What follows belongs to an exercise in optimizing a design on an open flow for small area; a production flow would make more cautious choices. Only simulation tests tie the RTL to the original design; equivalence was not proved. Not every run is shown, and edits may drop behaviour that the tests do not exercise.

## flow/design.v

```verilog
	module FIR #(parameter N=4, DATA_WIDTH=16) (
		 input wire clk,
		 input wire rst,
		 input wire valid,
		 input wire [DATA_WIDTH-1:0] sample,
		 output reg [DATA_WIDTH-1:0] result,
		 input wire we_coeff,
		 input wire [3:0] addr_coeff,
		 input wire [DATA_WIDTH-1:0] data_coeff_i,
		 input wire [3:0] rd_addr,
		 output wire [DATA_WIDTH-1:0] data_coeff_o
	);
		 reg signed [DATA_WIDTH-1:0] coeffs [0:N-1];
		 reg signed [DATA_WIDTH-1:0] samples [0:N-1];
		 reg signed [DATA_WIDTH*2-1:0] mult_stage [0:N-1];
		 reg signed [DATA_WIDTH*2-1:0] sum_stage [0:N-1];
		 integer i;
		 assign data_coeff_o = (rd_addr < N) ? coeffs[rd_addr[1:0]] : {DATA_WIDTH{1'b0}};
		 always @(posedge clk) begin
			  if (rst) begin
					for (i = 0; i < N; i = i + 1) begin
						 coeffs[i] <= 0;
						 samples[i] <= 0;
						 mult_stage[i] <= 0;
						 sum_stage[i] <= 0;
					end
					result <= 0;
			  end else begin
					if (we_coeff)
						 coeffs[addr_coeff] <= data_coeff_i;
					if (valid) begin
						 for (i = N-1; i > 0; i = i - 1)
							  samples[i] <= samples[i-1];
						 samples[0] <= sample;
					end
					for (i = 0; i < N; i = i + 1)
						 mult_stage[i] <= coeffs[i] * samples[i];
					sum_stage[0] <= mult_stage[0] + mult_stage[1];
					sum_stage[1] <= mult_stage[2] + mult_stage[3];
					sum_stage[2] <= sum_stage[0] + sum_stage[1];
					result <= sum_stage[2][DATA_WIDTH-1:0];
			  end
		 end
	endmodule
module wishbone #(parameter N=4, DATA_WIDTH=16) (
    input wire clk_i,
    input wire rst_i,
    input wire [3:0] adr_i,
    input wire [DATA_WIDTH-1:0] dat_i,
    output reg [DATA_WIDTH-1:0] dat_o,
    input wire we_i,
    input wire stb_i,
    input wire cyc_i,
    output reg ack_o,
    output reg we_coeff,
    output reg [3:0] addr_coeff,
    output wire [3:0] rd_addr,
    output reg [DATA_WIDTH-1:0] data_coeff_i,
    input wire [DATA_WIDTH-1:0] data_coeff_o,
    output reg valid,
    output reg [DATA_WIDTH-1:0] sample,
    input wire [DATA_WIDTH-1:0] result
);
assign rd_addr = adr_i;
always @(posedge clk_i or posedge rst_i) begin
    if (rst_i) begin
        ack_o <= 0;
        we_coeff <= 0;
        valid <= 0;
        addr_coeff <= 0;
        dat_o <= 0;
        sample <= 0;
        data_coeff_i <= 0;
    end else begin
        ack_o <= 0;
        we_coeff <= 0;
        valid <= 0;
        if (cyc_i && stb_i && !ack_o) begin
            ack_o <= 1;   
            addr_coeff <= adr_i;
            if (we_i) begin
                if (adr_i < N) begin
                    we_coeff <= 1;           
                    data_coeff_i <= dat_i;
                end else if (adr_i == N) begin
                    sample <= dat_i;         
                    valid <= 1;              
                end
            end else begin
                if (adr_i < N) begin
                    dat_o <= data_coeff_o;   
                end else if (adr_i == N + 1) begin
                    dat_o <= result;        
                end else begin
                    dat_o <= 0;              
                end
            end
        end
    end
end
endmodule
module fir_wishbone #(
    parameter N = 4,
    parameter DATA_WIDTH = 16
)(
    input  wire                  clk,
    input  wire                  rst,
    input  wire [3:0]            adr_i,
    input  wire [DATA_WIDTH-1:0] dat_i,
    output wire [DATA_WIDTH-1:0] dat_o,
    input  wire                  we_i,
    input  wire                  stb_i,
    input  wire                  cyc_i,
    output wire                  ack_o
);
    wire we_coeff;
    wire [3:0] addr_coeff, rd_addr;
    wire [DATA_WIDTH-1:0] data_coeff_i, data_coeff_o;
    wire valid;
    wire [DATA_WIDTH-1:0] sample, result;
    wishbone wb_inst (
        .clk_i(clk),
        .rst_i(rst),
        .adr_i(adr_i),
        .dat_i(dat_i),
        .dat_o(dat_o),
        .we_i(we_i),
        .stb_i(stb_i),
        .cyc_i(cyc_i),
        .ack_o(ack_o),
        .we_coeff(we_coeff),
        .addr_coeff(addr_coeff),
        .rd_addr(rd_addr),
        .data_coeff_i(data_coeff_i),
        .data_coeff_o(data_coeff_o),
        .valid(valid),
        .sample(sample),
        .result(result)
    );
    FIR fir_inst (
        .clk(clk),
        .rst(rst),
        .valid(valid),
        .sample(sample),
        .result(result),
        .we_coeff(we_coeff),
        .addr_coeff(addr_coeff),
        .rd_addr(rd_addr),
        .data_coeff_i(data_coeff_i),
        .data_coeff_o(data_coeff_o)
    );
endmodule
```

## flow/run.sh

```bash
#!/bin/bash
# synth_recipe.tcl (not shown) runs the flow's synth.tcl, then flattens the netlist and writes it again
# the make line also repeats each setting of config.mk as NAME=value (left out here)
make -C /OpenROAD-flow-scripts/flow DESIGN_CONFIG=/design/flow/config.mk WORK_HOME=/design/flow/orfs CLKGATE_MAP_FILE= SYNTH_SCRIPT=/design/flow/synth_recipe.tcl finish
```

## flow/config.mk

```make
export PLATFORM = sky130hd
export DESIGN_NAME = fir_wishbone
export DESIGN_NICKNAME = fir_wishbone
export VERILOG_FILES = /design/flow/design.v
export SDC_FILE = /design/flow/constraint.sdc
export NUM_CORES = 4
export LEC_CHECK = 0
export CAP_MARGIN = 20
export CORE_MARGIN = 2
export CORE_UTILIZATION = 40
export SLEW_MARGIN = 20
```

## flow/constraint.sdc

```tcl
create_clock -name core_clock -period 10.0 [get_ports {clk}]
set_input_delay 2.0000 -clock core_clock [delete_from_list [all_inputs] [get_ports {clk}]]
set_output_delay 2.0000 -clock core_clock [all_outputs]
set_load 0.01 [all_outputs]
```

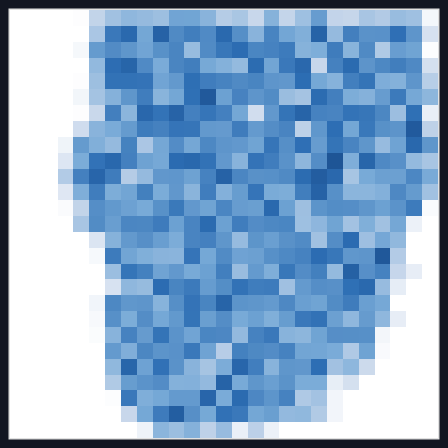
Fig. 1. Placement density heat map (run 1).
The die is cut into 27 by 27 equal tiles; white is low, dark blue is high, 0 to 100% covered.
25% of the tiles are nearly empty. 6.2% of the tiles are over 75% full. The fullest tile reaches 85%.
post-layout util: 43.9%
Initial Util: 40.4%
floorplan core area: 0.0715 mm2

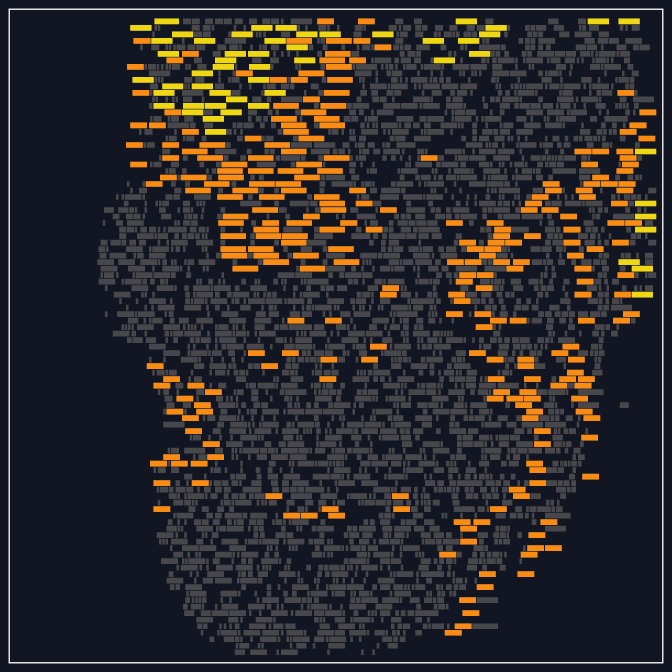
Fig. 2. Flops by top-level scope (run 1).
Key: yellow = wb_inst [placed flops 53]; orange = fir_inst [placed flops 256]
Layout Cells excl Fill: 4002
die area: 0.0744 mm2

==> results by group, run 1 <==
Critical path
  • R2R cell count: 16
  • CP max stage delay: 0.89 ns
  • Delay-heaviest family, CP: adder cells
  • Worst path cell trace: nand2_1, fa_1, fa_1, fa_1, fa_1, inv_1, fa_1, inv_1, fa_1, inv_1, ha_1, nand3_1, nor3_2, a2111oi_4, a21oi_2, mux2_4
  • WP data required: 10.46 ns
  • CP Launch Type: register
  • Worst path most repeated cell: fa_1
  • Stages on the worst setup path: 16
  • Critical path buffer and inverter count: 3
  • Endpoint class of the critical path: register
  • Worst setup path category: register to register
  • Slowest CP cell: dfxtp_1

Logic synthesis
  • Post-Synth XOR/XNOR Area: 5.80%
  • Synth area leaders: fa_1, dfxtp_1, ha_1, and2_1, edfxtp_1
  • Synth warn: 5
  • Synth Flop Type: dfxtp_1
  • Post-synthesis simple-gate area fraction: 17.3%
  • Mux share of post-synthesis cell area: 4.47%
  • Synth cell types: 64
  • Cell count after synthesis: between 3000 and 4000
  • Syn nets: 3684
  • Flop and latch count out of synthesis: 309
  • Synth Area in Adders: 34.6%
  • Synth area leader: fa_1
  • Ys async rst share: 17.2%
  • Count leader, synth: inv_1

Timing
  • Max Clk Rate: 174 MHz
  • Finish-stage setup viols: 0
  • Sum Neg Setup Slack: 0 ns
  • Period utilization: 57.4%
  • Post-layout min period: 5.74 ns
  • Unrepaired setup endpoints after global routing: false
  • Hold Vio Cnt, Final: 0
  • Slew HR: 29.9%
  • Worst-Margin Slew: 1.05 ns

Placed design
  • Detailed placement HPWL: 56.3 mm
  • Gpl congestion: 0.862
  • Setup slack after placement: 4.30 ns

Floorplan
  • Die Span X: 273 um
  • Chip Height: 273 um
  • I/O pins: 42

Finish
  • Final #Nets: around 3700
  • Sequential standard cell area: just over 0.007 mm2
  • Most common cell after layout, fill and taps aside: inv_1
  • Fraction of layout instances using a drive strength above 1: 4.69%
  • Multi-input logic area: 0.0194 mm2
  • Number of fill cells in the layout: 6926
  • Most frequent cells in the layout: inv_1, nand2_1, and2_1, fa_1, ha_1
  • Area Overhead vs Synth: 8.69%

Global route
  • M3 GR Usage: under 10%
  • Largest net degree at the start of global routing: just over 70
  • Gr ovfl total: 0
  • Grt met1 use: 28.0%
  • Initial antenna violation count: 0
  • GR Layer Usage met2: between 30% and 40%
  • GR peak layer: met2

Routing
  • Post-DRT Antenna Nets: 0
  • DRC violations left: 0
  • 1st-pass router iterations: 5

CTS
  • Clock buffer depth: 3
  • Cts repair resizes: 0
  • Postcts setup bufs: 0
  • CTS tree: yes
  • Clock Pin Slew Worst Setup and Hold Paths: approximately 0.06 ns
  • Hold buffers post-CTS: 0
  • Worst skew pair latency: 0.57 ns

Outcome
  • Status: no timing/DRC/antenna violations

Job
  • Max Cap Viol: 0
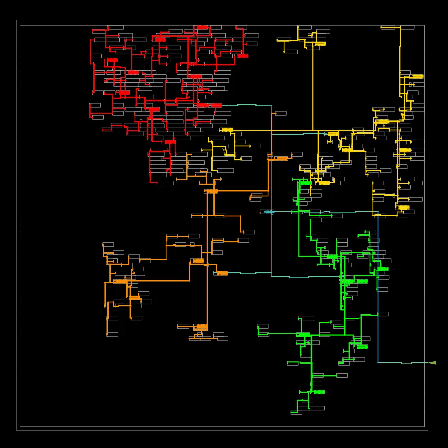
Fig. 3. Clock tree after CTS (run 1).
clk root buf: clkbuf_16
Sink Count: 309
CTS buffer count: 36
Seq cells: 309
H-tree lvl count: 2

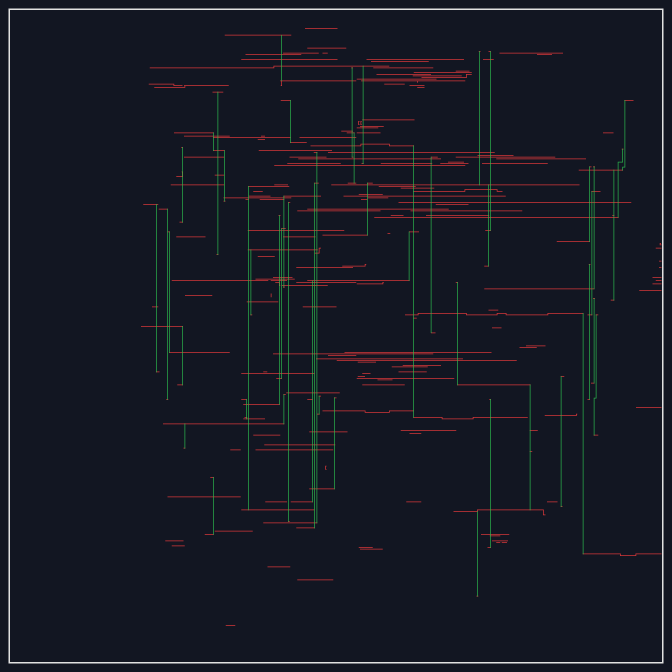
Fig. 4. Metal layers overlaid (run 1).
Two of the layers only.
Key: red = met3 [wire length 3850 um]; green = met4 [wire length 2590 um]
WL final: 74.2 mm
vias: 19645
All-Layer GR Usage: 20.5%
Routed WL per cell: 18.5 um

## run 1: path summary, 6_finish.rpt
check,start,endpoint
max,fir_inst.samples[0][1]$_SDFFE_PP0P_,fir_inst.mult_stage[0][14]$_SDFF_PP0_
min,fir_inst.sum_stage[2][3]$_SDFF_PP0_,fir_inst.result[3]$_SDFF_PP0_
max reg2reg,fir_inst.samples[0][1]$_SDFFE_PP0P_,fir_inst.mult_stage[0][14]$_SDFF_PP0_
min reg2reg,fir_inst.sum_stage[2][3]$_SDFF_PP0_,fir_inst.result[3]$_SDFF_PP0_
max in group asynchronous,rst,wb_inst.valid$_DFF_PP0_
min in group asynchronous,rst,wb_inst.dat_o[6]$_DFFE_PP0P_
## run 1: logic make-up (layout without fill, tap and decap cells)
logic type	after synthesis	count (layout)
AO/OA/AOI/OAI	202	202
XOR/XNOR	185	185
adder cells (fa/ha/maj)	608	608
buffers and inverters	629	630
flip-flops	309	309
multiplexers	105	105
AND/OR/NAND/NOR	1013	1013
## run 1: routing by layer
metal	share of wire (%)	wire (um)	vias up
li1	-	-	9433
met1	45	33400	9674
met2	46	34300	427
met3	5.2	3850	111
met4	3.5	2590	0
met5	0	0	-
## run 1: stage by stage
stage	hold slack, ns	area (um2)
2_1_floorplan	0.414	28900
3_3_place_gp	0.417	30200
3_5_place_dp	0.424	30200
4_1_cts	0.441	31400
5_1_grt	0.448	31400
6_report	0.439	31400
## run 1: registers in the layout, indices dropped and copies added, names as in the netlist
register / count
wb_inst.valid: 1
fir_inst.result: 16
wb_inst.addr_coeff: 2
fir_inst.coeffs: 64
fir_inst.samples: 64
wb_inst.we_coeff: 1
fir_inst.mult_stage: 64
fir_inst.sum_stage: 48
wb_inst.ack_o: 1
wb_inst.sample: 16
wb_inst.dat_o: 16
wb_inst.data_coeff_i: 16
## run 1: final cells by class
cell class,instances,share of cell area (%)
clock buffer,49,3.15
clock inverter,17,0.722
inverter,508,6.08
multi-input combinational,2113,61.9
sequential,309,22.6
tap,950,3.79
timing repair buffer,56,1.71
--- run 2 (changed files replaced; the others as in run 1) ---
removed: flow/run.sh
==> flow/design.v <==
module dot2 (
    input wire [15:0] a0,
    input wire [15:0] b0,
    input wire [15:0] a1,
    input wire [15:0] b1,
    input wire [15:0] p,
    output wire [15:0] y
);
    wire one0_0 = b0[0] ^ 1'b0;
    wire two0_0 = (b0[1] & ~b0[0] & ~1'b0) | (~b0[1] & b0[0] & 1'b0);
    wire neg0_0 = b0[1];
    wire pp0_0_0 = (a0[0] & one0_0) ^ neg0_0;
    wire pp0_0_1 = ((a0[1] & one0_0) | (a0[0] & two0_0)) ^ neg0_0;
    wire pp0_0_2 = ((a0[2] & one0_0) | (a0[1] & two0_0)) ^ neg0_0;
    wire pp0_0_3 = ((a0[3] & one0_0) | (a0[2] & two0_0)) ^ neg0_0;
    wire pp0_0_4 = ((a0[4] & one0_0) | (a0[3] & two0_0)) ^ neg0_0;
    wire pp0_0_5 = ((a0[5] & one0_0) | (a0[4] & two0_0)) ^ neg0_0;
    wire pp0_0_6 = ((a0[6] & one0_0) | (a0[5] & two0_0)) ^ neg0_0;
    wire pp0_0_7 = ((a0[7] & one0_0) | (a0[6] & two0_0)) ^ neg0_0;
    wire pp0_0_8 = ((a0[8] & one0_0) | (a0[7] & two0_0)) ^ neg0_0;
    wire pp0_0_9 = ((a0[9] & one0_0) | (a0[8] & two0_0)) ^ neg0_0;
    wire pp0_0_10 = ((a0[10] & one0_0) | (a0[9] & two0_0)) ^ neg0_0;
    wire pp0_0_11 = ((a0[11] & one0_0) | (a0[10] & two0_0)) ^ neg0_0;
    wire pp0_0_12 = ((a0[12] & one0_0) | (a0[11] & two0_0)) ^ neg0_0;
    wire pp0_0_13 = ((a0[13] & one0_0) | (a0[12] & two0_0)) ^ neg0_0;
    wire pp0_0_14 = ((a0[14] & one0_0) | (a0[13] & two0_0)) ^ neg0_0;
    wire pp0_0_15 = ((a0[15] & one0_0) | (a0[14] & two0_0)) ^ neg0_0;
    wire one0_1 = b0[2] ^ b0[1];
    wire two0_1 = (b0[3] & ~b0[2] & ~b0[1]) | (~b0[3] & b0[2] & b0[1]);
    wire neg0_1 = b0[3];
    wire pp0_1_0 = (a0[0] & one0_1) ^ neg0_1;
    wire pp0_1_1 = ((a0[1] & one0_1) | (a0[0] & two0_1)) ^ neg0_1;
    wire pp0_1_2 = ((a0[2] & one0_1) | (a0[1] & two0_1)) ^ neg0_1;
    wire pp0_1_3 = ((a0[3] & one0_1) | (a0[2] & two0_1)) ^ neg0_1;
    wire pp0_1_4 = ((a0[4] & one0_1) | (a0[3] & two0_1)) ^ neg0_1;
    wire pp0_1_5 = ((a0[5] & one0_1) | (a0[4] & two0_1)) ^ neg0_1;
    wire pp0_1_6 = ((a0[6] & one0_1) | (a0[5] & two0_1)) ^ neg0_1;
    wire pp0_1_7 = ((a0[7] & one0_1) | (a0[6] & two0_1)) ^ neg0_1;
    wire pp0_1_8 = ((a0[8] & one0_1) | (a0[7] & two0_1)) ^ neg0_1;
    wire pp0_1_9 = ((a0[9] & one0_1) | (a0[8] & two0_1)) ^ neg0_1;
    wire pp0_1_10 = ((a0[10] & one0_1) | (a0[9] & two0_1)) ^ neg0_1;
    wire pp0_1_11 = ((a0[11] & one0_1) | (a0[10] & two0_1)) ^ neg0_1;
    wire pp0_1_12 = ((a0[12] & one0_1) | (a0[11] & two0_1)) ^ neg0_1;
    wire pp0_1_13 = ((a0[13] & one0_1) | (a0[12] & two0_1)) ^ neg0_1;
    wire one0_2 = b0[4] ^ b0[3];
    wire two0_2 = (b0[5] & ~b0[4] & ~b0[3]) | (~b0[5] & b0[4] & b0[3]);
    wire neg0_2 = b0[5];
    wire pp0_2_0 = (a0[0] & one0_2) ^ neg0_2;
    wire pp0_2_1 = ((a0[1] & one0_2) | (a0[0] & two0_2)) ^ neg0_2;
    wire pp0_2_2 = ((a0[2] & one0_2) | (a0[1] & two0_2)) ^ neg0_2;
    wire pp0_2_3 = ((a0[3] & one0_2) | (a0[2] & two0_2)) ^ neg0_2;
    wire pp0_2_4 = ((a0[4] & one0_2) | (a0[3] & two0_2)) ^ neg0_2;
    wire pp0_2_5 = ((a0[5] & one0_2) | (a0[4] & two0_2)) ^ neg0_2;
    wire pp0_2_6 = ((a0[6] & one0_2) | (a0[5] & two0_2)) ^ neg0_2;
    wire pp0_2_7 = ((a0[7] & one0_2) | (a0[6] & two0_2)) ^ neg0_2;
    wire pp0_2_8 = ((a0[8] & one0_2) | (a0[7] & two0_2)) ^ neg0_2;
    wire pp0_2_9 = ((a0[9] & one0_2) | (a0[8] & two0_2)) ^ neg0_2;
    wire pp0_2_10 = ((a0[10] & one0_2) | (a0[9] & two0_2)) ^ neg0_2;
    wire pp0_2_11 = ((a0[11] & one0_2) | (a0[10] & two0_2)) ^ neg0_2;
    wire one0_3 = b0[6] ^ b0[5];
    wire two0_3 = (b0[7] & ~b0[6] & ~b0[5]) | (~b0[7] & b0[6] & b0[5]);
    wire neg0_3 = b0[7];
    wire pp0_3_0 = (a0[0] & one0_3) ^ neg0_3;
    wire pp0_3_1 = ((a0[1] & one0_3) | (a0[0] & two0_3)) ^ neg0_3;
    wire pp0_3_2 = ((a0[2] & one0_3) | (a0[1] & two0_3)) ^ neg0_3;
    wire pp0_3_3 = ((a0[3] & one0_3) | (a0[2] & two0_3)) ^ neg0_3;
    wire pp0_3_4 = ((a0[4] & one0_3) | (a0[3] & two0_3)) ^ neg0_3;
    wire pp0_3_5 = ((a0[5] & one0_3) | (a0[4] & two0_3)) ^ neg0_3;
    wire pp0_3_6 = ((a0[6] & one0_3) | (a0[5] & two0_3)) ^ neg0_3;
    wire pp0_3_7 = ((a0[7] & one0_3) | (a0[6] & two0_3)) ^ neg0_3;
    wire pp0_3_8 = ((a0[8] & one0_3) | (a0[7] & two0_3)) ^ neg0_3;
    wire pp0_3_9 = ((a0[9] & one0_3) | (a0[8] & two0_3)) ^ neg0_3;
    wire one0_4 = b0[8] ^ b0[7];
    wire two0_4 = (b0[9] & ~b0[8] & ~b0[7]) | (~b0[9] & b0[8] & b0[7]);
    wire neg0_4 = b0[9];
    wire pp0_4_0 = (a0[0] & one0_4) ^ neg0_4;
    wire pp0_4_1 = ((a0[1] & one0_4) | (a0[0] & two0_4)) ^ neg0_4;
    wire pp0_4_2 = ((a0[2] & one0_4) | (a0[1] & two0_4)) ^ neg0_4;
    wire pp0_4_3 = ((a0[3] & one0_4) | (a0[2] & two0_4)) ^ neg0_4;
    wire pp0_4_4 = ((a0[4] & one0_4) | (a0[3] & two0_4)) ^ neg0_4;
    wire pp0_4_5 = ((a0[5] & one0_4) | (a0[4] & two0_4)) ^ neg0_4;
    wire pp0_4_6 = ((a0[6] & one0_4) | (a0[5] & two0_4)) ^ neg0_4;
    wire pp0_4_7 = ((a0[7] & one0_4) | (a0[6] & two0_4)) ^ neg0_4;
    wire one0_5 = b0[10] ^ b0[9];
    wire two0_5 = (b0[11] & ~b0[10] & ~b0[9]) | (~b0[11] & b0[10] & b0[9]);
    wire neg0_5 = b0[11];
    wire pp0_5_0 = (a0[0] & one0_5) ^ neg0_5;
    wire pp0_5_1 = ((a0[1] & one0_5) | (a0[0] & two0_5)) ^ neg0_5;
    wire pp0_5_2 = ((a0[2] & one0_5) | (a0[1] & two0_5)) ^ neg0_5;
    wire pp0_5_3 = ((a0[3] & one0_5) | (a0[2] & two0_5)) ^ neg0_5;
    wire pp0_5_4 = ((a0[4] & one0_5) | (a0[3] & two0_5)) ^ neg0_5;
    wire pp0_5_5 = ((a0[5] & one0_5) | (a0[4] & two0_5)) ^ neg0_5;
    wire one0_6 = b0[12] ^ b0[11];
    wire two0_6 = (b0[13] & ~b0[12] & ~b0[11]) | (~b0[13] & b0[12] & b0[11]);
    wire neg0_6 = b0[13];
    wire pp0_6_0 = (a0[0] & one0_6) ^ neg0_6;
    wire pp0_6_1 = ((a0[1] & one0_6) | (a0[0] & two0_6)) ^ neg0_6;
    wire pp0_6_2 = ((a0[2] & one0_6) | (a0[1] & two0_6)) ^ neg0_6;
    wire pp0_6_3 = ((a0[3] & one0_6) | (a0[2] & two0_6)) ^ neg0_6;
    wire one0_7 = b0[14] ^ b0[13];
    wire two0_7 = (b0[15] & ~b0[14] & ~b0[13]) | (~b0[15] & b0[14] & b0[13]);
    wire neg0_7 = b0[15];
    wire pp0_7_0 = (a0[0] & one0_7) ^ neg0_7;
    wire pp0_7_1 = ((a0[1] & one0_7) | (a0[0] & two0_7)) ^ neg0_7;
    wire one1_0 = b1[0] ^ 1'b0;
    wire two1_0 = (b1[1] & ~b1[0] & ~1'b0) | (~b1[1] & b1[0] & 1'b0);
    wire neg1_0 = b1[1];
    wire pp1_0_0 = (a1[0] & one1_0) ^ neg1_0;
    wire pp1_0_1 = ((a1[1] & one1_0) | (a1[0] & two1_0)) ^ neg1_0;
    wire pp1_0_2 = ((a1[2] & one1_0) | (a1[1] & two1_0)) ^ neg1_0;
    wire pp1_0_3 = ((a1[3] & one1_0) | (a1[2] & two1_0)) ^ neg1_0;
    wire pp1_0_4 = ((a1[4] & one1_0) | (a1[3] & two1_0)) ^ neg1_0;
    wire pp1_0_5 = ((a1[5] & one1_0) | (a1[4] & two1_0)) ^ neg1_0;
    wire pp1_0_6 = ((a1[6] & one1_0) | (a1[5] & two1_0)) ^ neg1_0;
    wire pp1_0_7 = ((a1[7] & one1_0) | (a1[6] & two1_0)) ^ neg1_0;
    wire pp1_0_8 = ((a1[8] & one1_0) | (a1[7] & two1_0)) ^ neg1_0;
    wire pp1_0_9 = ((a1[9] & one1_0) | (a1[8] & two1_0)) ^ neg1_0;
    wire pp1_0_10 = ((a1[10] & one1_0) | (a1[9] & two1_0)) ^ neg1_0;
    wire pp1_0_11 = ((a1[11] & one1_0) | (a1[10] & two1_0)) ^ neg1_0;
    wire pp1_0_12 = ((a1[12] & one1_0) | (a1[11] & two1_0)) ^ neg1_0;
    wire pp1_0_13 = ((a1[13] & one1_0) | (a1[12] & two1_0)) ^ neg1_0;
    wire pp1_0_14 = ((a1[14] & one1_0) | (a1[13] & two1_0)) ^ neg1_0;
    wire pp1_0_15 = ((a1[15] & one1_0) | (a1[14] & two1_0)) ^ neg1_0;
    wire one1_1 = b1[2] ^ b1[1];
    wire two1_1 = (b1[3] & ~b1[2] & ~b1[1]) | (~b1[3] & b1[2] & b1[1]);
    wire neg1_1 = b1[3];
    wire pp1_1_0 = (a1[0] & one1_1) ^ neg1_1;
    wire pp1_1_1 = ((a1[1] & one1_1) | (a1[0] & two1_1)) ^ neg1_1;
    wire pp1_1_2 = ((a1[2] & one1_1) | (a1[1] & two1_1)) ^ neg1_1;
    wire pp1_1_3 = ((a1[3] & one1_1) | (a1[2] & two1_1)) ^ neg1_1;
    wire pp1_1_4 = ((a1[4] & one1_1) | (a1[3] & two1_1)) ^ neg1_1;
    wire pp1_1_5 = ((a1[5] & one1_1) | (a1[4] & two1_1)) ^ neg1_1;
    wire pp1_1_6 = ((a1[6] & one1_1) | (a1[5] & two1_1)) ^ neg1_1;
    wire pp1_1_7 = ((a1[7] & one1_1) | (a1[6] & two1_1)) ^ neg1_1;
    wire pp1_1_8 = ((a1[8] & one1_1) | (a1[7] & two1_1)) ^ neg1_1;
    wire pp1_1_9 = ((a1[9] & one1_1) | (a1[8] & two1_1)) ^ neg1_1;
    wire pp1_1_10 = ((a1[10] & one1_1) | (a1[9] & two1_1)) ^ neg1_1;
    wire pp1_1_11 = ((a1[11] & one1_1) | (a1[10] & two1_1)) ^ neg1_1;
    wire pp1_1_12 = ((a1[12] & one1_1) | (a1[11] & two1_1)) ^ neg1_1;
    wire pp1_1_13 = ((a1[13] & one1_1) | (a1[12] & two1_1)) ^ neg1_1;
    wire one1_2 = b1[4] ^ b1[3];
    wire two1_2 = (b1[5] & ~b1[4] & ~b1[3]) | (~b1[5] & b1[4] & b1[3]);
    wire neg1_2 = b1[5];
    wire pp1_2_0 = (a1[0] & one1_2) ^ neg1_2;
    wire pp1_2_1 = ((a1[1] & one1_2) | (a1[0] & two1_2)) ^ neg1_2;
    wire pp1_2_2 = ((a1[2] & one1_2) | (a1[1] & two1_2)) ^ neg1_2;
    wire pp1_2_3 = ((a1[3] & one1_2) | (a1[2] & two1_2)) ^ neg1_2;
    wire pp1_2_4 = ((a1[4] & one1_2) | (a1[3] & two1_2)) ^ neg1_2;
    wire pp1_2_5 = ((a1[5] & one1_2) | (a1[4] & two1_2)) ^ neg1_2;
    wire pp1_2_6 = ((a1[6] & one1_2) | (a1[5] & two1_2)) ^ neg1_2;
    wire pp1_2_7 = ((a1[7] & one1_2) | (a1[6] & two1_2)) ^ neg1_2;
    wire pp1_2_8 = ((a1[8] & one1_2) | (a1[7] & two1_2)) ^ neg1_2;
    wire pp1_2_9 = ((a1[9] & one1_2) | (a1[8] & two1_2)) ^ neg1_2;
    wire pp1_2_10 = ((a1[10] & one1_2) | (a1[9] & two1_2)) ^ neg1_2;
    wire pp1_2_11 = ((a1[11] & one1_2) | (a1[10] & two1_2)) ^ neg1_2;
    wire one1_3 = b1[6] ^ b1[5];
    wire two1_3 = (b1[7] & ~b1[6] & ~b1[5]) | (~b1[7] & b1[6] & b1[5]);
    wire neg1_3 = b1[7];
    wire pp1_3_0 = (a1[0] & one1_3) ^ neg1_3;
    wire pp1_3_1 = ((a1[1] & one1_3) | (a1[0] & two1_3)) ^ neg1_3;
    wire pp1_3_2 = ((a1[2] & one1_3) | (a1[1] & two1_3)) ^ neg1_3;
    wire pp1_3_3 = ((a1[3] & one1_3) | (a1[2] & two1_3)) ^ neg1_3;
    wire pp1_3_4 = ((a1[4] & one1_3) | (a1[3] & two1_3)) ^ neg1_3;
    wire pp1_3_5 = ((a1[5] & one1_3) | (a1[4] & two1_3)) ^ neg1_3;
    wire pp1_3_6 = ((a1[6] & one1_3) | (a1[5] & two1_3)) ^ neg1_3;
    wire pp1_3_7 = ((a1[7] & one1_3) | (a1[6] & two1_3)) ^ neg1_3;
    wire pp1_3_8 = ((a1[8] & one1_3) | (a1[7] & two1_3)) ^ neg1_3;
    wire pp1_3_9 = ((a1[9] & one1_3) | (a1[8] & two1_3)) ^ neg1_3;
    wire one1_4 = b1[8] ^ b1[7];
    wire two1_4 = (b1[9] & ~b1[8] & ~b1[7]) | (~b1[9] & b1[8] & b1[7]);
    wire neg1_4 = b1[9];
    wire pp1_4_0 = (a1[0] & one1_4) ^ neg1_4;
    wire pp1_4_1 = ((a1[1] & one1_4) | (a1[0] & two1_4)) ^ neg1_4;
    wire pp1_4_2 = ((a1[2] & one1_4) | (a1[1] & two1_4)) ^ neg1_4;
    wire pp1_4_3 = ((a1[3] & one1_4) | (a1[2] & two1_4)) ^ neg1_4;
    wire pp1_4_4 = ((a1[4] & one1_4) | (a1[3] & two1_4)) ^ neg1_4;
    wire pp1_4_5 = ((a1[5] & one1_4) | (a1[4] & two1_4)) ^ neg1_4;
    wire pp1_4_6 = ((a1[6] & one1_4) | (a1[5] & two1_4)) ^ neg1_4;
    wire pp1_4_7 = ((a1[7] & one1_4) | (a1[6] & two1_4)) ^ neg1_4;
    wire one1_5 = b1[10] ^ b1[9];
    wire two1_5 = (b1[11] & ~b1[10] & ~b1[9]) | (~b1[11] & b1[10] & b1[9]);
    wire neg1_5 = b1[11];
    wire pp1_5_0 = (a1[0] & one1_5) ^ neg1_5;
    wire pp1_5_1 = ((a1[1] & one1_5) | (a1[0] & two1_5)) ^ neg1_5;
    wire pp1_5_2 = ((a1[2] & one1_5) | (a1[1] & two1_5)) ^ neg1_5;
    wire pp1_5_3 = ((a1[3] & one1_5) | (a1[2] & two1_5)) ^ neg1_5;
    wire pp1_5_4 = ((a1[4] & one1_5) | (a1[3] & two1_5)) ^ neg1_5;
    wire pp1_5_5 = ((a1[5] & one1_5) | (a1[4] & two1_5)) ^ neg1_5;
    wire one1_6 = b1[12] ^ b1[11];
    wire two1_6 = (b1[13] & ~b1[12] & ~b1[11]) | (~b1[13] & b1[12] & b1[11]);
    wire neg1_6 = b1[13];
    wire pp1_6_0 = (a1[0] & one1_6) ^ neg1_6;
    wire pp1_6_1 = ((a1[1] & one1_6) | (a1[0] & two1_6)) ^ neg1_6;
    wire pp1_6_2 = ((a1[2] & one1_6) | (a1[1] & two1_6)) ^ neg1_6;
    wire pp1_6_3 = ((a1[3] & one1_6) | (a1[2] & two1_6)) ^ neg1_6;
    wire one1_7 = b1[14] ^ b1[13];
    wire two1_7 = (b1[15] & ~b1[14] & ~b1[13]) | (~b1[15] & b1[14] & b1[13]);
    wire neg1_7 = b1[15];
    wire pp1_7_0 = (a1[0] & one1_7) ^ neg1_7;
    wire pp1_7_1 = ((a1[1] & one1_7) | (a1[0] & two1_7)) ^ neg1_7;
    wire t1 = p[0] ^ neg0_0 ^ neg1_0;
    wire t2 = (p[0] & neg0_0) | (p[0] & neg1_0) | (neg0_0 & neg1_0);
    wire t3 = t1 ^ pp0_0_0 ^ pp1_0_0;
    wire t4 = (t1 & pp0_0_0) | (t1 & pp1_0_0) | (pp0_0_0 & pp1_0_0);
    assign y[0] = t3;   
    wire t5 = p[1] ^ t2 ^ pp0_0_1;
    wire t6 = (p[1] & t2) | (p[1] & pp0_0_1) | (t2 & pp0_0_1);
    wire t7 = pp1_0_1 ^ t4 ^ t5;
    wire t8 = (pp1_0_1 & t4) | (pp1_0_1 & t5) | (t4 & t5);
    assign y[1] = t7;   
    wire t9 = p[2] ^ neg0_1 ^ neg1_1;
    wire t10 = (p[2] & neg0_1) | (p[2] & neg1_1) | (neg0_1 & neg1_1);
    wire t11 = t9 ^ pp0_0_2 ^ pp0_1_0;
    wire t12 = (t9 & pp0_0_2) | (t9 & pp0_1_0) | (pp0_0_2 & pp0_1_0);
    wire t13 = pp1_0_2 ^ pp1_1_0 ^ t6;
    wire t14 = (pp1_0_2 & pp1_1_0) | (pp1_0_2 & t6) | (pp1_1_0 & t6);
    wire t15 = t11 ^ t13 ^ t8;
    wire t16 = (t11 & t13) | (t11 & t8) | (t13 & t8);
    assign y[2] = t15;   
    wire t17 = p[3] ^ t10 ^ pp0_0_3;
    wire t18 = (p[3] & t10) | (p[3] & pp0_0_3) | (t10 & pp0_0_3);
    wire t19 = pp0_1_1 ^ pp1_0_3 ^ pp1_1_1;
    wire t20 = (pp0_1_1 & pp1_0_3) | (pp0_1_1 & pp1_1_1) | (pp1_0_3 & pp1_1_1);
    wire t21 = t12 ^ t17 ^ t19;
    wire t22 = (t12 & t17) | (t12 & t19) | (t17 & t19);
    wire t23 = t14 ^ t21 ^ t16;
    wire t24 = (t14 & t21) | (t14 & t16) | (t21 & t16);
    assign y[3] = t23;   
    wire t25 = p[4] ^ neg0_2 ^ neg1_2;
    wire t26 = (p[4] & neg0_2) | (p[4] & neg1_2) | (neg0_2 & neg1_2);
    wire t27 = t25 ^ pp0_0_4 ^ pp0_1_2;
    wire t28 = (t25 & pp0_0_4) | (t25 & pp0_1_2) | (pp0_0_4 & pp0_1_2);
    wire t29 = pp0_2_0 ^ pp1_0_4 ^ pp1_1_2;
    wire t30 = (pp0_2_0 & pp1_0_4) | (pp0_2_0 & pp1_1_2) | (pp1_0_4 & pp1_1_2);
    wire t31 = pp1_2_0 ^ t18 ^ t20;
    wire t32 = (pp1_2_0 & t18) | (pp1_2_0 & t20) | (t18 & t20);
    wire t33 = t27 ^ t29 ^ t31;
    wire t34 = (t27 & t29) | (t27 & t31) | (t29 & t31);
    wire t35 = t22 ^ t33 ^ t24;
    wire t36 = (t22 & t33) | (t22 & t24) | (t33 & t24);
    assign y[4] = t35;   
    wire t37 = p[5] ^ t26 ^ pp0_0_5;
    wire t38 = (p[5] & t26) | (p[5] & pp0_0_5) | (t26 & pp0_0_5);
    wire t39 = pp0_1_3 ^ pp0_2_1 ^ pp1_0_5;
    wire t40 = (pp0_1_3 & pp0_2_1) | (pp0_1_3 & pp1_0_5) | (pp0_2_1 & pp1_0_5);
    wire t41 = pp1_1_3 ^ pp1_2_1 ^ t28;
    wire t42 = (pp1_1_3 & pp1_2_1) | (pp1_1_3 & t28) | (pp1_2_1 & t28);
    wire t43 = t30 ^ t37 ^ t39;
    wire t44 = (t30 & t37) | (t30 & t39) | (t37 & t39);
    wire t45 = t32 ^ t41 ^ t43;
    wire t46 = (t32 & t41) | (t32 & t43) | (t41 & t43);
    wire t47 = t34 ^ t45 ^ t36;
    wire t48 = (t34 & t45) | (t34 & t36) | (t45 & t36);
    assign y[5] = t47;   
    wire t49 = p[6] ^ neg0_3 ^ neg1_3;
    wire t50 = (p[6] & neg0_3) | (p[6] & neg1_3) | (neg0_3 & neg1_3);
    wire t51 = t49 ^ pp0_0_6 ^ pp0_1_4;
    wire t52 = (t49 & pp0_0_6) | (t49 & pp0_1_4) | (pp0_0_6 & pp0_1_4);
    wire t53 = pp0_2_2 ^ pp0_3_0 ^ pp1_0_6;
    wire t54 = (pp0_2_2 & pp0_3_0) | (pp0_2_2 & pp1_0_6) | (pp0_3_0 & pp1_0_6);
    wire t55 = pp1_1_4 ^ pp1_2_2 ^ pp1_3_0;
    wire t56 = (pp1_1_4 & pp1_2_2) | (pp1_1_4 & pp1_3_0) | (pp1_2_2 & pp1_3_0);
    wire t57 = t38 ^ t40 ^ t51;
    wire t58 = (t38 & t40) | (t38 & t51) | (t40 & t51);
    wire t59 = t53 ^ t55 ^ t42;
    wire t60 = (t53 & t55) | (t53 & t42) | (t55 & t42);
    wire t61 = t44 ^ t57 ^ t59;
    wire t62 = (t44 & t57) | (t44 & t59) | (t57 & t59);
    wire t63 = t46 ^ t61 ^ t48;
    wire t64 = (t46 & t61) | (t46 & t48) | (t61 & t48);
    assign y[6] = t63;   
    wire t65 = p[7] ^ t50 ^ pp0_0_7;
    wire t66 = (p[7] & t50) | (p[7] & pp0_0_7) | (t50 & pp0_0_7);
    wire t67 = pp0_1_5 ^ pp0_2_3 ^ pp0_3_1;
    wire t68 = (pp0_1_5 & pp0_2_3) | (pp0_1_5 & pp0_3_1) | (pp0_2_3 & pp0_3_1);
    wire t69 = pp1_0_7 ^ pp1_1_5 ^ pp1_2_3;
    wire t70 = (pp1_0_7 & pp1_1_5) | (pp1_0_7 & pp1_2_3) | (pp1_1_5 & pp1_2_3);
    wire t71 = pp1_3_1 ^ t52 ^ t54;
    wire t72 = (pp1_3_1 & t52) | (pp1_3_1 & t54) | (t52 & t54);
    wire t73 = t56 ^ t65 ^ t67;
    wire t74 = (t56 & t65) | (t56 & t67) | (t65 & t67);
    wire t75 = t69 ^ t71 ^ t58;
    wire t76 = (t69 & t71) | (t69 & t58) | (t71 & t58);
    wire t77 = t73 ^ t60 ^ t75;
    wire t78 = (t73 & t60) | (t73 & t75) | (t60 & t75);
    wire t79 = t62 ^ t77 ^ t64;
    wire t80 = (t62 & t77) | (t62 & t64) | (t77 & t64);
    assign y[7] = t79;   
    wire t81 = p[8] ^ neg0_4 ^ neg1_4;
    wire t82 = (p[8] & neg0_4) | (p[8] & neg1_4) | (neg0_4 & neg1_4);
    wire t83 = t81 ^ pp0_0_8 ^ pp0_1_6;
    wire t84 = (t81 & pp0_0_8) | (t81 & pp0_1_6) | (pp0_0_8 & pp0_1_6);
    wire t85 = pp0_2_4 ^ pp0_3_2 ^ pp0_4_0;
    wire t86 = (pp0_2_4 & pp0_3_2) | (pp0_2_4 & pp0_4_0) | (pp0_3_2 & pp0_4_0);
    wire t87 = pp1_0_8 ^ pp1_1_6 ^ pp1_2_4;
    wire t88 = (pp1_0_8 & pp1_1_6) | (pp1_0_8 & pp1_2_4) | (pp1_1_6 & pp1_2_4);
    wire t89 = pp1_3_2 ^ pp1_4_0 ^ t66;
    wire t90 = (pp1_3_2 & pp1_4_0) | (pp1_3_2 & t66) | (pp1_4_0 & t66);
    wire t91 = t68 ^ t70 ^ t83;
    wire t92 = (t68 & t70) | (t68 & t83) | (t70 & t83);
    wire t93 = t85 ^ t87 ^ t72;
    wire t94 = (t85 & t87) | (t85 & t72) | (t87 & t72);
    wire t95 = t89 ^ t74 ^ t91;
    wire t96 = (t89 & t74) | (t89 & t91) | (t74 & t91);
    wire t97 = t76 ^ t93 ^ t95;
    wire t98 = (t76 & t93) | (t76 & t95) | (t93 & t95);
    wire t99 = t78 ^ t97 ^ t80;
    wire t100 = (t78 & t97) | (t78 & t80) | (t97 & t80);
    assign y[8] = t99;   
    wire t101 = p[9] ^ t82 ^ pp0_0_9;
    wire t102 = (p[9] & t82) | (p[9] & pp0_0_9) | (t82 & pp0_0_9);
    wire t103 = pp0_1_7 ^ pp0_2_5 ^ pp0_3_3;
    wire t104 = (pp0_1_7 & pp0_2_5) | (pp0_1_7 & pp0_3_3) | (pp0_2_5 & pp0_3_3);
    wire t105 = pp0_4_1 ^ pp1_0_9 ^ pp1_1_7;
    wire t106 = (pp0_4_1 & pp1_0_9) | (pp0_4_1 & pp1_1_7) | (pp1_0_9 & pp1_1_7);
    wire t107 = pp1_2_5 ^ pp1_3_3 ^ pp1_4_1;
    wire t108 = (pp1_2_5 & pp1_3_3) | (pp1_2_5 & pp1_4_1) | (pp1_3_3 & pp1_4_1);
    wire t109 = t84 ^ t86 ^ t88;
    wire t110 = (t84 & t86) | (t84 & t88) | (t86 & t88);
    wire t111 = t101 ^ t103 ^ t105;
    wire t112 = (t101 & t103) | (t101 & t105) | (t103 & t105);
    wire t113 = t107 ^ t90 ^ t109;
    wire t114 = (t107 & t90) | (t107 & t109) | (t90 & t109);
    wire t115 = t92 ^ t111 ^ t94;
    wire t116 = (t92 & t111) | (t92 & t94) | (t111 & t94);
    wire t117 = t113 ^ t96 ^ t115;
    wire t118 = (t113 & t96) | (t113 & t115) | (t96 & t115);
    wire t119 = t98 ^ t117 ^ t100;
    wire t120 = (t98 & t117) | (t98 & t100) | (t117 & t100);
    assign y[9] = t119;   
    wire t121 = p[10] ^ neg0_5 ^ neg1_5;
    wire t122 = (p[10] & neg0_5) | (p[10] & neg1_5) | (neg0_5 & neg1_5);
    wire t123 = t121 ^ pp0_0_10 ^ pp0_1_8;
    wire t124 = (t121 & pp0_0_10) | (t121 & pp0_1_8) | (pp0_0_10 & pp0_1_8);
    wire t125 = pp0_2_6 ^ pp0_3_4 ^ pp0_4_2;
    wire t126 = (pp0_2_6 & pp0_3_4) | (pp0_2_6 & pp0_4_2) | (pp0_3_4 & pp0_4_2);
    wire t127 = pp0_5_0 ^ pp1_0_10 ^ pp1_1_8;
    wire t128 = (pp0_5_0 & pp1_0_10) | (pp0_5_0 & pp1_1_8) | (pp1_0_10 & pp1_1_8);
    wire t129 = pp1_2_6 ^ pp1_3_4 ^ pp1_4_2;
    wire t130 = (pp1_2_6 & pp1_3_4) | (pp1_2_6 & pp1_4_2) | (pp1_3_4 & pp1_4_2);
    wire t131 = pp1_5_0 ^ t102 ^ t104;
    wire t132 = (pp1_5_0 & t102) | (pp1_5_0 & t104) | (t102 & t104);
    wire t133 = t106 ^ t108 ^ t123;
    wire t134 = (t106 & t108) | (t106 & t123) | (t108 & t123);
    wire t135 = t125 ^ t127 ^ t129;
    wire t136 = (t125 & t127) | (t125 & t129) | (t127 & t129);
    wire t137 = t110 ^ t131 ^ t112;
    wire t138 = (t110 & t131) | (t110 & t112) | (t131 & t112);
    wire t139 = t133 ^ t135 ^ t114;
    wire t140 = (t133 & t135) | (t133 & t114) | (t135 & t114);
    wire t141 = t137 ^ t116 ^ t139;
    wire t142 = (t137 & t116) | (t137 & t139) | (t116 & t139);
    wire t143 = t118 ^ t141 ^ t120;
    wire t144 = (t118 & t141) | (t118 & t120) | (t141 & t120);
    assign y[10] = t143;   
    wire t145 = p[11] ^ t122 ^ pp0_0_11;
    wire t146 = (p[11] & t122) | (p[11] & pp0_0_11) | (t122 & pp0_0_11);
    wire t147 = pp0_1_9 ^ pp0_2_7 ^ pp0_3_5;
    wire t148 = (pp0_1_9 & pp0_2_7) | (pp0_1_9 & pp0_3_5) | (pp0_2_7 & pp0_3_5);
    wire t149 = pp0_4_3 ^ pp0_5_1 ^ pp1_0_11;
    wire t150 = (pp0_4_3 & pp0_5_1) | (pp0_4_3 & pp1_0_11) | (pp0_5_1 & pp1_0_11);
    wire t151 = pp1_1_9 ^ pp1_2_7 ^ pp1_3_5;
    wire t152 = (pp1_1_9 & pp1_2_7) | (pp1_1_9 & pp1_3_5) | (pp1_2_7 & pp1_3_5);
    wire t153 = pp1_4_3 ^ pp1_5_1 ^ t124;
    wire t154 = (pp1_4_3 & pp1_5_1) | (pp1_4_3 & t124) | (pp1_5_1 & t124);
    wire t155 = t126 ^ t128 ^ t130;
    wire t156 = (t126 & t128) | (t126 & t130) | (t128 & t130);
    wire t157 = t145 ^ t147 ^ t149;
    wire t158 = (t145 & t147) | (t145 & t149) | (t147 & t149);
    wire t159 = t151 ^ t132 ^ t153;
    wire t160 = (t151 & t132) | (t151 & t153) | (t132 & t153);
    wire t161 = t155 ^ t134 ^ t136;
    wire t162 = (t155 & t134) | (t155 & t136) | (t134 & t136);
    wire t163 = t157 ^ t138 ^ t159;
    wire t164 = (t157 & t138) | (t157 & t159) | (t138 & t159);
    wire t165 = t161 ^ t140 ^ t163;
    wire t166 = (t161 & t140) | (t161 & t163) | (t140 & t163);
    wire t167 = t142 ^ t165 ^ t144;
    wire t168 = (t142 & t165) | (t142 & t144) | (t165 & t144);
    assign y[11] = t167;   
    wire t169 = p[12] ^ neg0_6 ^ neg1_6;
    wire t170 = (p[12] & neg0_6) | (p[12] & neg1_6) | (neg0_6 & neg1_6);
    wire t171 = t169 ^ pp0_0_12 ^ pp0_1_10;
    wire t172 = (t169 & pp0_0_12) | (t169 & pp0_1_10) | (pp0_0_12 & pp0_1_10);
    wire t173 = pp0_2_8 ^ pp0_3_6 ^ pp0_4_4;
    wire t174 = (pp0_2_8 & pp0_3_6) | (pp0_2_8 & pp0_4_4) | (pp0_3_6 & pp0_4_4);
    wire t175 = pp0_5_2 ^ pp0_6_0 ^ pp1_0_12;
    wire t176 = (pp0_5_2 & pp0_6_0) | (pp0_5_2 & pp1_0_12) | (pp0_6_0 & pp1_0_12);
    wire t177 = pp1_1_10 ^ pp1_2_8 ^ pp1_3_6;
    wire t178 = (pp1_1_10 & pp1_2_8) | (pp1_1_10 & pp1_3_6) | (pp1_2_8 & pp1_3_6);
    wire t179 = pp1_4_4 ^ pp1_5_2 ^ pp1_6_0;
    wire t180 = (pp1_4_4 & pp1_5_2) | (pp1_4_4 & pp1_6_0) | (pp1_5_2 & pp1_6_0);
    wire t181 = t146 ^ t148 ^ t150;
    wire t182 = (t146 & t148) | (t146 & t150) | (t148 & t150);
    wire t183 = t152 ^ t171 ^ t173;
    wire t184 = (t152 & t171) | (t152 & t173) | (t171 & t173);
    wire t185 = t175 ^ t177 ^ t179;
    wire t186 = (t175 & t177) | (t175 & t179) | (t177 & t179);
    wire t187 = t154 ^ t156 ^ t181;
    wire t188 = (t154 & t156) | (t154 & t181) | (t156 & t181);
    wire t189 = t158 ^ t183 ^ t185;
    wire t190 = (t158 & t183) | (t158 & t185) | (t183 & t185);
    wire t191 = t160 ^ t162 ^ t187;
    wire t192 = (t160 & t162) | (t160 & t187) | (t162 & t187);
    wire t193 = t189 ^ t164 ^ t191;
    wire t194 = (t189 & t164) | (t189 & t191) | (t164 & t191);
    wire t195 = t166 ^ t193 ^ t168;
    wire t196 = (t166 & t193) | (t166 & t168) | (t193 & t168);
    assign y[12] = t195;   
    wire t197 = p[13] ^ t170 ^ pp0_0_13;
    wire t198 = (p[13] & t170) | (p[13] & pp0_0_13) | (t170 & pp0_0_13);
    wire t199 = pp0_1_11 ^ pp0_2_9 ^ pp0_3_7;
    wire t200 = (pp0_1_11 & pp0_2_9) | (pp0_1_11 & pp0_3_7) | (pp0_2_9 & pp0_3_7);
    wire t201 = pp0_4_5 ^ pp0_5_3 ^ pp0_6_1;
    wire t202 = (pp0_4_5 & pp0_5_3) | (pp0_4_5 & pp0_6_1) | (pp0_5_3 & pp0_6_1);
    wire t203 = pp1_0_13 ^ pp1_1_11 ^ pp1_2_9;
    wire t204 = (pp1_0_13 & pp1_1_11) | (pp1_0_13 & pp1_2_9) | (pp1_1_11 & pp1_2_9);
    wire t205 = pp1_3_7 ^ pp1_4_5 ^ pp1_5_3;
    wire t206 = (pp1_3_7 & pp1_4_5) | (pp1_3_7 & pp1_5_3) | (pp1_4_5 & pp1_5_3);
    wire t207 = pp1_6_1 ^ t172 ^ t174;
    wire t208 = (pp1_6_1 & t172) | (pp1_6_1 & t174) | (t172 & t174);
    wire t209 = t176 ^ t178 ^ t180;
    wire t210 = (t176 & t178) | (t176 & t180) | (t178 & t180);
    wire t211 = t197 ^ t199 ^ t201;
    wire t212 = (t197 & t199) | (t197 & t201) | (t199 & t201);
    wire t213 = t203 ^ t205 ^ t182;
    wire t214 = (t203 & t205) | (t203 & t182) | (t205 & t182);
    wire t215 = t207 ^ t209 ^ t184;
    wire t216 = (t207 & t209) | (t207 & t184) | (t209 & t184);
    wire t217 = t186 ^ t211 ^ t188;
    wire t218 = (t186 & t211) | (t186 & t188) | (t211 & t188);
    wire t219 = t213 ^ t190 ^ t215;
    wire t220 = (t213 & t190) | (t213 & t215) | (t190 & t215);
    wire t221 = t192 ^ t217 ^ t219;
    wire t222 = (t192 & t217) | (t192 & t219) | (t217 & t219);
    wire t223 = t194 ^ t221 ^ t196;
    wire t224 = (t194 & t221) | (t194 & t196) | (t221 & t196);
    assign y[13] = t223;   
    wire t225 = p[14] ^ neg0_7 ^ neg1_7;
    wire t226 = (p[14] & neg0_7) | (p[14] & neg1_7) | (neg0_7 & neg1_7);
    wire t227 = t225 ^ pp0_0_14 ^ pp0_1_12;
    wire t228 = (t225 & pp0_0_14) | (t225 & pp0_1_12) | (pp0_0_14 & pp0_1_12);
    wire t229 = pp0_2_10 ^ pp0_3_8 ^ pp0_4_6;
    wire t230 = (pp0_2_10 & pp0_3_8) | (pp0_2_10 & pp0_4_6) | (pp0_3_8 & pp0_4_6);
    wire t231 = pp0_5_4 ^ pp0_6_2 ^ pp0_7_0;
    wire t232 = (pp0_5_4 & pp0_6_2) | (pp0_5_4 & pp0_7_0) | (pp0_6_2 & pp0_7_0);
    wire t233 = pp1_0_14 ^ pp1_1_12 ^ pp1_2_10;
    wire t234 = (pp1_0_14 & pp1_1_12) | (pp1_0_14 & pp1_2_10) | (pp1_1_12 & pp1_2_10);
    wire t235 = pp1_3_8 ^ pp1_4_6 ^ pp1_5_4;
    wire t236 = (pp1_3_8 & pp1_4_6) | (pp1_3_8 & pp1_5_4) | (pp1_4_6 & pp1_5_4);
    wire t237 = pp1_6_2 ^ pp1_7_0 ^ t198;
    wire t238 = (pp1_6_2 & pp1_7_0) | (pp1_6_2 & t198) | (pp1_7_0 & t198);
    wire t239 = t200 ^ t202 ^ t204;
    wire t240 = (t200 & t202) | (t200 & t204) | (t202 & t204);
    wire t241 = t206 ^ t227 ^ t229;
    wire t242 = (t206 & t227) | (t206 & t229) | (t227 & t229);
    wire t243 = t231 ^ t233 ^ t235;
    wire t244 = (t231 & t233) | (t231 & t235) | (t233 & t235);
    wire t245 = t208 ^ t210 ^ t237;
    wire t246 = (t208 & t210) | (t208 & t237) | (t210 & t237);
    wire t247 = t239 ^ t212 ^ t241;
    wire t248 = (t239 & t212) | (t239 & t241) | (t212 & t241);
    wire t249 = t243 ^ t214 ^ t216;
    wire t250 = (t243 & t214) | (t243 & t216) | (t214 & t216);
    wire t251 = t245 ^ t247 ^ t218;
    wire t252 = (t245 & t247) | (t245 & t218) | (t247 & t218);
    wire t253 = t220 ^ t249 ^ t251;
    wire t254 = (t220 & t249) | (t220 & t251) | (t249 & t251);
    wire t255 = t222 ^ t253 ^ t224;
    wire t256 = (t222 & t253) | (t222 & t224) | (t253 & t224);
    assign y[14] = t255;   
    wire t257 = p[15] ^ t226 ^ pp0_0_15;
    wire t258 = pp0_1_13 ^ pp0_2_11 ^ pp0_3_9;
    wire t259 = pp0_4_7 ^ pp0_5_5 ^ pp0_6_3;
    wire t260 = pp0_7_1 ^ pp1_0_15 ^ pp1_1_13;
    wire t261 = pp1_2_11 ^ pp1_3_9 ^ pp1_4_7;
    wire t262 = pp1_5_5 ^ pp1_6_3 ^ pp1_7_1;
    wire t263 = t228 ^ t230 ^ t232;
    wire t264 = t234 ^ t236 ^ t257;
    wire t265 = t258 ^ t259 ^ t260;
    wire t266 = t261 ^ t262 ^ t238;
    wire t267 = t240 ^ t263 ^ t242;
    wire t268 = t244 ^ t264 ^ t265;
    wire t269 = t246 ^ t266 ^ t248;
    wire t270 = t267 ^ t268 ^ t250;
    wire t271 = t269 ^ t252 ^ t270;
    wire t272 = t254 ^ t271 ^ t256;
    assign y[15] = t272;   
endmodule
module fir_wishbone #(
    parameter N = 4,
    parameter DATA_WIDTH = 16
)(
    input  wire                  clk,
    input  wire                  rst,
    input  wire [3:0]            adr_i,
    input  wire [DATA_WIDTH-1:0] dat_i,
    output wire [DATA_WIDTH-1:0] dat_o,
    input  wire                  we_i,
    input  wire                  stb_i,
    input  wire                  cyc_i,
    output reg                   ack_o
);
    wire acc = cyc_i & stb_i & ~ack_o;
    wire wr  = acc & we_i;
    reg [15:0] c0, c1, c2, c3;
    wire [15:0] cd = rst ? 16'd0 : dat_i;
    always @(posedge clk) begin
        if (rst || (wr && adr_i == 4'd0)) c0 <= cd;
        if (rst || (wr && adr_i == 4'd1)) c1 <= cd;
        if (rst || (wr && adr_i == 4'd2)) c2 <= cd;
        if (rst || (wr && adr_i == 4'd3)) c3 <= cd;
    end
    reg [15:0] x0, x1, x2, x3;
    reg [3:0]  v;
    wire push = wr && adr_i == 4'd4;
    always @(posedge clk)
        if (push) begin
            x0 <= dat_i; x1 <= x0; x2 <= x1; x3 <= x2;
        end
    reg a1, a2, a3, a4;
    always @(posedge clk or posedge rst) begin
        if (rst) begin
            ack_o <= 1'b0; a1 <= 1'b0; a2 <= 1'b0; a3 <= 1'b0; a4 <= 1'b0;
            v <= 4'd0;
        end else begin
            ack_o <= acc; a1 <= ack_o; a2 <= a1; a3 <= a2; a4 <= a3;
            if (push) v <= {v[2:0], 1'b1};
        end
    end
    wire        ph = ack_o;
    wire [15:0] ca = ph ? c0 : c2;
    wire [15:0] cb = ph ? c1 : c3;
    wire        va = ph ? v[0] : v[2];
    wire        vb = ph ? v[1] : v[3];
    wire [15:0] xa = (ph ? x0 : x2) & {16{va}};
    wire [15:0] xb = (ph ? x1 : x3) & {16{vb}};
    reg  [15:0] p;
    wire [15:0] m;
    dot2 tree (.a0(ca), .b0(xa), .a1(cb), .b1(xb), .p(p & {16{~ph}}), .y(m));
    always @(posedge clk) p <= m;
    reg [15:0] y, r1, r2;
    always @(posedge clk or posedge rst)
        if (rst) y <= 16'd0;
        else if (a1) y <= m;
    always @(posedge clk) begin
        if (!a2) r1 <= y;
        if (!a4) r2 <= r1;
    end
    reg [3:0] rs;
    reg       rr;
    always @(posedge clk) begin
        rs <= {adr_i == 4'd3, adr_i == 4'd2, adr_i == 4'd1, adr_i == 4'd0};
        rr <= (adr_i == 4'd5);
    end
    assign dat_o = (c0 & {16{rs[0]}}) | (c1 & {16{rs[1]}}) |
                   (c2 & {16{rs[2]}}) | (c3 & {16{rs[3]}}) | (r2 & {16{rr}});
endmodule
==> flow/flow/run.sh <==
#!/bin/bash
# Own flow: the standard layout, except that synthesis extracts the
# design's full adders before Yosys's "abc -fast" (ORFS's synth.tcl otherwise
# runs the whole fine stage of synth first, which restructures them and
# leaves inverters between adder cells).  Everything else, including the
# registers, is as in the standard synthesis.
set -euo pipefail
WORK=$(pwd)

# Our synthesis script: ORFS's synth.tcl with the fine stage spelled out.
python3 - "$FLOW_HOME/scripts/synth.tcl" "$WORK/synth_own.tcl" <<'PY'
import sys
s = open(sys.argv[1]).read()
old = "  synth -top $::env(DESIGN_NAME) -run fine: {*}$synth_full_args\n"
new = """  opt -fast -full
  memory_map
  opt -full
  techmap -map +/techmap.v -map $::env(FLOW_HOME)/platforms/common/lcu_kogge_stone.v
  opt -fast
  extract_fa
  techmap -map $::env(ADDER_MAP_FILE)
  techmap
  opt -fast
  abc -fast
  opt -fast
  synth -top $::env(DESIGN_NAME) -run check: {*}$synth_full_args
"""
assert s.count(old) == 1, "synth.tcl changed"
open(sys.argv[2], "w").write(s.replace(old, new))
PY
# The standard flow's synthesis wrapper (synth -nofsm -noshare, flatten, renames), sourcing ours
grep -q 'source $::env(SCRIPTS_DIR)/synth.tcl' synth_recipe.tcl
sed "s#source \$::env(SCRIPTS_DIR)/synth.tcl#source $WORK/synth_own.tcl#" synth_recipe.tcl > own_synth.tcl
# standard.sh with our synthesis script and the extra make variables in
# flow/extra.txt (one NAME=value per line)
python3 - "$WORK" <<'PY'
import shlex, sys
work = sys.argv[1]
s = open("standard.sh").read()
old = "SYNTH_SCRIPT=" + shlex.quote(work + "/synth_recipe.tcl")
assert s.count(old) == 1, "standard.sh changed"
s = s.replace(old, "SYNTH_SCRIPT=" + shlex.quote(work + "/own_synth.tcl"))
extra = [l.strip() for l in open("flow/extra.txt") if l.strip() and not l.startswith("#")]
tail = '"${@:-finish}"'
assert s.count(tail) == 1
s = s.replace(tail, " ".join(shlex.quote(e) for e in extra) + " " + tail)
open("standard_own.sh", "w").write(s)
PY

bash standard_own.sh synth > synth.log 2>&1
bash standard_own.sh > layout.log 2>&1
test -f out/final.def
==> flow/flow/extra.txt <==
# extra ORFS make variables for this flow
BUFFER_PORTS_ARGS=-buffer_cell sky130_fd_sc_hd__buf_1
CTS_ARGS=-sink_clustering_enable -repair_clock_nets -sink_clustering_size 25 -sink_clustering_max_diameter 100 -dont_use_dummy_load
==> flow/standard.sh <==
#!/bin/bash
# synth_recipe.tcl (not shown) runs the flow's synth.tcl, then flattens the netlist and writes it again
# the make line also repeats each setting of config.mk as NAME=value (left out here)
make -C /OpenROAD-flow-scripts/flow DESIGN_CONFIG=/design/flow/config.mk WORK_HOME=/design/flow/orfs CLKGATE_MAP_FILE= SYNTH_SCRIPT=/design/flow/synth_recipe.tcl "${@:-finish}"
==> flow/config.mk <==
export PLATFORM = sky130hd
export DESIGN_NAME = fir_wishbone
export DESIGN_NICKNAME = fir_wishbone
export VERILOG_FILES = /design/flow/design.v
export SDC_FILE = /design/flow/constraint.sdc
export NUM_CORES = 4
export LEC_CHECK = 0
export CAP_MARGIN = 20
export CORE_MARGIN = 2
export CORE_UTILIZATION = 40
export CTS_CLUSTER_DIAMETER = 100
export CTS_CLUSTER_SIZE = 25
export PLACE_DENSITY = 0.85
export SLEW_MARGIN = 20
==> results by group, run 2 <==
Timing
  • Max Clk Rate: 103 MHz (-41%)
  • Post-layout min period: 9.70 ns (+3.96 ns)
  • Sum Neg Setup Slack: 0 ns (unchanged)
  • Unrepaired setup endpoints after global routing: false
  • Finish-stage setup viols: 0 (unchanged)
  • Worst-Margin Slew: 0.916 ns (-0.134 ns)
  • Fin Hold WS: 0.366 ns (-0.0729 ns)
  • Period utilization: 97.0% (+40 points)
  • Slew HR: 39.0% (+9.1 points)

Floorplan
  • I/O pins: 42 (unchanged)
  • Initial Util: 40.6% (+0.16 points)

Finish
  • Fraction of layout instances using a drive strength above 1: 14.9% (+10 points)
  • Multi-In Gates: 798 (-62%)
  • Sequential standard cell area: 0.00585 mm2 (-17%)
  • Leading cell kind: multi-input gates
  • Final #Nets: 1279 (-65%)
  • Inverters, non-clock: 5 (-99%)
  • Seq area share: 38.4% (+16 points)
  • Most common cell after layout, fill and taps aside: edfxtp_1
  • Clk tree area frac: 2.14% (-1.7 points)
  • Number of clock buffers in the layout: 13 (-73%)
  • Most frequent cells in the layout: edfxtp_1, xnor2_1, a22oi_1, fa_1, nor2_1
  • Number of fill cells in the layout: 3068 (-56%)

Global route
  • M3 GR Usage: 3.86% (+0.66 points)
  • GR Layer Usage met2: 34.5% (+1.4 points)
  • Grt met1 use: 30.4% (+2.3 points)
  • Gr ovfl total: 0 (unchanged)
  • Largest net degree at the start of global routing: 69 (-4.2%)
  • Initial antenna violation count: 0 (unchanged)

Routing
  • Detail Route met2 WL: 18.1 mm (-47%)
  • Met3 Wirelength: 3.92 mm (+1.9%)
  • 1st-pass router iterations: 7 (+2)
  • M1 WL: 15.7 mm (-53%)
  • Top sig layer: met4

CTS
  • Clock Pin Slew Worst Setup and Hold Paths: 0.09 ns (+0.03 ns)
  • Hold buffers post-CTS: 0 (unchanged)
  • CTS tree: yes

Logic synthesis
  • Synth Flop Type: edfxtp_1
  • Synth area leaders: edfxtp_1, fa_1, xnor2_1, a22oi_1, dfrtp_1
  • Synth warn: 1 (-4)
  • Cell count after synthesis: 1083 (-65%)
  • Flop and latch count out of synthesis: 206 (-33%)
  • Count leader, synth: edfxtp_1
  • Post-synthesis simple-gate area fraction: 6.60% (-11 points)
  • Synth area leader: edfxtp_1
  • Post-Synth XOR/XNOR Area: 9.80% (+4.0 points)
  • Syn nets: 1236 (-66%)

Hold path
  • Worst hold path startpoint: a3$_DFF_PP0_
  • Hold Path End: a4$_DFF_PP0_

Critical path
  • Reg-to-reg endpoint: y[15]$_DFFE_PP0P_
  • Endpoint class of the critical path: register
  • R2R cell count: 28 (+12)
  • Slowest CP cell: dfrtp_4
  • Worst setup path category: register to register
  • Worst path most repeated cell: fa_1

Placed design
  • Detailed placement HPWL: 29.6 mm (-47%)

Job
  • Max Cap Viol: 0 (unchanged)

Outcome
  • Status: no timing/DRC/antenna violations
-- run 2: changes by cell type after synthesis, moves of 119 or more --
cell and change:
inv_1 -502, and2_1 -328, nand2_1 -297, ha_1 -289, fa_1 -191, dfxtp_1 -171
nor2_1 -119
-- run 2: how the worst max path moves through the flow --
stage / start / end / slack, ns / cells after the start
2_1_floorplan: ack_o$_DFF_PP0_ / y[15]$_DFFE_PP0P_ / 0.0002 / 33
3_3_place_gp: ack_o$_DFF_PP0_ / y[15]$_DFFE_PP0P_ / 0.23 / 28
3_5_place_dp: ack_o$_DFF_PP0_ / y[15]$_DFFE_PP0P_ / 0.16 / 28
4_1_cts: ack_o$_DFF_PP0_ / y[15]$_DFFE_PP0P_ / 0.09 / 28
5_1_grt: ack_o$_DFF_PP0_ / y[15]$_DFFE_PP0P_ / 0.009 / 29
6_report: ack_o$_DFF_PP0_ / y[15]$_DFFE_PP0P_ / 0.30 / 28
-- run 2: per-stage QoR --
step | std cells | utilization, % | worst slack, ns | instance area, um2
2_1_floorplan | 1083 | - | 0.000187 | 14000
3_3_place_gp | 1565 | 43.1 | 0.233 | 14900
3_5_place_dp | 1565 | 43.1 | 0.157 | 14900
4_1_cts | 1578 | 44.1 | 0.0947 | 15200
5_1_grt | 1579 | 44.2 | 0.00895 | 15200
6_report | 1580 | 44.2 | 0.299 | 15200
-- run 2: cell families (layout without fill, tap and decap cells) --
| group | Yosys count | count (layout) |
|---|---|---|
| flip-flops | 206 | 206 |
| buffers and inverters | 79 | 120 |
| AO/OA/AOI/OAI | 208 | 208 |
| AND/OR/NAND/NOR | 192 | 192 |
| multiplexers | 116 | 116 |
| adder cells (fa/ha/maj) | 128 | 128 |
| other | 0 | 1 |
| XOR/XNOR | 154 | 154 |
-- run 2: critical path: cells and delay by family, from the launching register on --
kind / cells / cell delay (ns)
compound gates: 2 / 0.25
xor+xnor: 8 / 1.44
fa+ha+maj: 14 / 6.15
buf+inv: 1 / 0.19
flops: 1 / 0.54
mux: 2 / 0.58
simple gates: 1 / 0.38
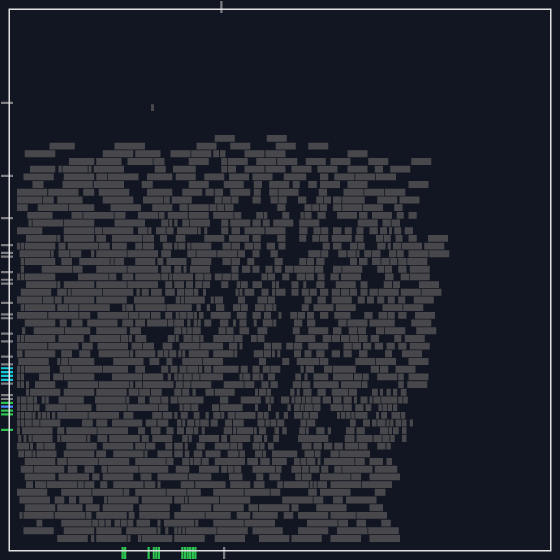
Fig. 5. Pin placement (run 2).
Pins as bars across the die edge, other pins in gray.
Key: blue = rst [pins 1, direction input, edge west]; green = dat_i [pins 16, direction input, edge 12 south, 4 west]; cyan = adr_i [pins 4, direction input, edge west]
Die Span X: 191 um
Chip Height: 191 um
PortBufs: 41

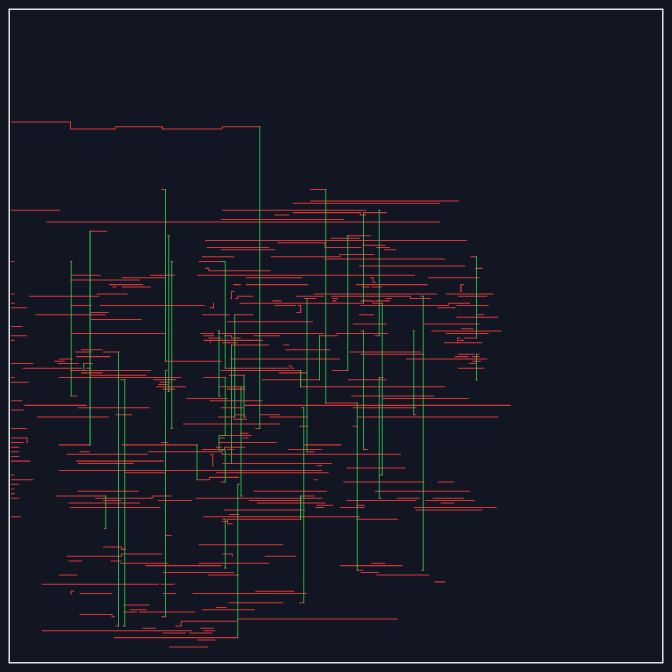
Fig. 6. Metal layers overlaid (run 2).
Two of the layers only.
Key: red = met3 [wire length 3920 um]; green = met4 [wire length 1430 um]
WL final: 39.2 mm
Routed WL per cell: 24.8 um

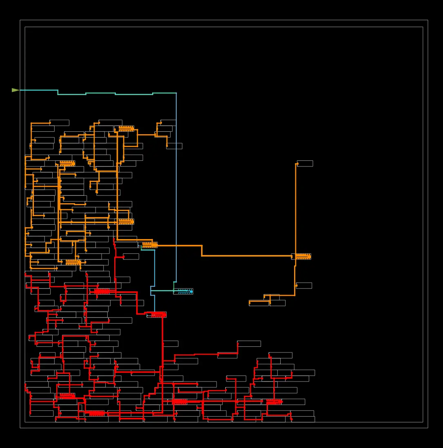
Fig. 7. Clock tree after CTS (run 2).
Sink Count: 206
CTS buffer count: 13
H-tree lvl count: 1
Seq cells: 206

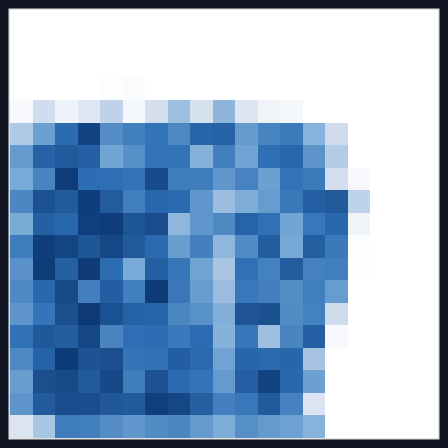
Fig. 8. Placement density heat map (run 2).
The die is cut into 19 by 19 equal tiles; white is low, dark blue is high, 0 to 100% covered.
The fullest tile reaches 97%. The mean over all tiles is 40%. The emptiest ninth of the die: north-east.
post-layout util: 44.2%
floorplan core area: 0.0345 mm2

==> inputs of run 3 (changes only) <==
==> flow/flow/extra.txt (replaced) <==
# extra ORFS make variables for this flow
BUFFER_PORTS_ARGS=-buffer_cell sky130_fd_sc_hd__buf_1
CTS_ARGS=-sink_clustering_enable -repair_clock_nets -sink_clustering_size 18 -sink_clustering_max_diameter 60 -dont_use_dummy_load -buf_list sky130_fd_sc_hd__clkbuf_8
RECOVER_POWER=100
--- a/flow/config.mk
+++ b/flow/config.mk
@@ -7,8 +7,8 @@
 export LEC_CHECK = 0
 export CAP_MARGIN = 20
 export CORE_MARGIN = 2
-export CORE_UTILIZATION = 40
-export CTS_CLUSTER_DIAMETER = 100
-export CTS_CLUSTER_SIZE = 25
+export CORE_UTILIZATION = 65
+export CTS_CLUSTER_DIAMETER = 60
+export CTS_CLUSTER_SIZE = 18
 export PLACE_DENSITY = 0.85
 export SLEW_MARGIN = 20
==> results by group, run 3 <==
Logic synthesis
  • Count leader, synth: edfxtp_1
  • Cell count after synthesis: 1083 (unchanged)
  • Synth Flop Type: edfxtp_1
  • Synth area leader: edfxtp_1
  • Flop and latch count out of synthesis: 206 (unchanged)

CTS
  • Hold buffers post-CTS: 0 (unchanged)
  • CTS tree: yes
  • Clock Pin Slew Worst Setup and Hold Paths: 0.11 ns (+0.02 ns)
  • CTS buffer count: 16 (+3)

Critical path
  • Delay-heaviest family, CP: adder cells
  • Slowest CP cell: fa_1
  • Critical path buffer and inverter count: 1 (unchanged)
  • Worst path most repeated cell: fa_1
  • Endpoint class of the critical path: register
  • Worst setup path category: register to register

Global route
  • Gr ovfl total: 0 (unchanged)
  • Initial antenna violation count: 1 (+1)
  • Grt met1 use: 50.6% (+20 points)
  • Largest net degree at the start of global routing: 69 (unchanged)
  • M3 GR Usage: 5.94% (+2.1 points)

Placed design
  • Detailed placement HPWL: 29.6 mm (about the same)
  • DP Area: 0.0146 mm2 (-1.8%)
  • Dpl cells: 1384 (-12%)

Finish
  • Fin area: 0.0148 mm2 (-2.5%)
  • Most frequent cells in the layout: edfxtp_1, xnor2_1, a22oi_1, fa_1, nor2_1
  • Final #Nets: 1280 (+0.078%)
  • Number of fill cells in the layout: 1448 (-53%)
  • Fraction of layout instances using a drive strength above 1: 14.5% (-0.46 points)

Timing
  • Slew Viols, Final: between 90 and 100
  • Sum Neg Setup Slack: 0 ns (unchanged)
  • Finish-stage setup viols: 0 (unchanged)
  • Post-layout min period: 9.72 ns (+0.0203 ns)
  • Period utilization: 97.2% (+0.20 points)
  • Worst-Margin Slew: 3.50 ns (+2.59 ns)

Job
  • Max Cap Viol: 2 (+2)

Floorplan
  • I/O pins: 42 (unchanged)

Routing
  • Met3 Wirelength: 4.10 mm (+4.5%)
  • 1st-pass router iterations: 6 (-1)

Outcome
  • Violated Checks: capacitance limit, slew limit
  • Status: failed layout checks
run 3: cell counts after synthesis:
No cell type changed its count.
run 3: worst paths after layout:
check	start	endpoint	slack, ns	cells after the start
worst min register to register	a3$_DFF_PP0_	a4$_DFF_PP0_	0.36	0
worst min-delay path	a3$_DFF_PP0_	a4$_DFF_PP0_	0.36	0
max in group asynchronous	rst	ack_o$_DFF_PP0_	6.06	3
worst max-delay path	ack_o$_DFF_PP0_	y[15]$_DFFE_PP0P_	0.28	28
min in group asynchronous	rst	ack_o$_DFF_PP0_	2.49	3
worst max register to register	ack_o$_DFF_PP0_	y[15]$_DFFE_PP0P_	0.28	28
run 3: cells by family after synthesis:
kind of cell / count (synthesis) / share of synthesized area, %
XOR/XNOR: 154 / 9.80
AND/OR/NAND/NOR: 192 / 6.60
adder cells (fa/ha/maj): 128 / 18.3
flip-flops: 206 / 41.9
buffers and inverters: 79 / 2.66
multiplexers: 116 / 9.45
AO/OA/AOI/OAI: 208 / 11.3
run 3: final cells by class:
cell class	instances	area [um2]	share of cell area [%]
multi-input combinational	798	7820	52.7
inverter	5	18.8	0.126
tap	275	344	2.32
timing repair buffer	100	589	3.97
sequential	206	5850	39.4
clock buffer	16	220	1.48
run 3: worst register-to-register path, delay by kind of cell (launching register included):
family	cells	cell delay [ns]
xor gates and xnor gates	8	1.43
AOI/OAI and AO/OA	2	0.25
buffers and inverters	1	0.19
DFF	1	0.53
muxes	2	0.58
and+or+nand+nor	1	0.38
adders and majority gates	14	6.24
run 3: through the flow:
step                      util, %
after floorplan                 -
after global placement       69.2
after detailed placement     69.2
after CTS                    70.3
after global routing         70.4
final                        70.4
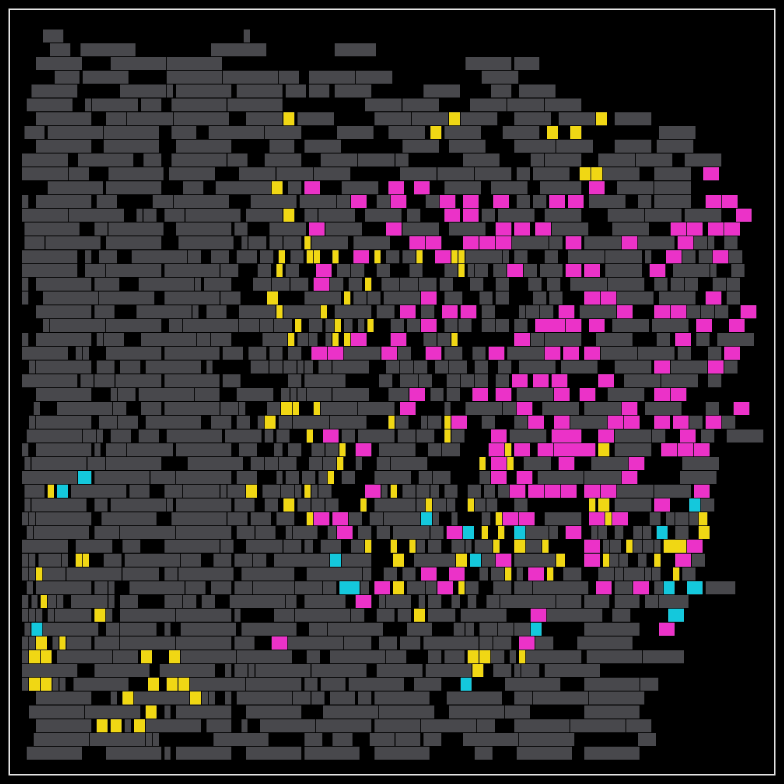
Fig. 9. Logic cells by family (run 3).
Key: yellow = NOR gates [cells 110]; cyan = AND and OR gates [cells 16]; magenta = XOR/XNOR gates [cells 154]
Layout Cells excl Fill: 1400
multi-input combinational area share: 52.7%
most common cell after layout, fill and taps aside: edfxtp_1

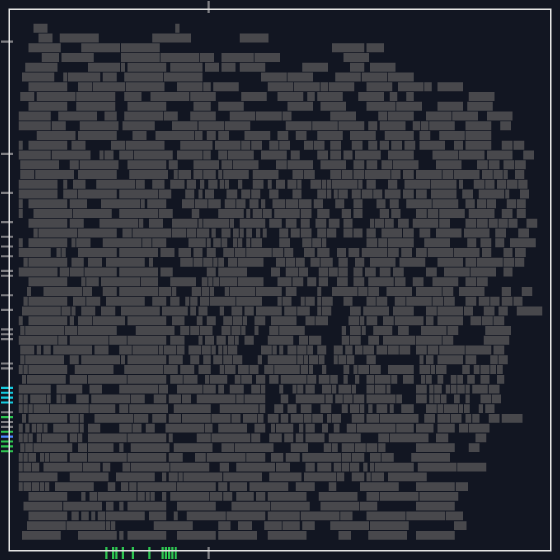
Fig. 10. Pin placement (run 3).
Pins as bars across the die edge, other pins in gray.
Key: cyan = adr_i [pins 4, direction input, edge west]; blue = rst [pins 1, direction input, edge west]; green = dat_i [pins 16, direction input, edge 11 south, 5 west]
Die Span X: 151 um
Chip Height: 151 um

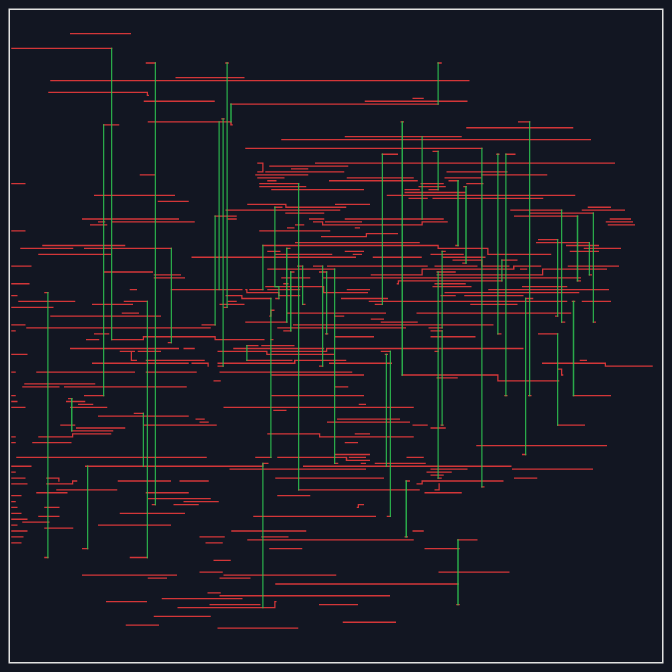
Fig. 11. Metal layers overlaid (run 3).
Two of the layers only.
Key: red = met3 [wire length 4100 um]; green = met4 [wire length 1650 um]
All-Layer GR Usage: 35.7%
WL final: 38.9 mm
Routed WL per cell: 27.8 um
vias: 9520

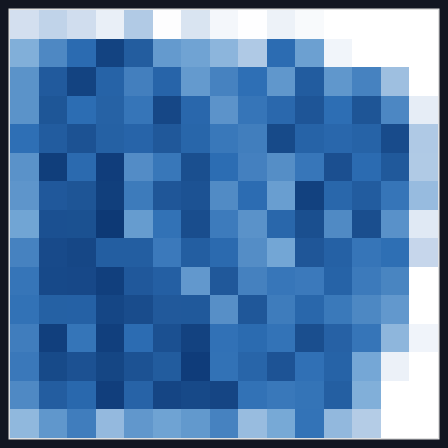
Fig. 12. Placement density heat map (run 3).
The die is cut into 15 by 15 equal tiles; white is low, dark blue is high, 0 to 100% covered.
The emptiest ninth of the die: north-east. 44% of the tiles are over 75% full. 7.6% of the tiles are nearly empty. The mean over all tiles is 64%. The fullest tile reaches 96%.
floorplan core area: 0.0211 mm2
Initial Util: 66.3%
post-layout util: 70.4%

==> inputs of run 4 (changes only) <==
==> flow/flow/extra.txt (replaced) <==
# extra ORFS make variables for this flow
BUFFER_PORTS_ARGS=-buffer_cell sky130_fd_sc_hd__buf_1
CTS_ARGS=-sink_clustering_enable -repair_clock_nets -sink_clustering_size 18 -sink_clustering_max_diameter 60 -dont_use_dummy_load -buf_list sky130_fd_sc_hd__clkbuf_8
==> results by group, run 4 <==
Outcome
  • Status: no timing/DRC/antenna violations

Timing
  • Max Clk Rate: 103 MHz
  • Sum Neg Setup Slack: 0 ns (unchanged)
  • Finish-stage setup viols: 0 (unchanged)
  • Slew HR: between 30% and 40%
  • Slew Viols, Final: 0 (-100%)
  • Period utilization: 97.2% (about the same)
  • Hold Vio Cnt, Final: 0
  • Worst-Margin Slew: 0.991 ns (-2.51 ns)
  • Post-layout min period: 9.72 ns (+0.00158 ns)
  • Fin Hold WS: 0.358 ns

Critical path
  • Setup slack, reg-to-reg: 0.28 ns (about the same)
  • Arr. time, crit path: 10.10 ns
  • Worst path most repeated cell: fa_1
  • CP max stage delay: 0.55 ns
  • Worst Path Max Fanout: 7
  • CP Launch Type: register
  • Endpoint class of the critical path: register
  • Worst setup path category: register to register
  • Slowest CP cell: fa_1
  • Worst reg2reg startpoint: ack_o$_DFF_PP0_
  • R2R cell count: 28 (unchanged)
  • Reg-to-reg endpoint: y[15]$_DFFE_PP0P_
  • Crit path from: ack_o$_DFF_PP0_
  • WP data required: about 10 ns

Hold path
  • Hold Path End: a4$_DFF_PP0_
  • Hold WC Path Type: register to register
  • Worst hold path startpoint: a3$_DFF_PP0_
  • WHS Path Cells: 0 (unchanged)

Logic synthesis
  • Post-synth EDFFs: 160
  • Ys async rst share: ~12%
  • Synth area leader: edfxtp_1
  • Cell count after synthesis: 1083 (unchanged)
  • Synth cell types: 53
  • Sequential share of the synthesized area: 41.9%
  • Count leader, synth: edfxtp_1
  • Synth Flop Type: edfxtp_1
  • Commonest cells in the netlist: edfxtp_1, xnor2_1, a22oi_1, fa_1, nor2_1
  • Syn Std Cell Area: roughly 0.014 mm2
  • Synth warn: 1
  • Flop and latch count out of synthesis: 206 (unchanged)
  • Syn nets: 1236

CTS
  • Clock buffer depth: 3
  • Sink Count: 206
  • Postcts setup bufs: 0
  • H-tree lvl count: 1
  • CTS tree: yes
  • Worst skew pair latency: 0.52 ns
  • Clock Pin Slew Worst Setup and Hold Paths: 0.11 ns (about the same)

Finish
  • Final #Nets: 1280 (unchanged)
  • Layout Cells excl Fill: 1400 (unchanged)
  • Fraction of layout instances using a drive strength above 1: 14.9% (+0.44 points)
  • Most common cell after layout, fill and taps aside: edfxtp_1
  • Most frequent cells in the layout: edfxtp_1, xnor2_1, a22oi_1, fa_1, nor2_1
  • Fin area: 0.0149 mm2 (+0.10%)
  • Ant diodes: 0

Routing
  • DRC violations left: 0
  • Vias: 9515 (-0.053%)
  • Post-DRT Antenna Nets: 0
  • Vias per inst: 6.80
  • 1st-pass router iterations: 6 (unchanged)

Global route
  • GR peak layer: met2
  • M3 GR Usage: 5.94% (unchanged)
  • Number of global-route vias before repair: 9634
  • Grt met1 use: 50.6% (unchanged)
  • First-pass GRT wire length: 58.6 mm
  • Largest net degree at the start of global routing: 69 (unchanged)
  • GR Layer Usage met2: 56.5%
  • Gr ovfl total: 0 (unchanged)
  • Initial antenna violation count: 1 (unchanged)
  • All-Layer GR Usage: 35.7% (unchanged)

Floorplan
  • Chip Height: 151 um (unchanged)
  • Num rows: 53
  • Initial Util: 66.3% (unchanged)
  • Die Span X: 151 um (unchanged)
  • I/O pins: 42 (unchanged)
  • Floorplan core area: 0.0211 mm2 (unchanged)
  • Die area: about 0.023 mm2

Placed design
  • DP Area: 0.0146 mm2 (unchanged)
  • Dpl cells: 1384 (unchanged)
  • Detailed placement HPWL: 29.6 mm (unchanged)
  • PortBufs: approximately 40
  • Gpl congestion: 0.968

Job
  • Max Cap Viol: 0 (-2)
run 4: layout make-up:
type | count | area [um2]
multi-input combinational | 798 | 7820
fill | 1440 | 6230
sequential | 206 | 5850
timing repair buffer | 100 | 604
tap | 275 | 344
clock buffer | 16 | 220
inverter | 5 | 18.8
run 4: metrics by stage:
stage	setup slack, ns	util [%]
floorplan	0.000187	-
global placement	0.245	69.2
detailed placement	0.124	69.2
CTS	0.0363	70.3
global route	-0.0175	70.5
finish	0.277	70.5
run 4: logic make-up (layout without fill, tap and decap cells):
kind of cell    Yosys count  in the layout  share of synthesized area, %
xor+xnor                154            154                          9.80
flops                   206            206                          41.9
compound gates          208            208                          11.3
buf+inv                  79            121                          2.66
mux                     116            116                          9.45
fa+ha+maj               128            128                          18.3
simple gates            192            192                          6.60
run 4: worst max-delay path by stage:
stage                                   end  slack (ns)  depth (start not counted)
after global routing      y[15]$_DFFE_PP0P_       -0.02                         28
after global placement    y[15]$_DFFE_PP0P_        0.24                         28
after floorplan           y[15]$_DFFE_PP0P_      0.0002                         33
after CTS                 y[15]$_DFFE_PP0P_        0.04                         28
final                     y[15]$_DFFE_PP0P_        0.28                         28
after detailed placement  y[15]$_DFFE_PP0P_        0.12                         28
run 4: worst max-delay path, delay by kind of cell, from the launching register on:
family / cells / cell delay (ns)
fa+ha+maj: 14 / 6.22
xor+xnor: 8 / 1.44
mux: 2 / 0.58
flops: 1 / 0.53
simple gates: 1 / 0.38
compound gates: 2 / 0.25
buf+inv: 1 / 0.19
run 4: timing repair:
item                       CTS  global route
setup endpoints to repair    0             2
hold buffers                 0             0
gates resized for setup      0             9
run 4: layer usage:
| metal | wire (um) | vias to the layer above |
|---|---|---|
| met2 | 18100 | 649 |
| met3 | 4180 | 111 |
| met5 | 0 | - |
| met4 | 1600 | 0 |
| met1 | 15000 | 4750 |
| li1 | - | 4005 |
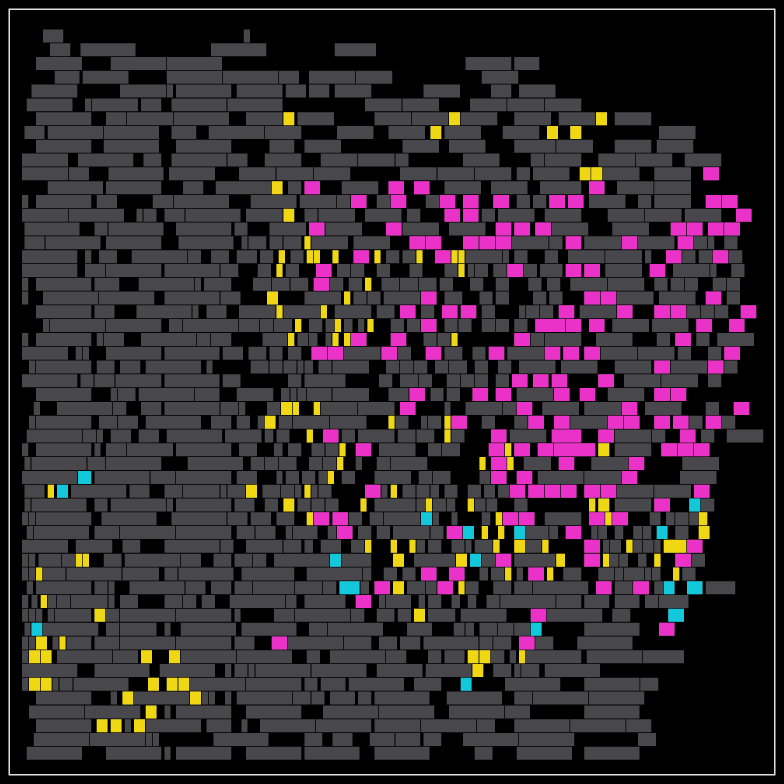
Fig. 13. Logic cells by family (run 4).
Key: cyan = AND and OR gates [cells 16]; magenta = XOR/XNOR gates [cells 154]; yellow = NOR gates [cells 110]
multi-input combinational area share: 52.6%

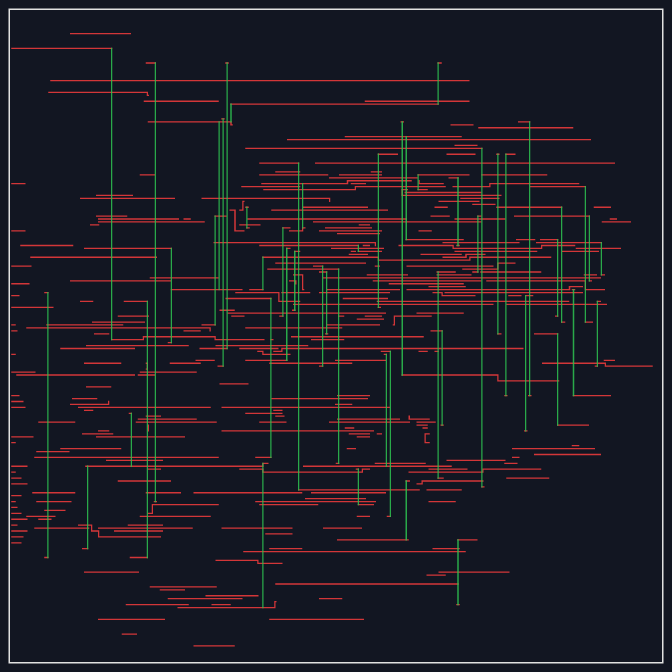
Fig. 14. Metal layers overlaid (run 4).
Two of the layers only.
Key: green = met4 [wire length 1600 um]; red = met3 [wire length 4180 um]
Routed WL per cell: 27.8 um
WL final: 38.9 mm

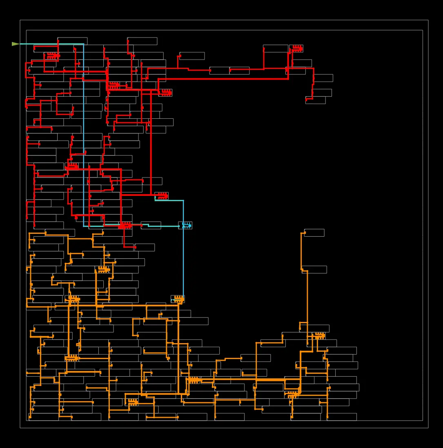
Fig. 15. Clock tree after CTS (run 4).
CTS buffer count: 16
clk root buf: clkbuf_8

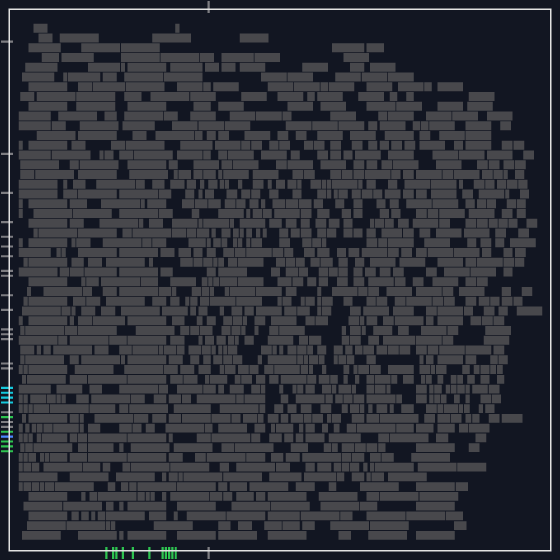
Fig. 16. Pin placement (run 4).
Pins as bars across the die edge, other pins in gray.
Key: blue = rst [pins 1, direction input, edge west]; green = dat_i [pins 16, direction input, edge 11 south, 5 west]; cyan = adr_i [pins 4, direction input, edge west]
All pins by edge: 29 west, 12 south, 1 north.

## Run 5: large edit since run 4, in outline
flow/design.v: 558 -> 847 lines; modules unchanged: 1
  dot2: edited, 489 -> 778 lines
==> flow/run.sh (new file) <==
#!/bin/bash
# synth_recipe.tcl (not shown) runs the flow's synth.tcl, then flattens the netlist and writes it again
# the make line also repeats each setting of config.mk as NAME=value (left out here)
make -C /OpenROAD-flow-scripts/flow DESIGN_CONFIG=/design/flow/config.mk WORK_HOME=/design/flow/orfs CLKGATE_MAP_FILE= SYNTH_SCRIPT=/design/flow/synth_recipe.tcl finish
--- a/flow/config.mk
+++ b/flow/config.mk
@@ -8,7 +8,4 @@
 export CAP_MARGIN = 20
 export CORE_MARGIN = 2
-export CORE_UTILIZATION = 65
-export CTS_CLUSTER_DIAMETER = 60
-export CTS_CLUSTER_SIZE = 18
-export PLACE_DENSITY = 0.85
+export CORE_UTILIZATION = 40
 export SLEW_MARGIN = 20
removed: flow/flow/run.sh
removed: flow/flow/extra.txt
removed: flow/standard.sh
==> results by group, run 5 <==
Outcome
  • Status: no timing/DRC/antenna violations

Placed design
  • PortBufs: 41 (unchanged)
  • DP Area: 0.0163 mm2 (+11%)
  • Setup slack after placement: 0.0487 ns (-0.0757 ns)
  • Gpl congestion: 0.963 (-0.48%)
  • Detailed placement HPWL: 36.2 mm (+22%)
  • Dpl cells: 1809 (+31%)

Critical path
  • Crit path from: ack_o$_DFF_PP0_
  • CP max stage delay: 0.54 ns (about the same)
  • WP data required: 10.41 ns (+0.03 ns)
  • Arr. time, crit path: 10.06 ns (-0.04 ns)
  • Worst Path Max Fanout: 12 (+5)
  • Slowest CP cell: fa_1
  • Endpoint class of the critical path: register
  • Setup slack, reg-to-reg: 0.35 ns (+0.07 ns)
  • CP Launch Type: register
  • Worst path most repeated cell: fa_1

Logic synthesis
  • Synth Flop Type: edfxtp_1
  • Synth area leader: edfxtp_1
  • Synth cell types: 48 (-9.4%)
  • Syn Std Cell Area: 0.0149 mm2 (+6.6%)
  • Count leader, synth: inv_1
  • Post-synth EDFFs: 160 (unchanged)
  • Synth warn: 1 (unchanged)
  • Ys async rst share: 12.1% (unchanged)
  • Sequential share of the synthesized area: 39.3% (-2.6 points)
  • Syn nets: 1528 (+24%)
  • Cell count after synthesis: 1278 (+18%)

Finish
  • Most frequent cells in the layout: inv_1, fa_1, nor2_1, edfxtp_1, buf_4
  • Fin area: 0.0171 mm2 (+15%)
  • Ant diodes: 0 (unchanged)
  • Fraction of layout instances using a drive strength above 1: 13.0% (-1.9 points)
  • Final #Nets: 1619 (+26%)

Timing
  • Fin Hold WS: 0.354 ns (-0.00441 ns)
  • Worst-Margin Slew: 0.889 ns (-0.102 ns)
  • Hold Vio Cnt, Final: 0 (unchanged)
  • Finish-stage setup viols: 0 (unchanged)
  • Post-layout min period: 9.65 ns (-0.0722 ns)

Global route
  • Number of global-route vias before repair: 10869 (+13%)
  • All-Layer GR Usage: 24.4% (-11 points)
  • Initial antenna violation count: 0 (-1)
  • Gr ovfl total: 0 (unchanged)
  • Largest net degree at the start of global routing: 43 (-38%)

Hold path
  • Hold WC Path Type: register to register
  • Hold Path End: a4$_DFF_PP0_
  • Worst hold path startpoint: a3$_DFF_PP0_
  • WHS Path Cells: 0 (unchanged)

Routing
  • 1st-pass router iterations: 7 (+1)
  • Routed WL per cell: 24.5 um (-12%)
  • Vias per inst: 5.45 (-20%)
  • Post-DRT Antenna Nets: 0 (unchanged)

CTS
  • H-tree lvl count: 1 (unchanged)
  • CTS tree: yes
  • Clock buffer depth: 3 (unchanged)
  • Worst skew pair latency: 0.53 ns (about the same)

Floorplan
  • I/O pins: 42 (unchanged)
  • Chip Height: 197 um (+31%)
  • Die area: 0.0388 mm2 (+71%)
  • Num rows: 70 (+32%)
run 5: cells by family (layout without fill, tap and decap cells):
| logic type | Yosys count | in the layout | synth area share, % |
|---|---|---|---|
| AOI/OAI and AO/OA | 104 | 104 | 5.47 |
| buffers and inverters | 265 | 372 | 6.88 |
| muxes | 62 | 62 | 4.34 |
| DFF | 206 | 206 | 39.3 |
| xor gates and xnor gates | 53 | 53 | 3.44 |
| and+or+nand+nor | 363 | 363 | 11.1 |
| adders and majority gates | 225 | 225 | 29.5 |
run 5: per-layer routing:
metal  vias to the layer above  share of wire, %  GRT usage [%]
li1                       4319                 -              -
met1                      5144                42           34.0
met2                       526                44           37.4
met3                       114               9.7           5.75
met4                         0               4.3           8.99
met5                         -                 0              0
run 5: repair_timing:
| item | 4_1_cts | 5_1_grt |
|---|---|---|
| setup buffers | 0 | 4 |
| setup endpoints to repair | 0 | 2 |
| hold buffers | 0 | 0 |
| resized for setup | 0 | 16 |
run 5: how the worst max path moves through the flow:
stage,end,slack (ns),cells past startpoint
after floorplan,y[15]$_DFFE_PP0P_,0.09,33
final,y[15]$_DFFE_PP0P_,0.35,31
after CTS,y[15]$_DFFE_PP0P_,0.03,31
after global placement,y[15]$_DFFE_PP0P_,0.19,31
after global routing,y[15]$_DFFE_PP0P_,0.07,29
after detailed placement,y[15]$_DFFE_PP0P_,0.05,31
run 5: critical path, delay by kind of cell (launching register included):
family                   cells  cell delay [ns]
adder cells (fa/ha/maj)     15             6.28
XOR/XNOR                     7             1.43
buffers and inverters        6             0.63
multiplexers                 2             0.54
flip-flops                   1             0.52
AND/OR/NAND/NOR              1             0.09
run 5: area by class of cell:
type / instances / area (um2)
fillers: 3342 / 19600
multi-input cells: 807 / 8090
flip-flops and latches: 206 / 5850
repair buffers: 115 / 1010
inverters: 217 / 815
clock buffers: 33 / 623
well taps: 468 / 586
clock inverters: 7 / 75.1
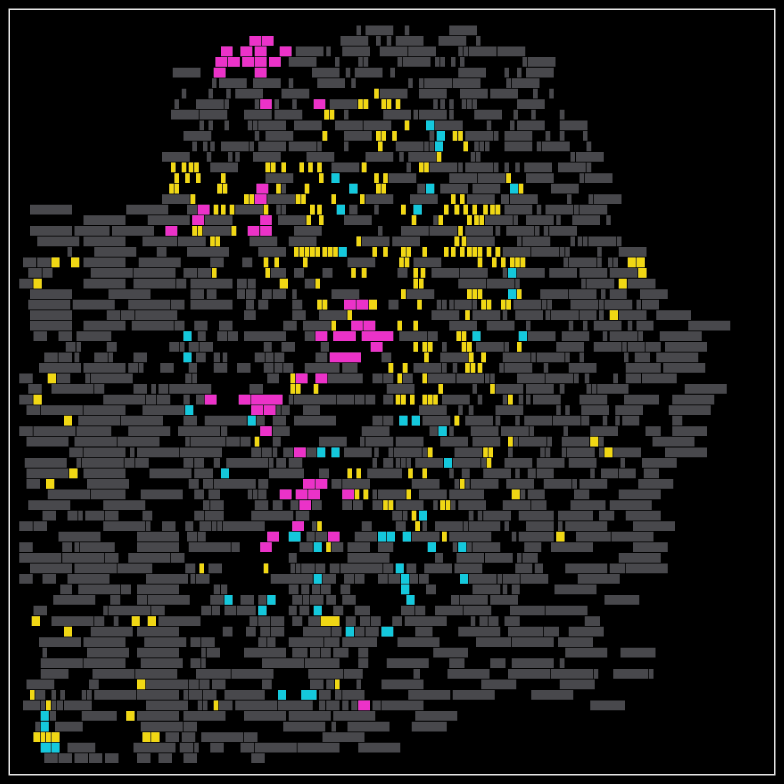
Fig. 17. Logic cells by family (run 5).
Key: yellow = NOR gates [cells 238]; magenta = XOR/XNOR gates [cells 53]; cyan = AND and OR gates [cells 51]
most common cell after layout, fill and taps aside: inv_1
multi-input combinational area share: 47.4%
Layout Cells excl Fill: 1853

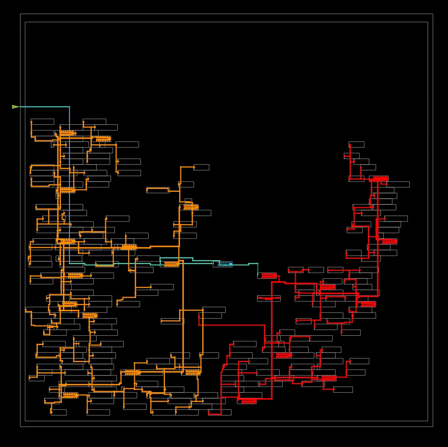
Fig. 18. Clock tree after CTS (run 5).
CTS buffer count: 22
clk root buf: clkbuf_16

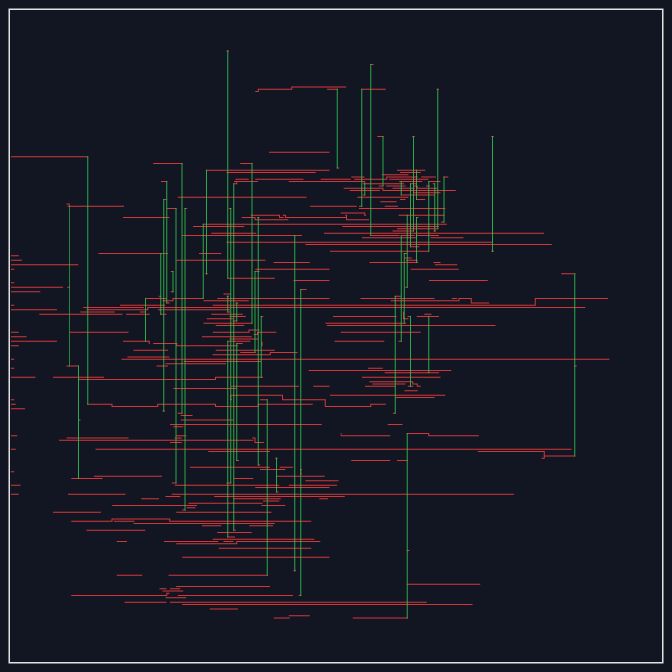
Fig. 19. Metal layers overlaid (run 5).
Two of the layers only.
Key: red = met3 [wire length 4420 um]; green = met4 [wire length 1970 um]
WL final: 45.4 mm
vias: 10103

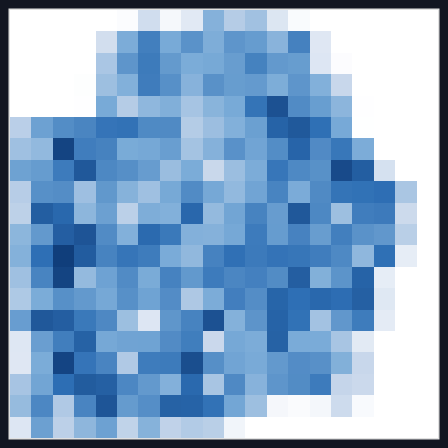
Fig. 20. Placement density heat map (run 5).
The die is cut into 20 by 20 equal tiles; white is low, dark blue is high, 0 to 100% covered.
22% of the tiles are nearly empty. The emptiest ninth of the die: north-east. 9.8% of the tiles are over 75% full. The mean over all tiles is 42%.
Initial Util: 40.7%
post-layout util: 46.6%
floorplan core area: 0.0366 mm2

-- re-timing with driven ports --
How much do the figures lean on ideal ports? The routed layouts below were timed once more, with nothing changed but the port constraints. Step 1 (the two cells are an assumption about what drives the block):
set clk [get_ports {clk}]
set_driving_cell -lib_cell sky130_fd_sc_hd__clkbuf_16 $clk
set_driving_cell -lib_cell sky130_fd_sc_hd__buf_2 [delete_from_list [all_inputs] $clk]
Step 2, shift: input delay + t, output delay - t, t = (earliest + latest rising clock arrival at the registers) / 2. This alone moves slack from input paths to output paths. Slacks: ideal / step 1 / step 2; pairs: ideal / step 1.
| run | t (ns) | slack for setup (ns) | worst setup path at the end | worst slew at a driven data input, ns |
|---|---|---|---|---|
| run 1 | 0.613 | 4.258 / 4.258 / 4.258 | register to register | 0.09 |
| run 2 | 0.504 | 0.299 / 0.299 / 0.299 | register to register | 0.05 |
| run 3 | 0.538 | 0.279 / 0.279 / 0.279 | register to register | 0.04 |
| run 4 | 0.536 | 0.277 / 0.277 / 0.277 | register to register | 0.04 |
| run 5 | 0.567 | 0.349 / 0.349 / 0.349 | register to register | 0.05 |
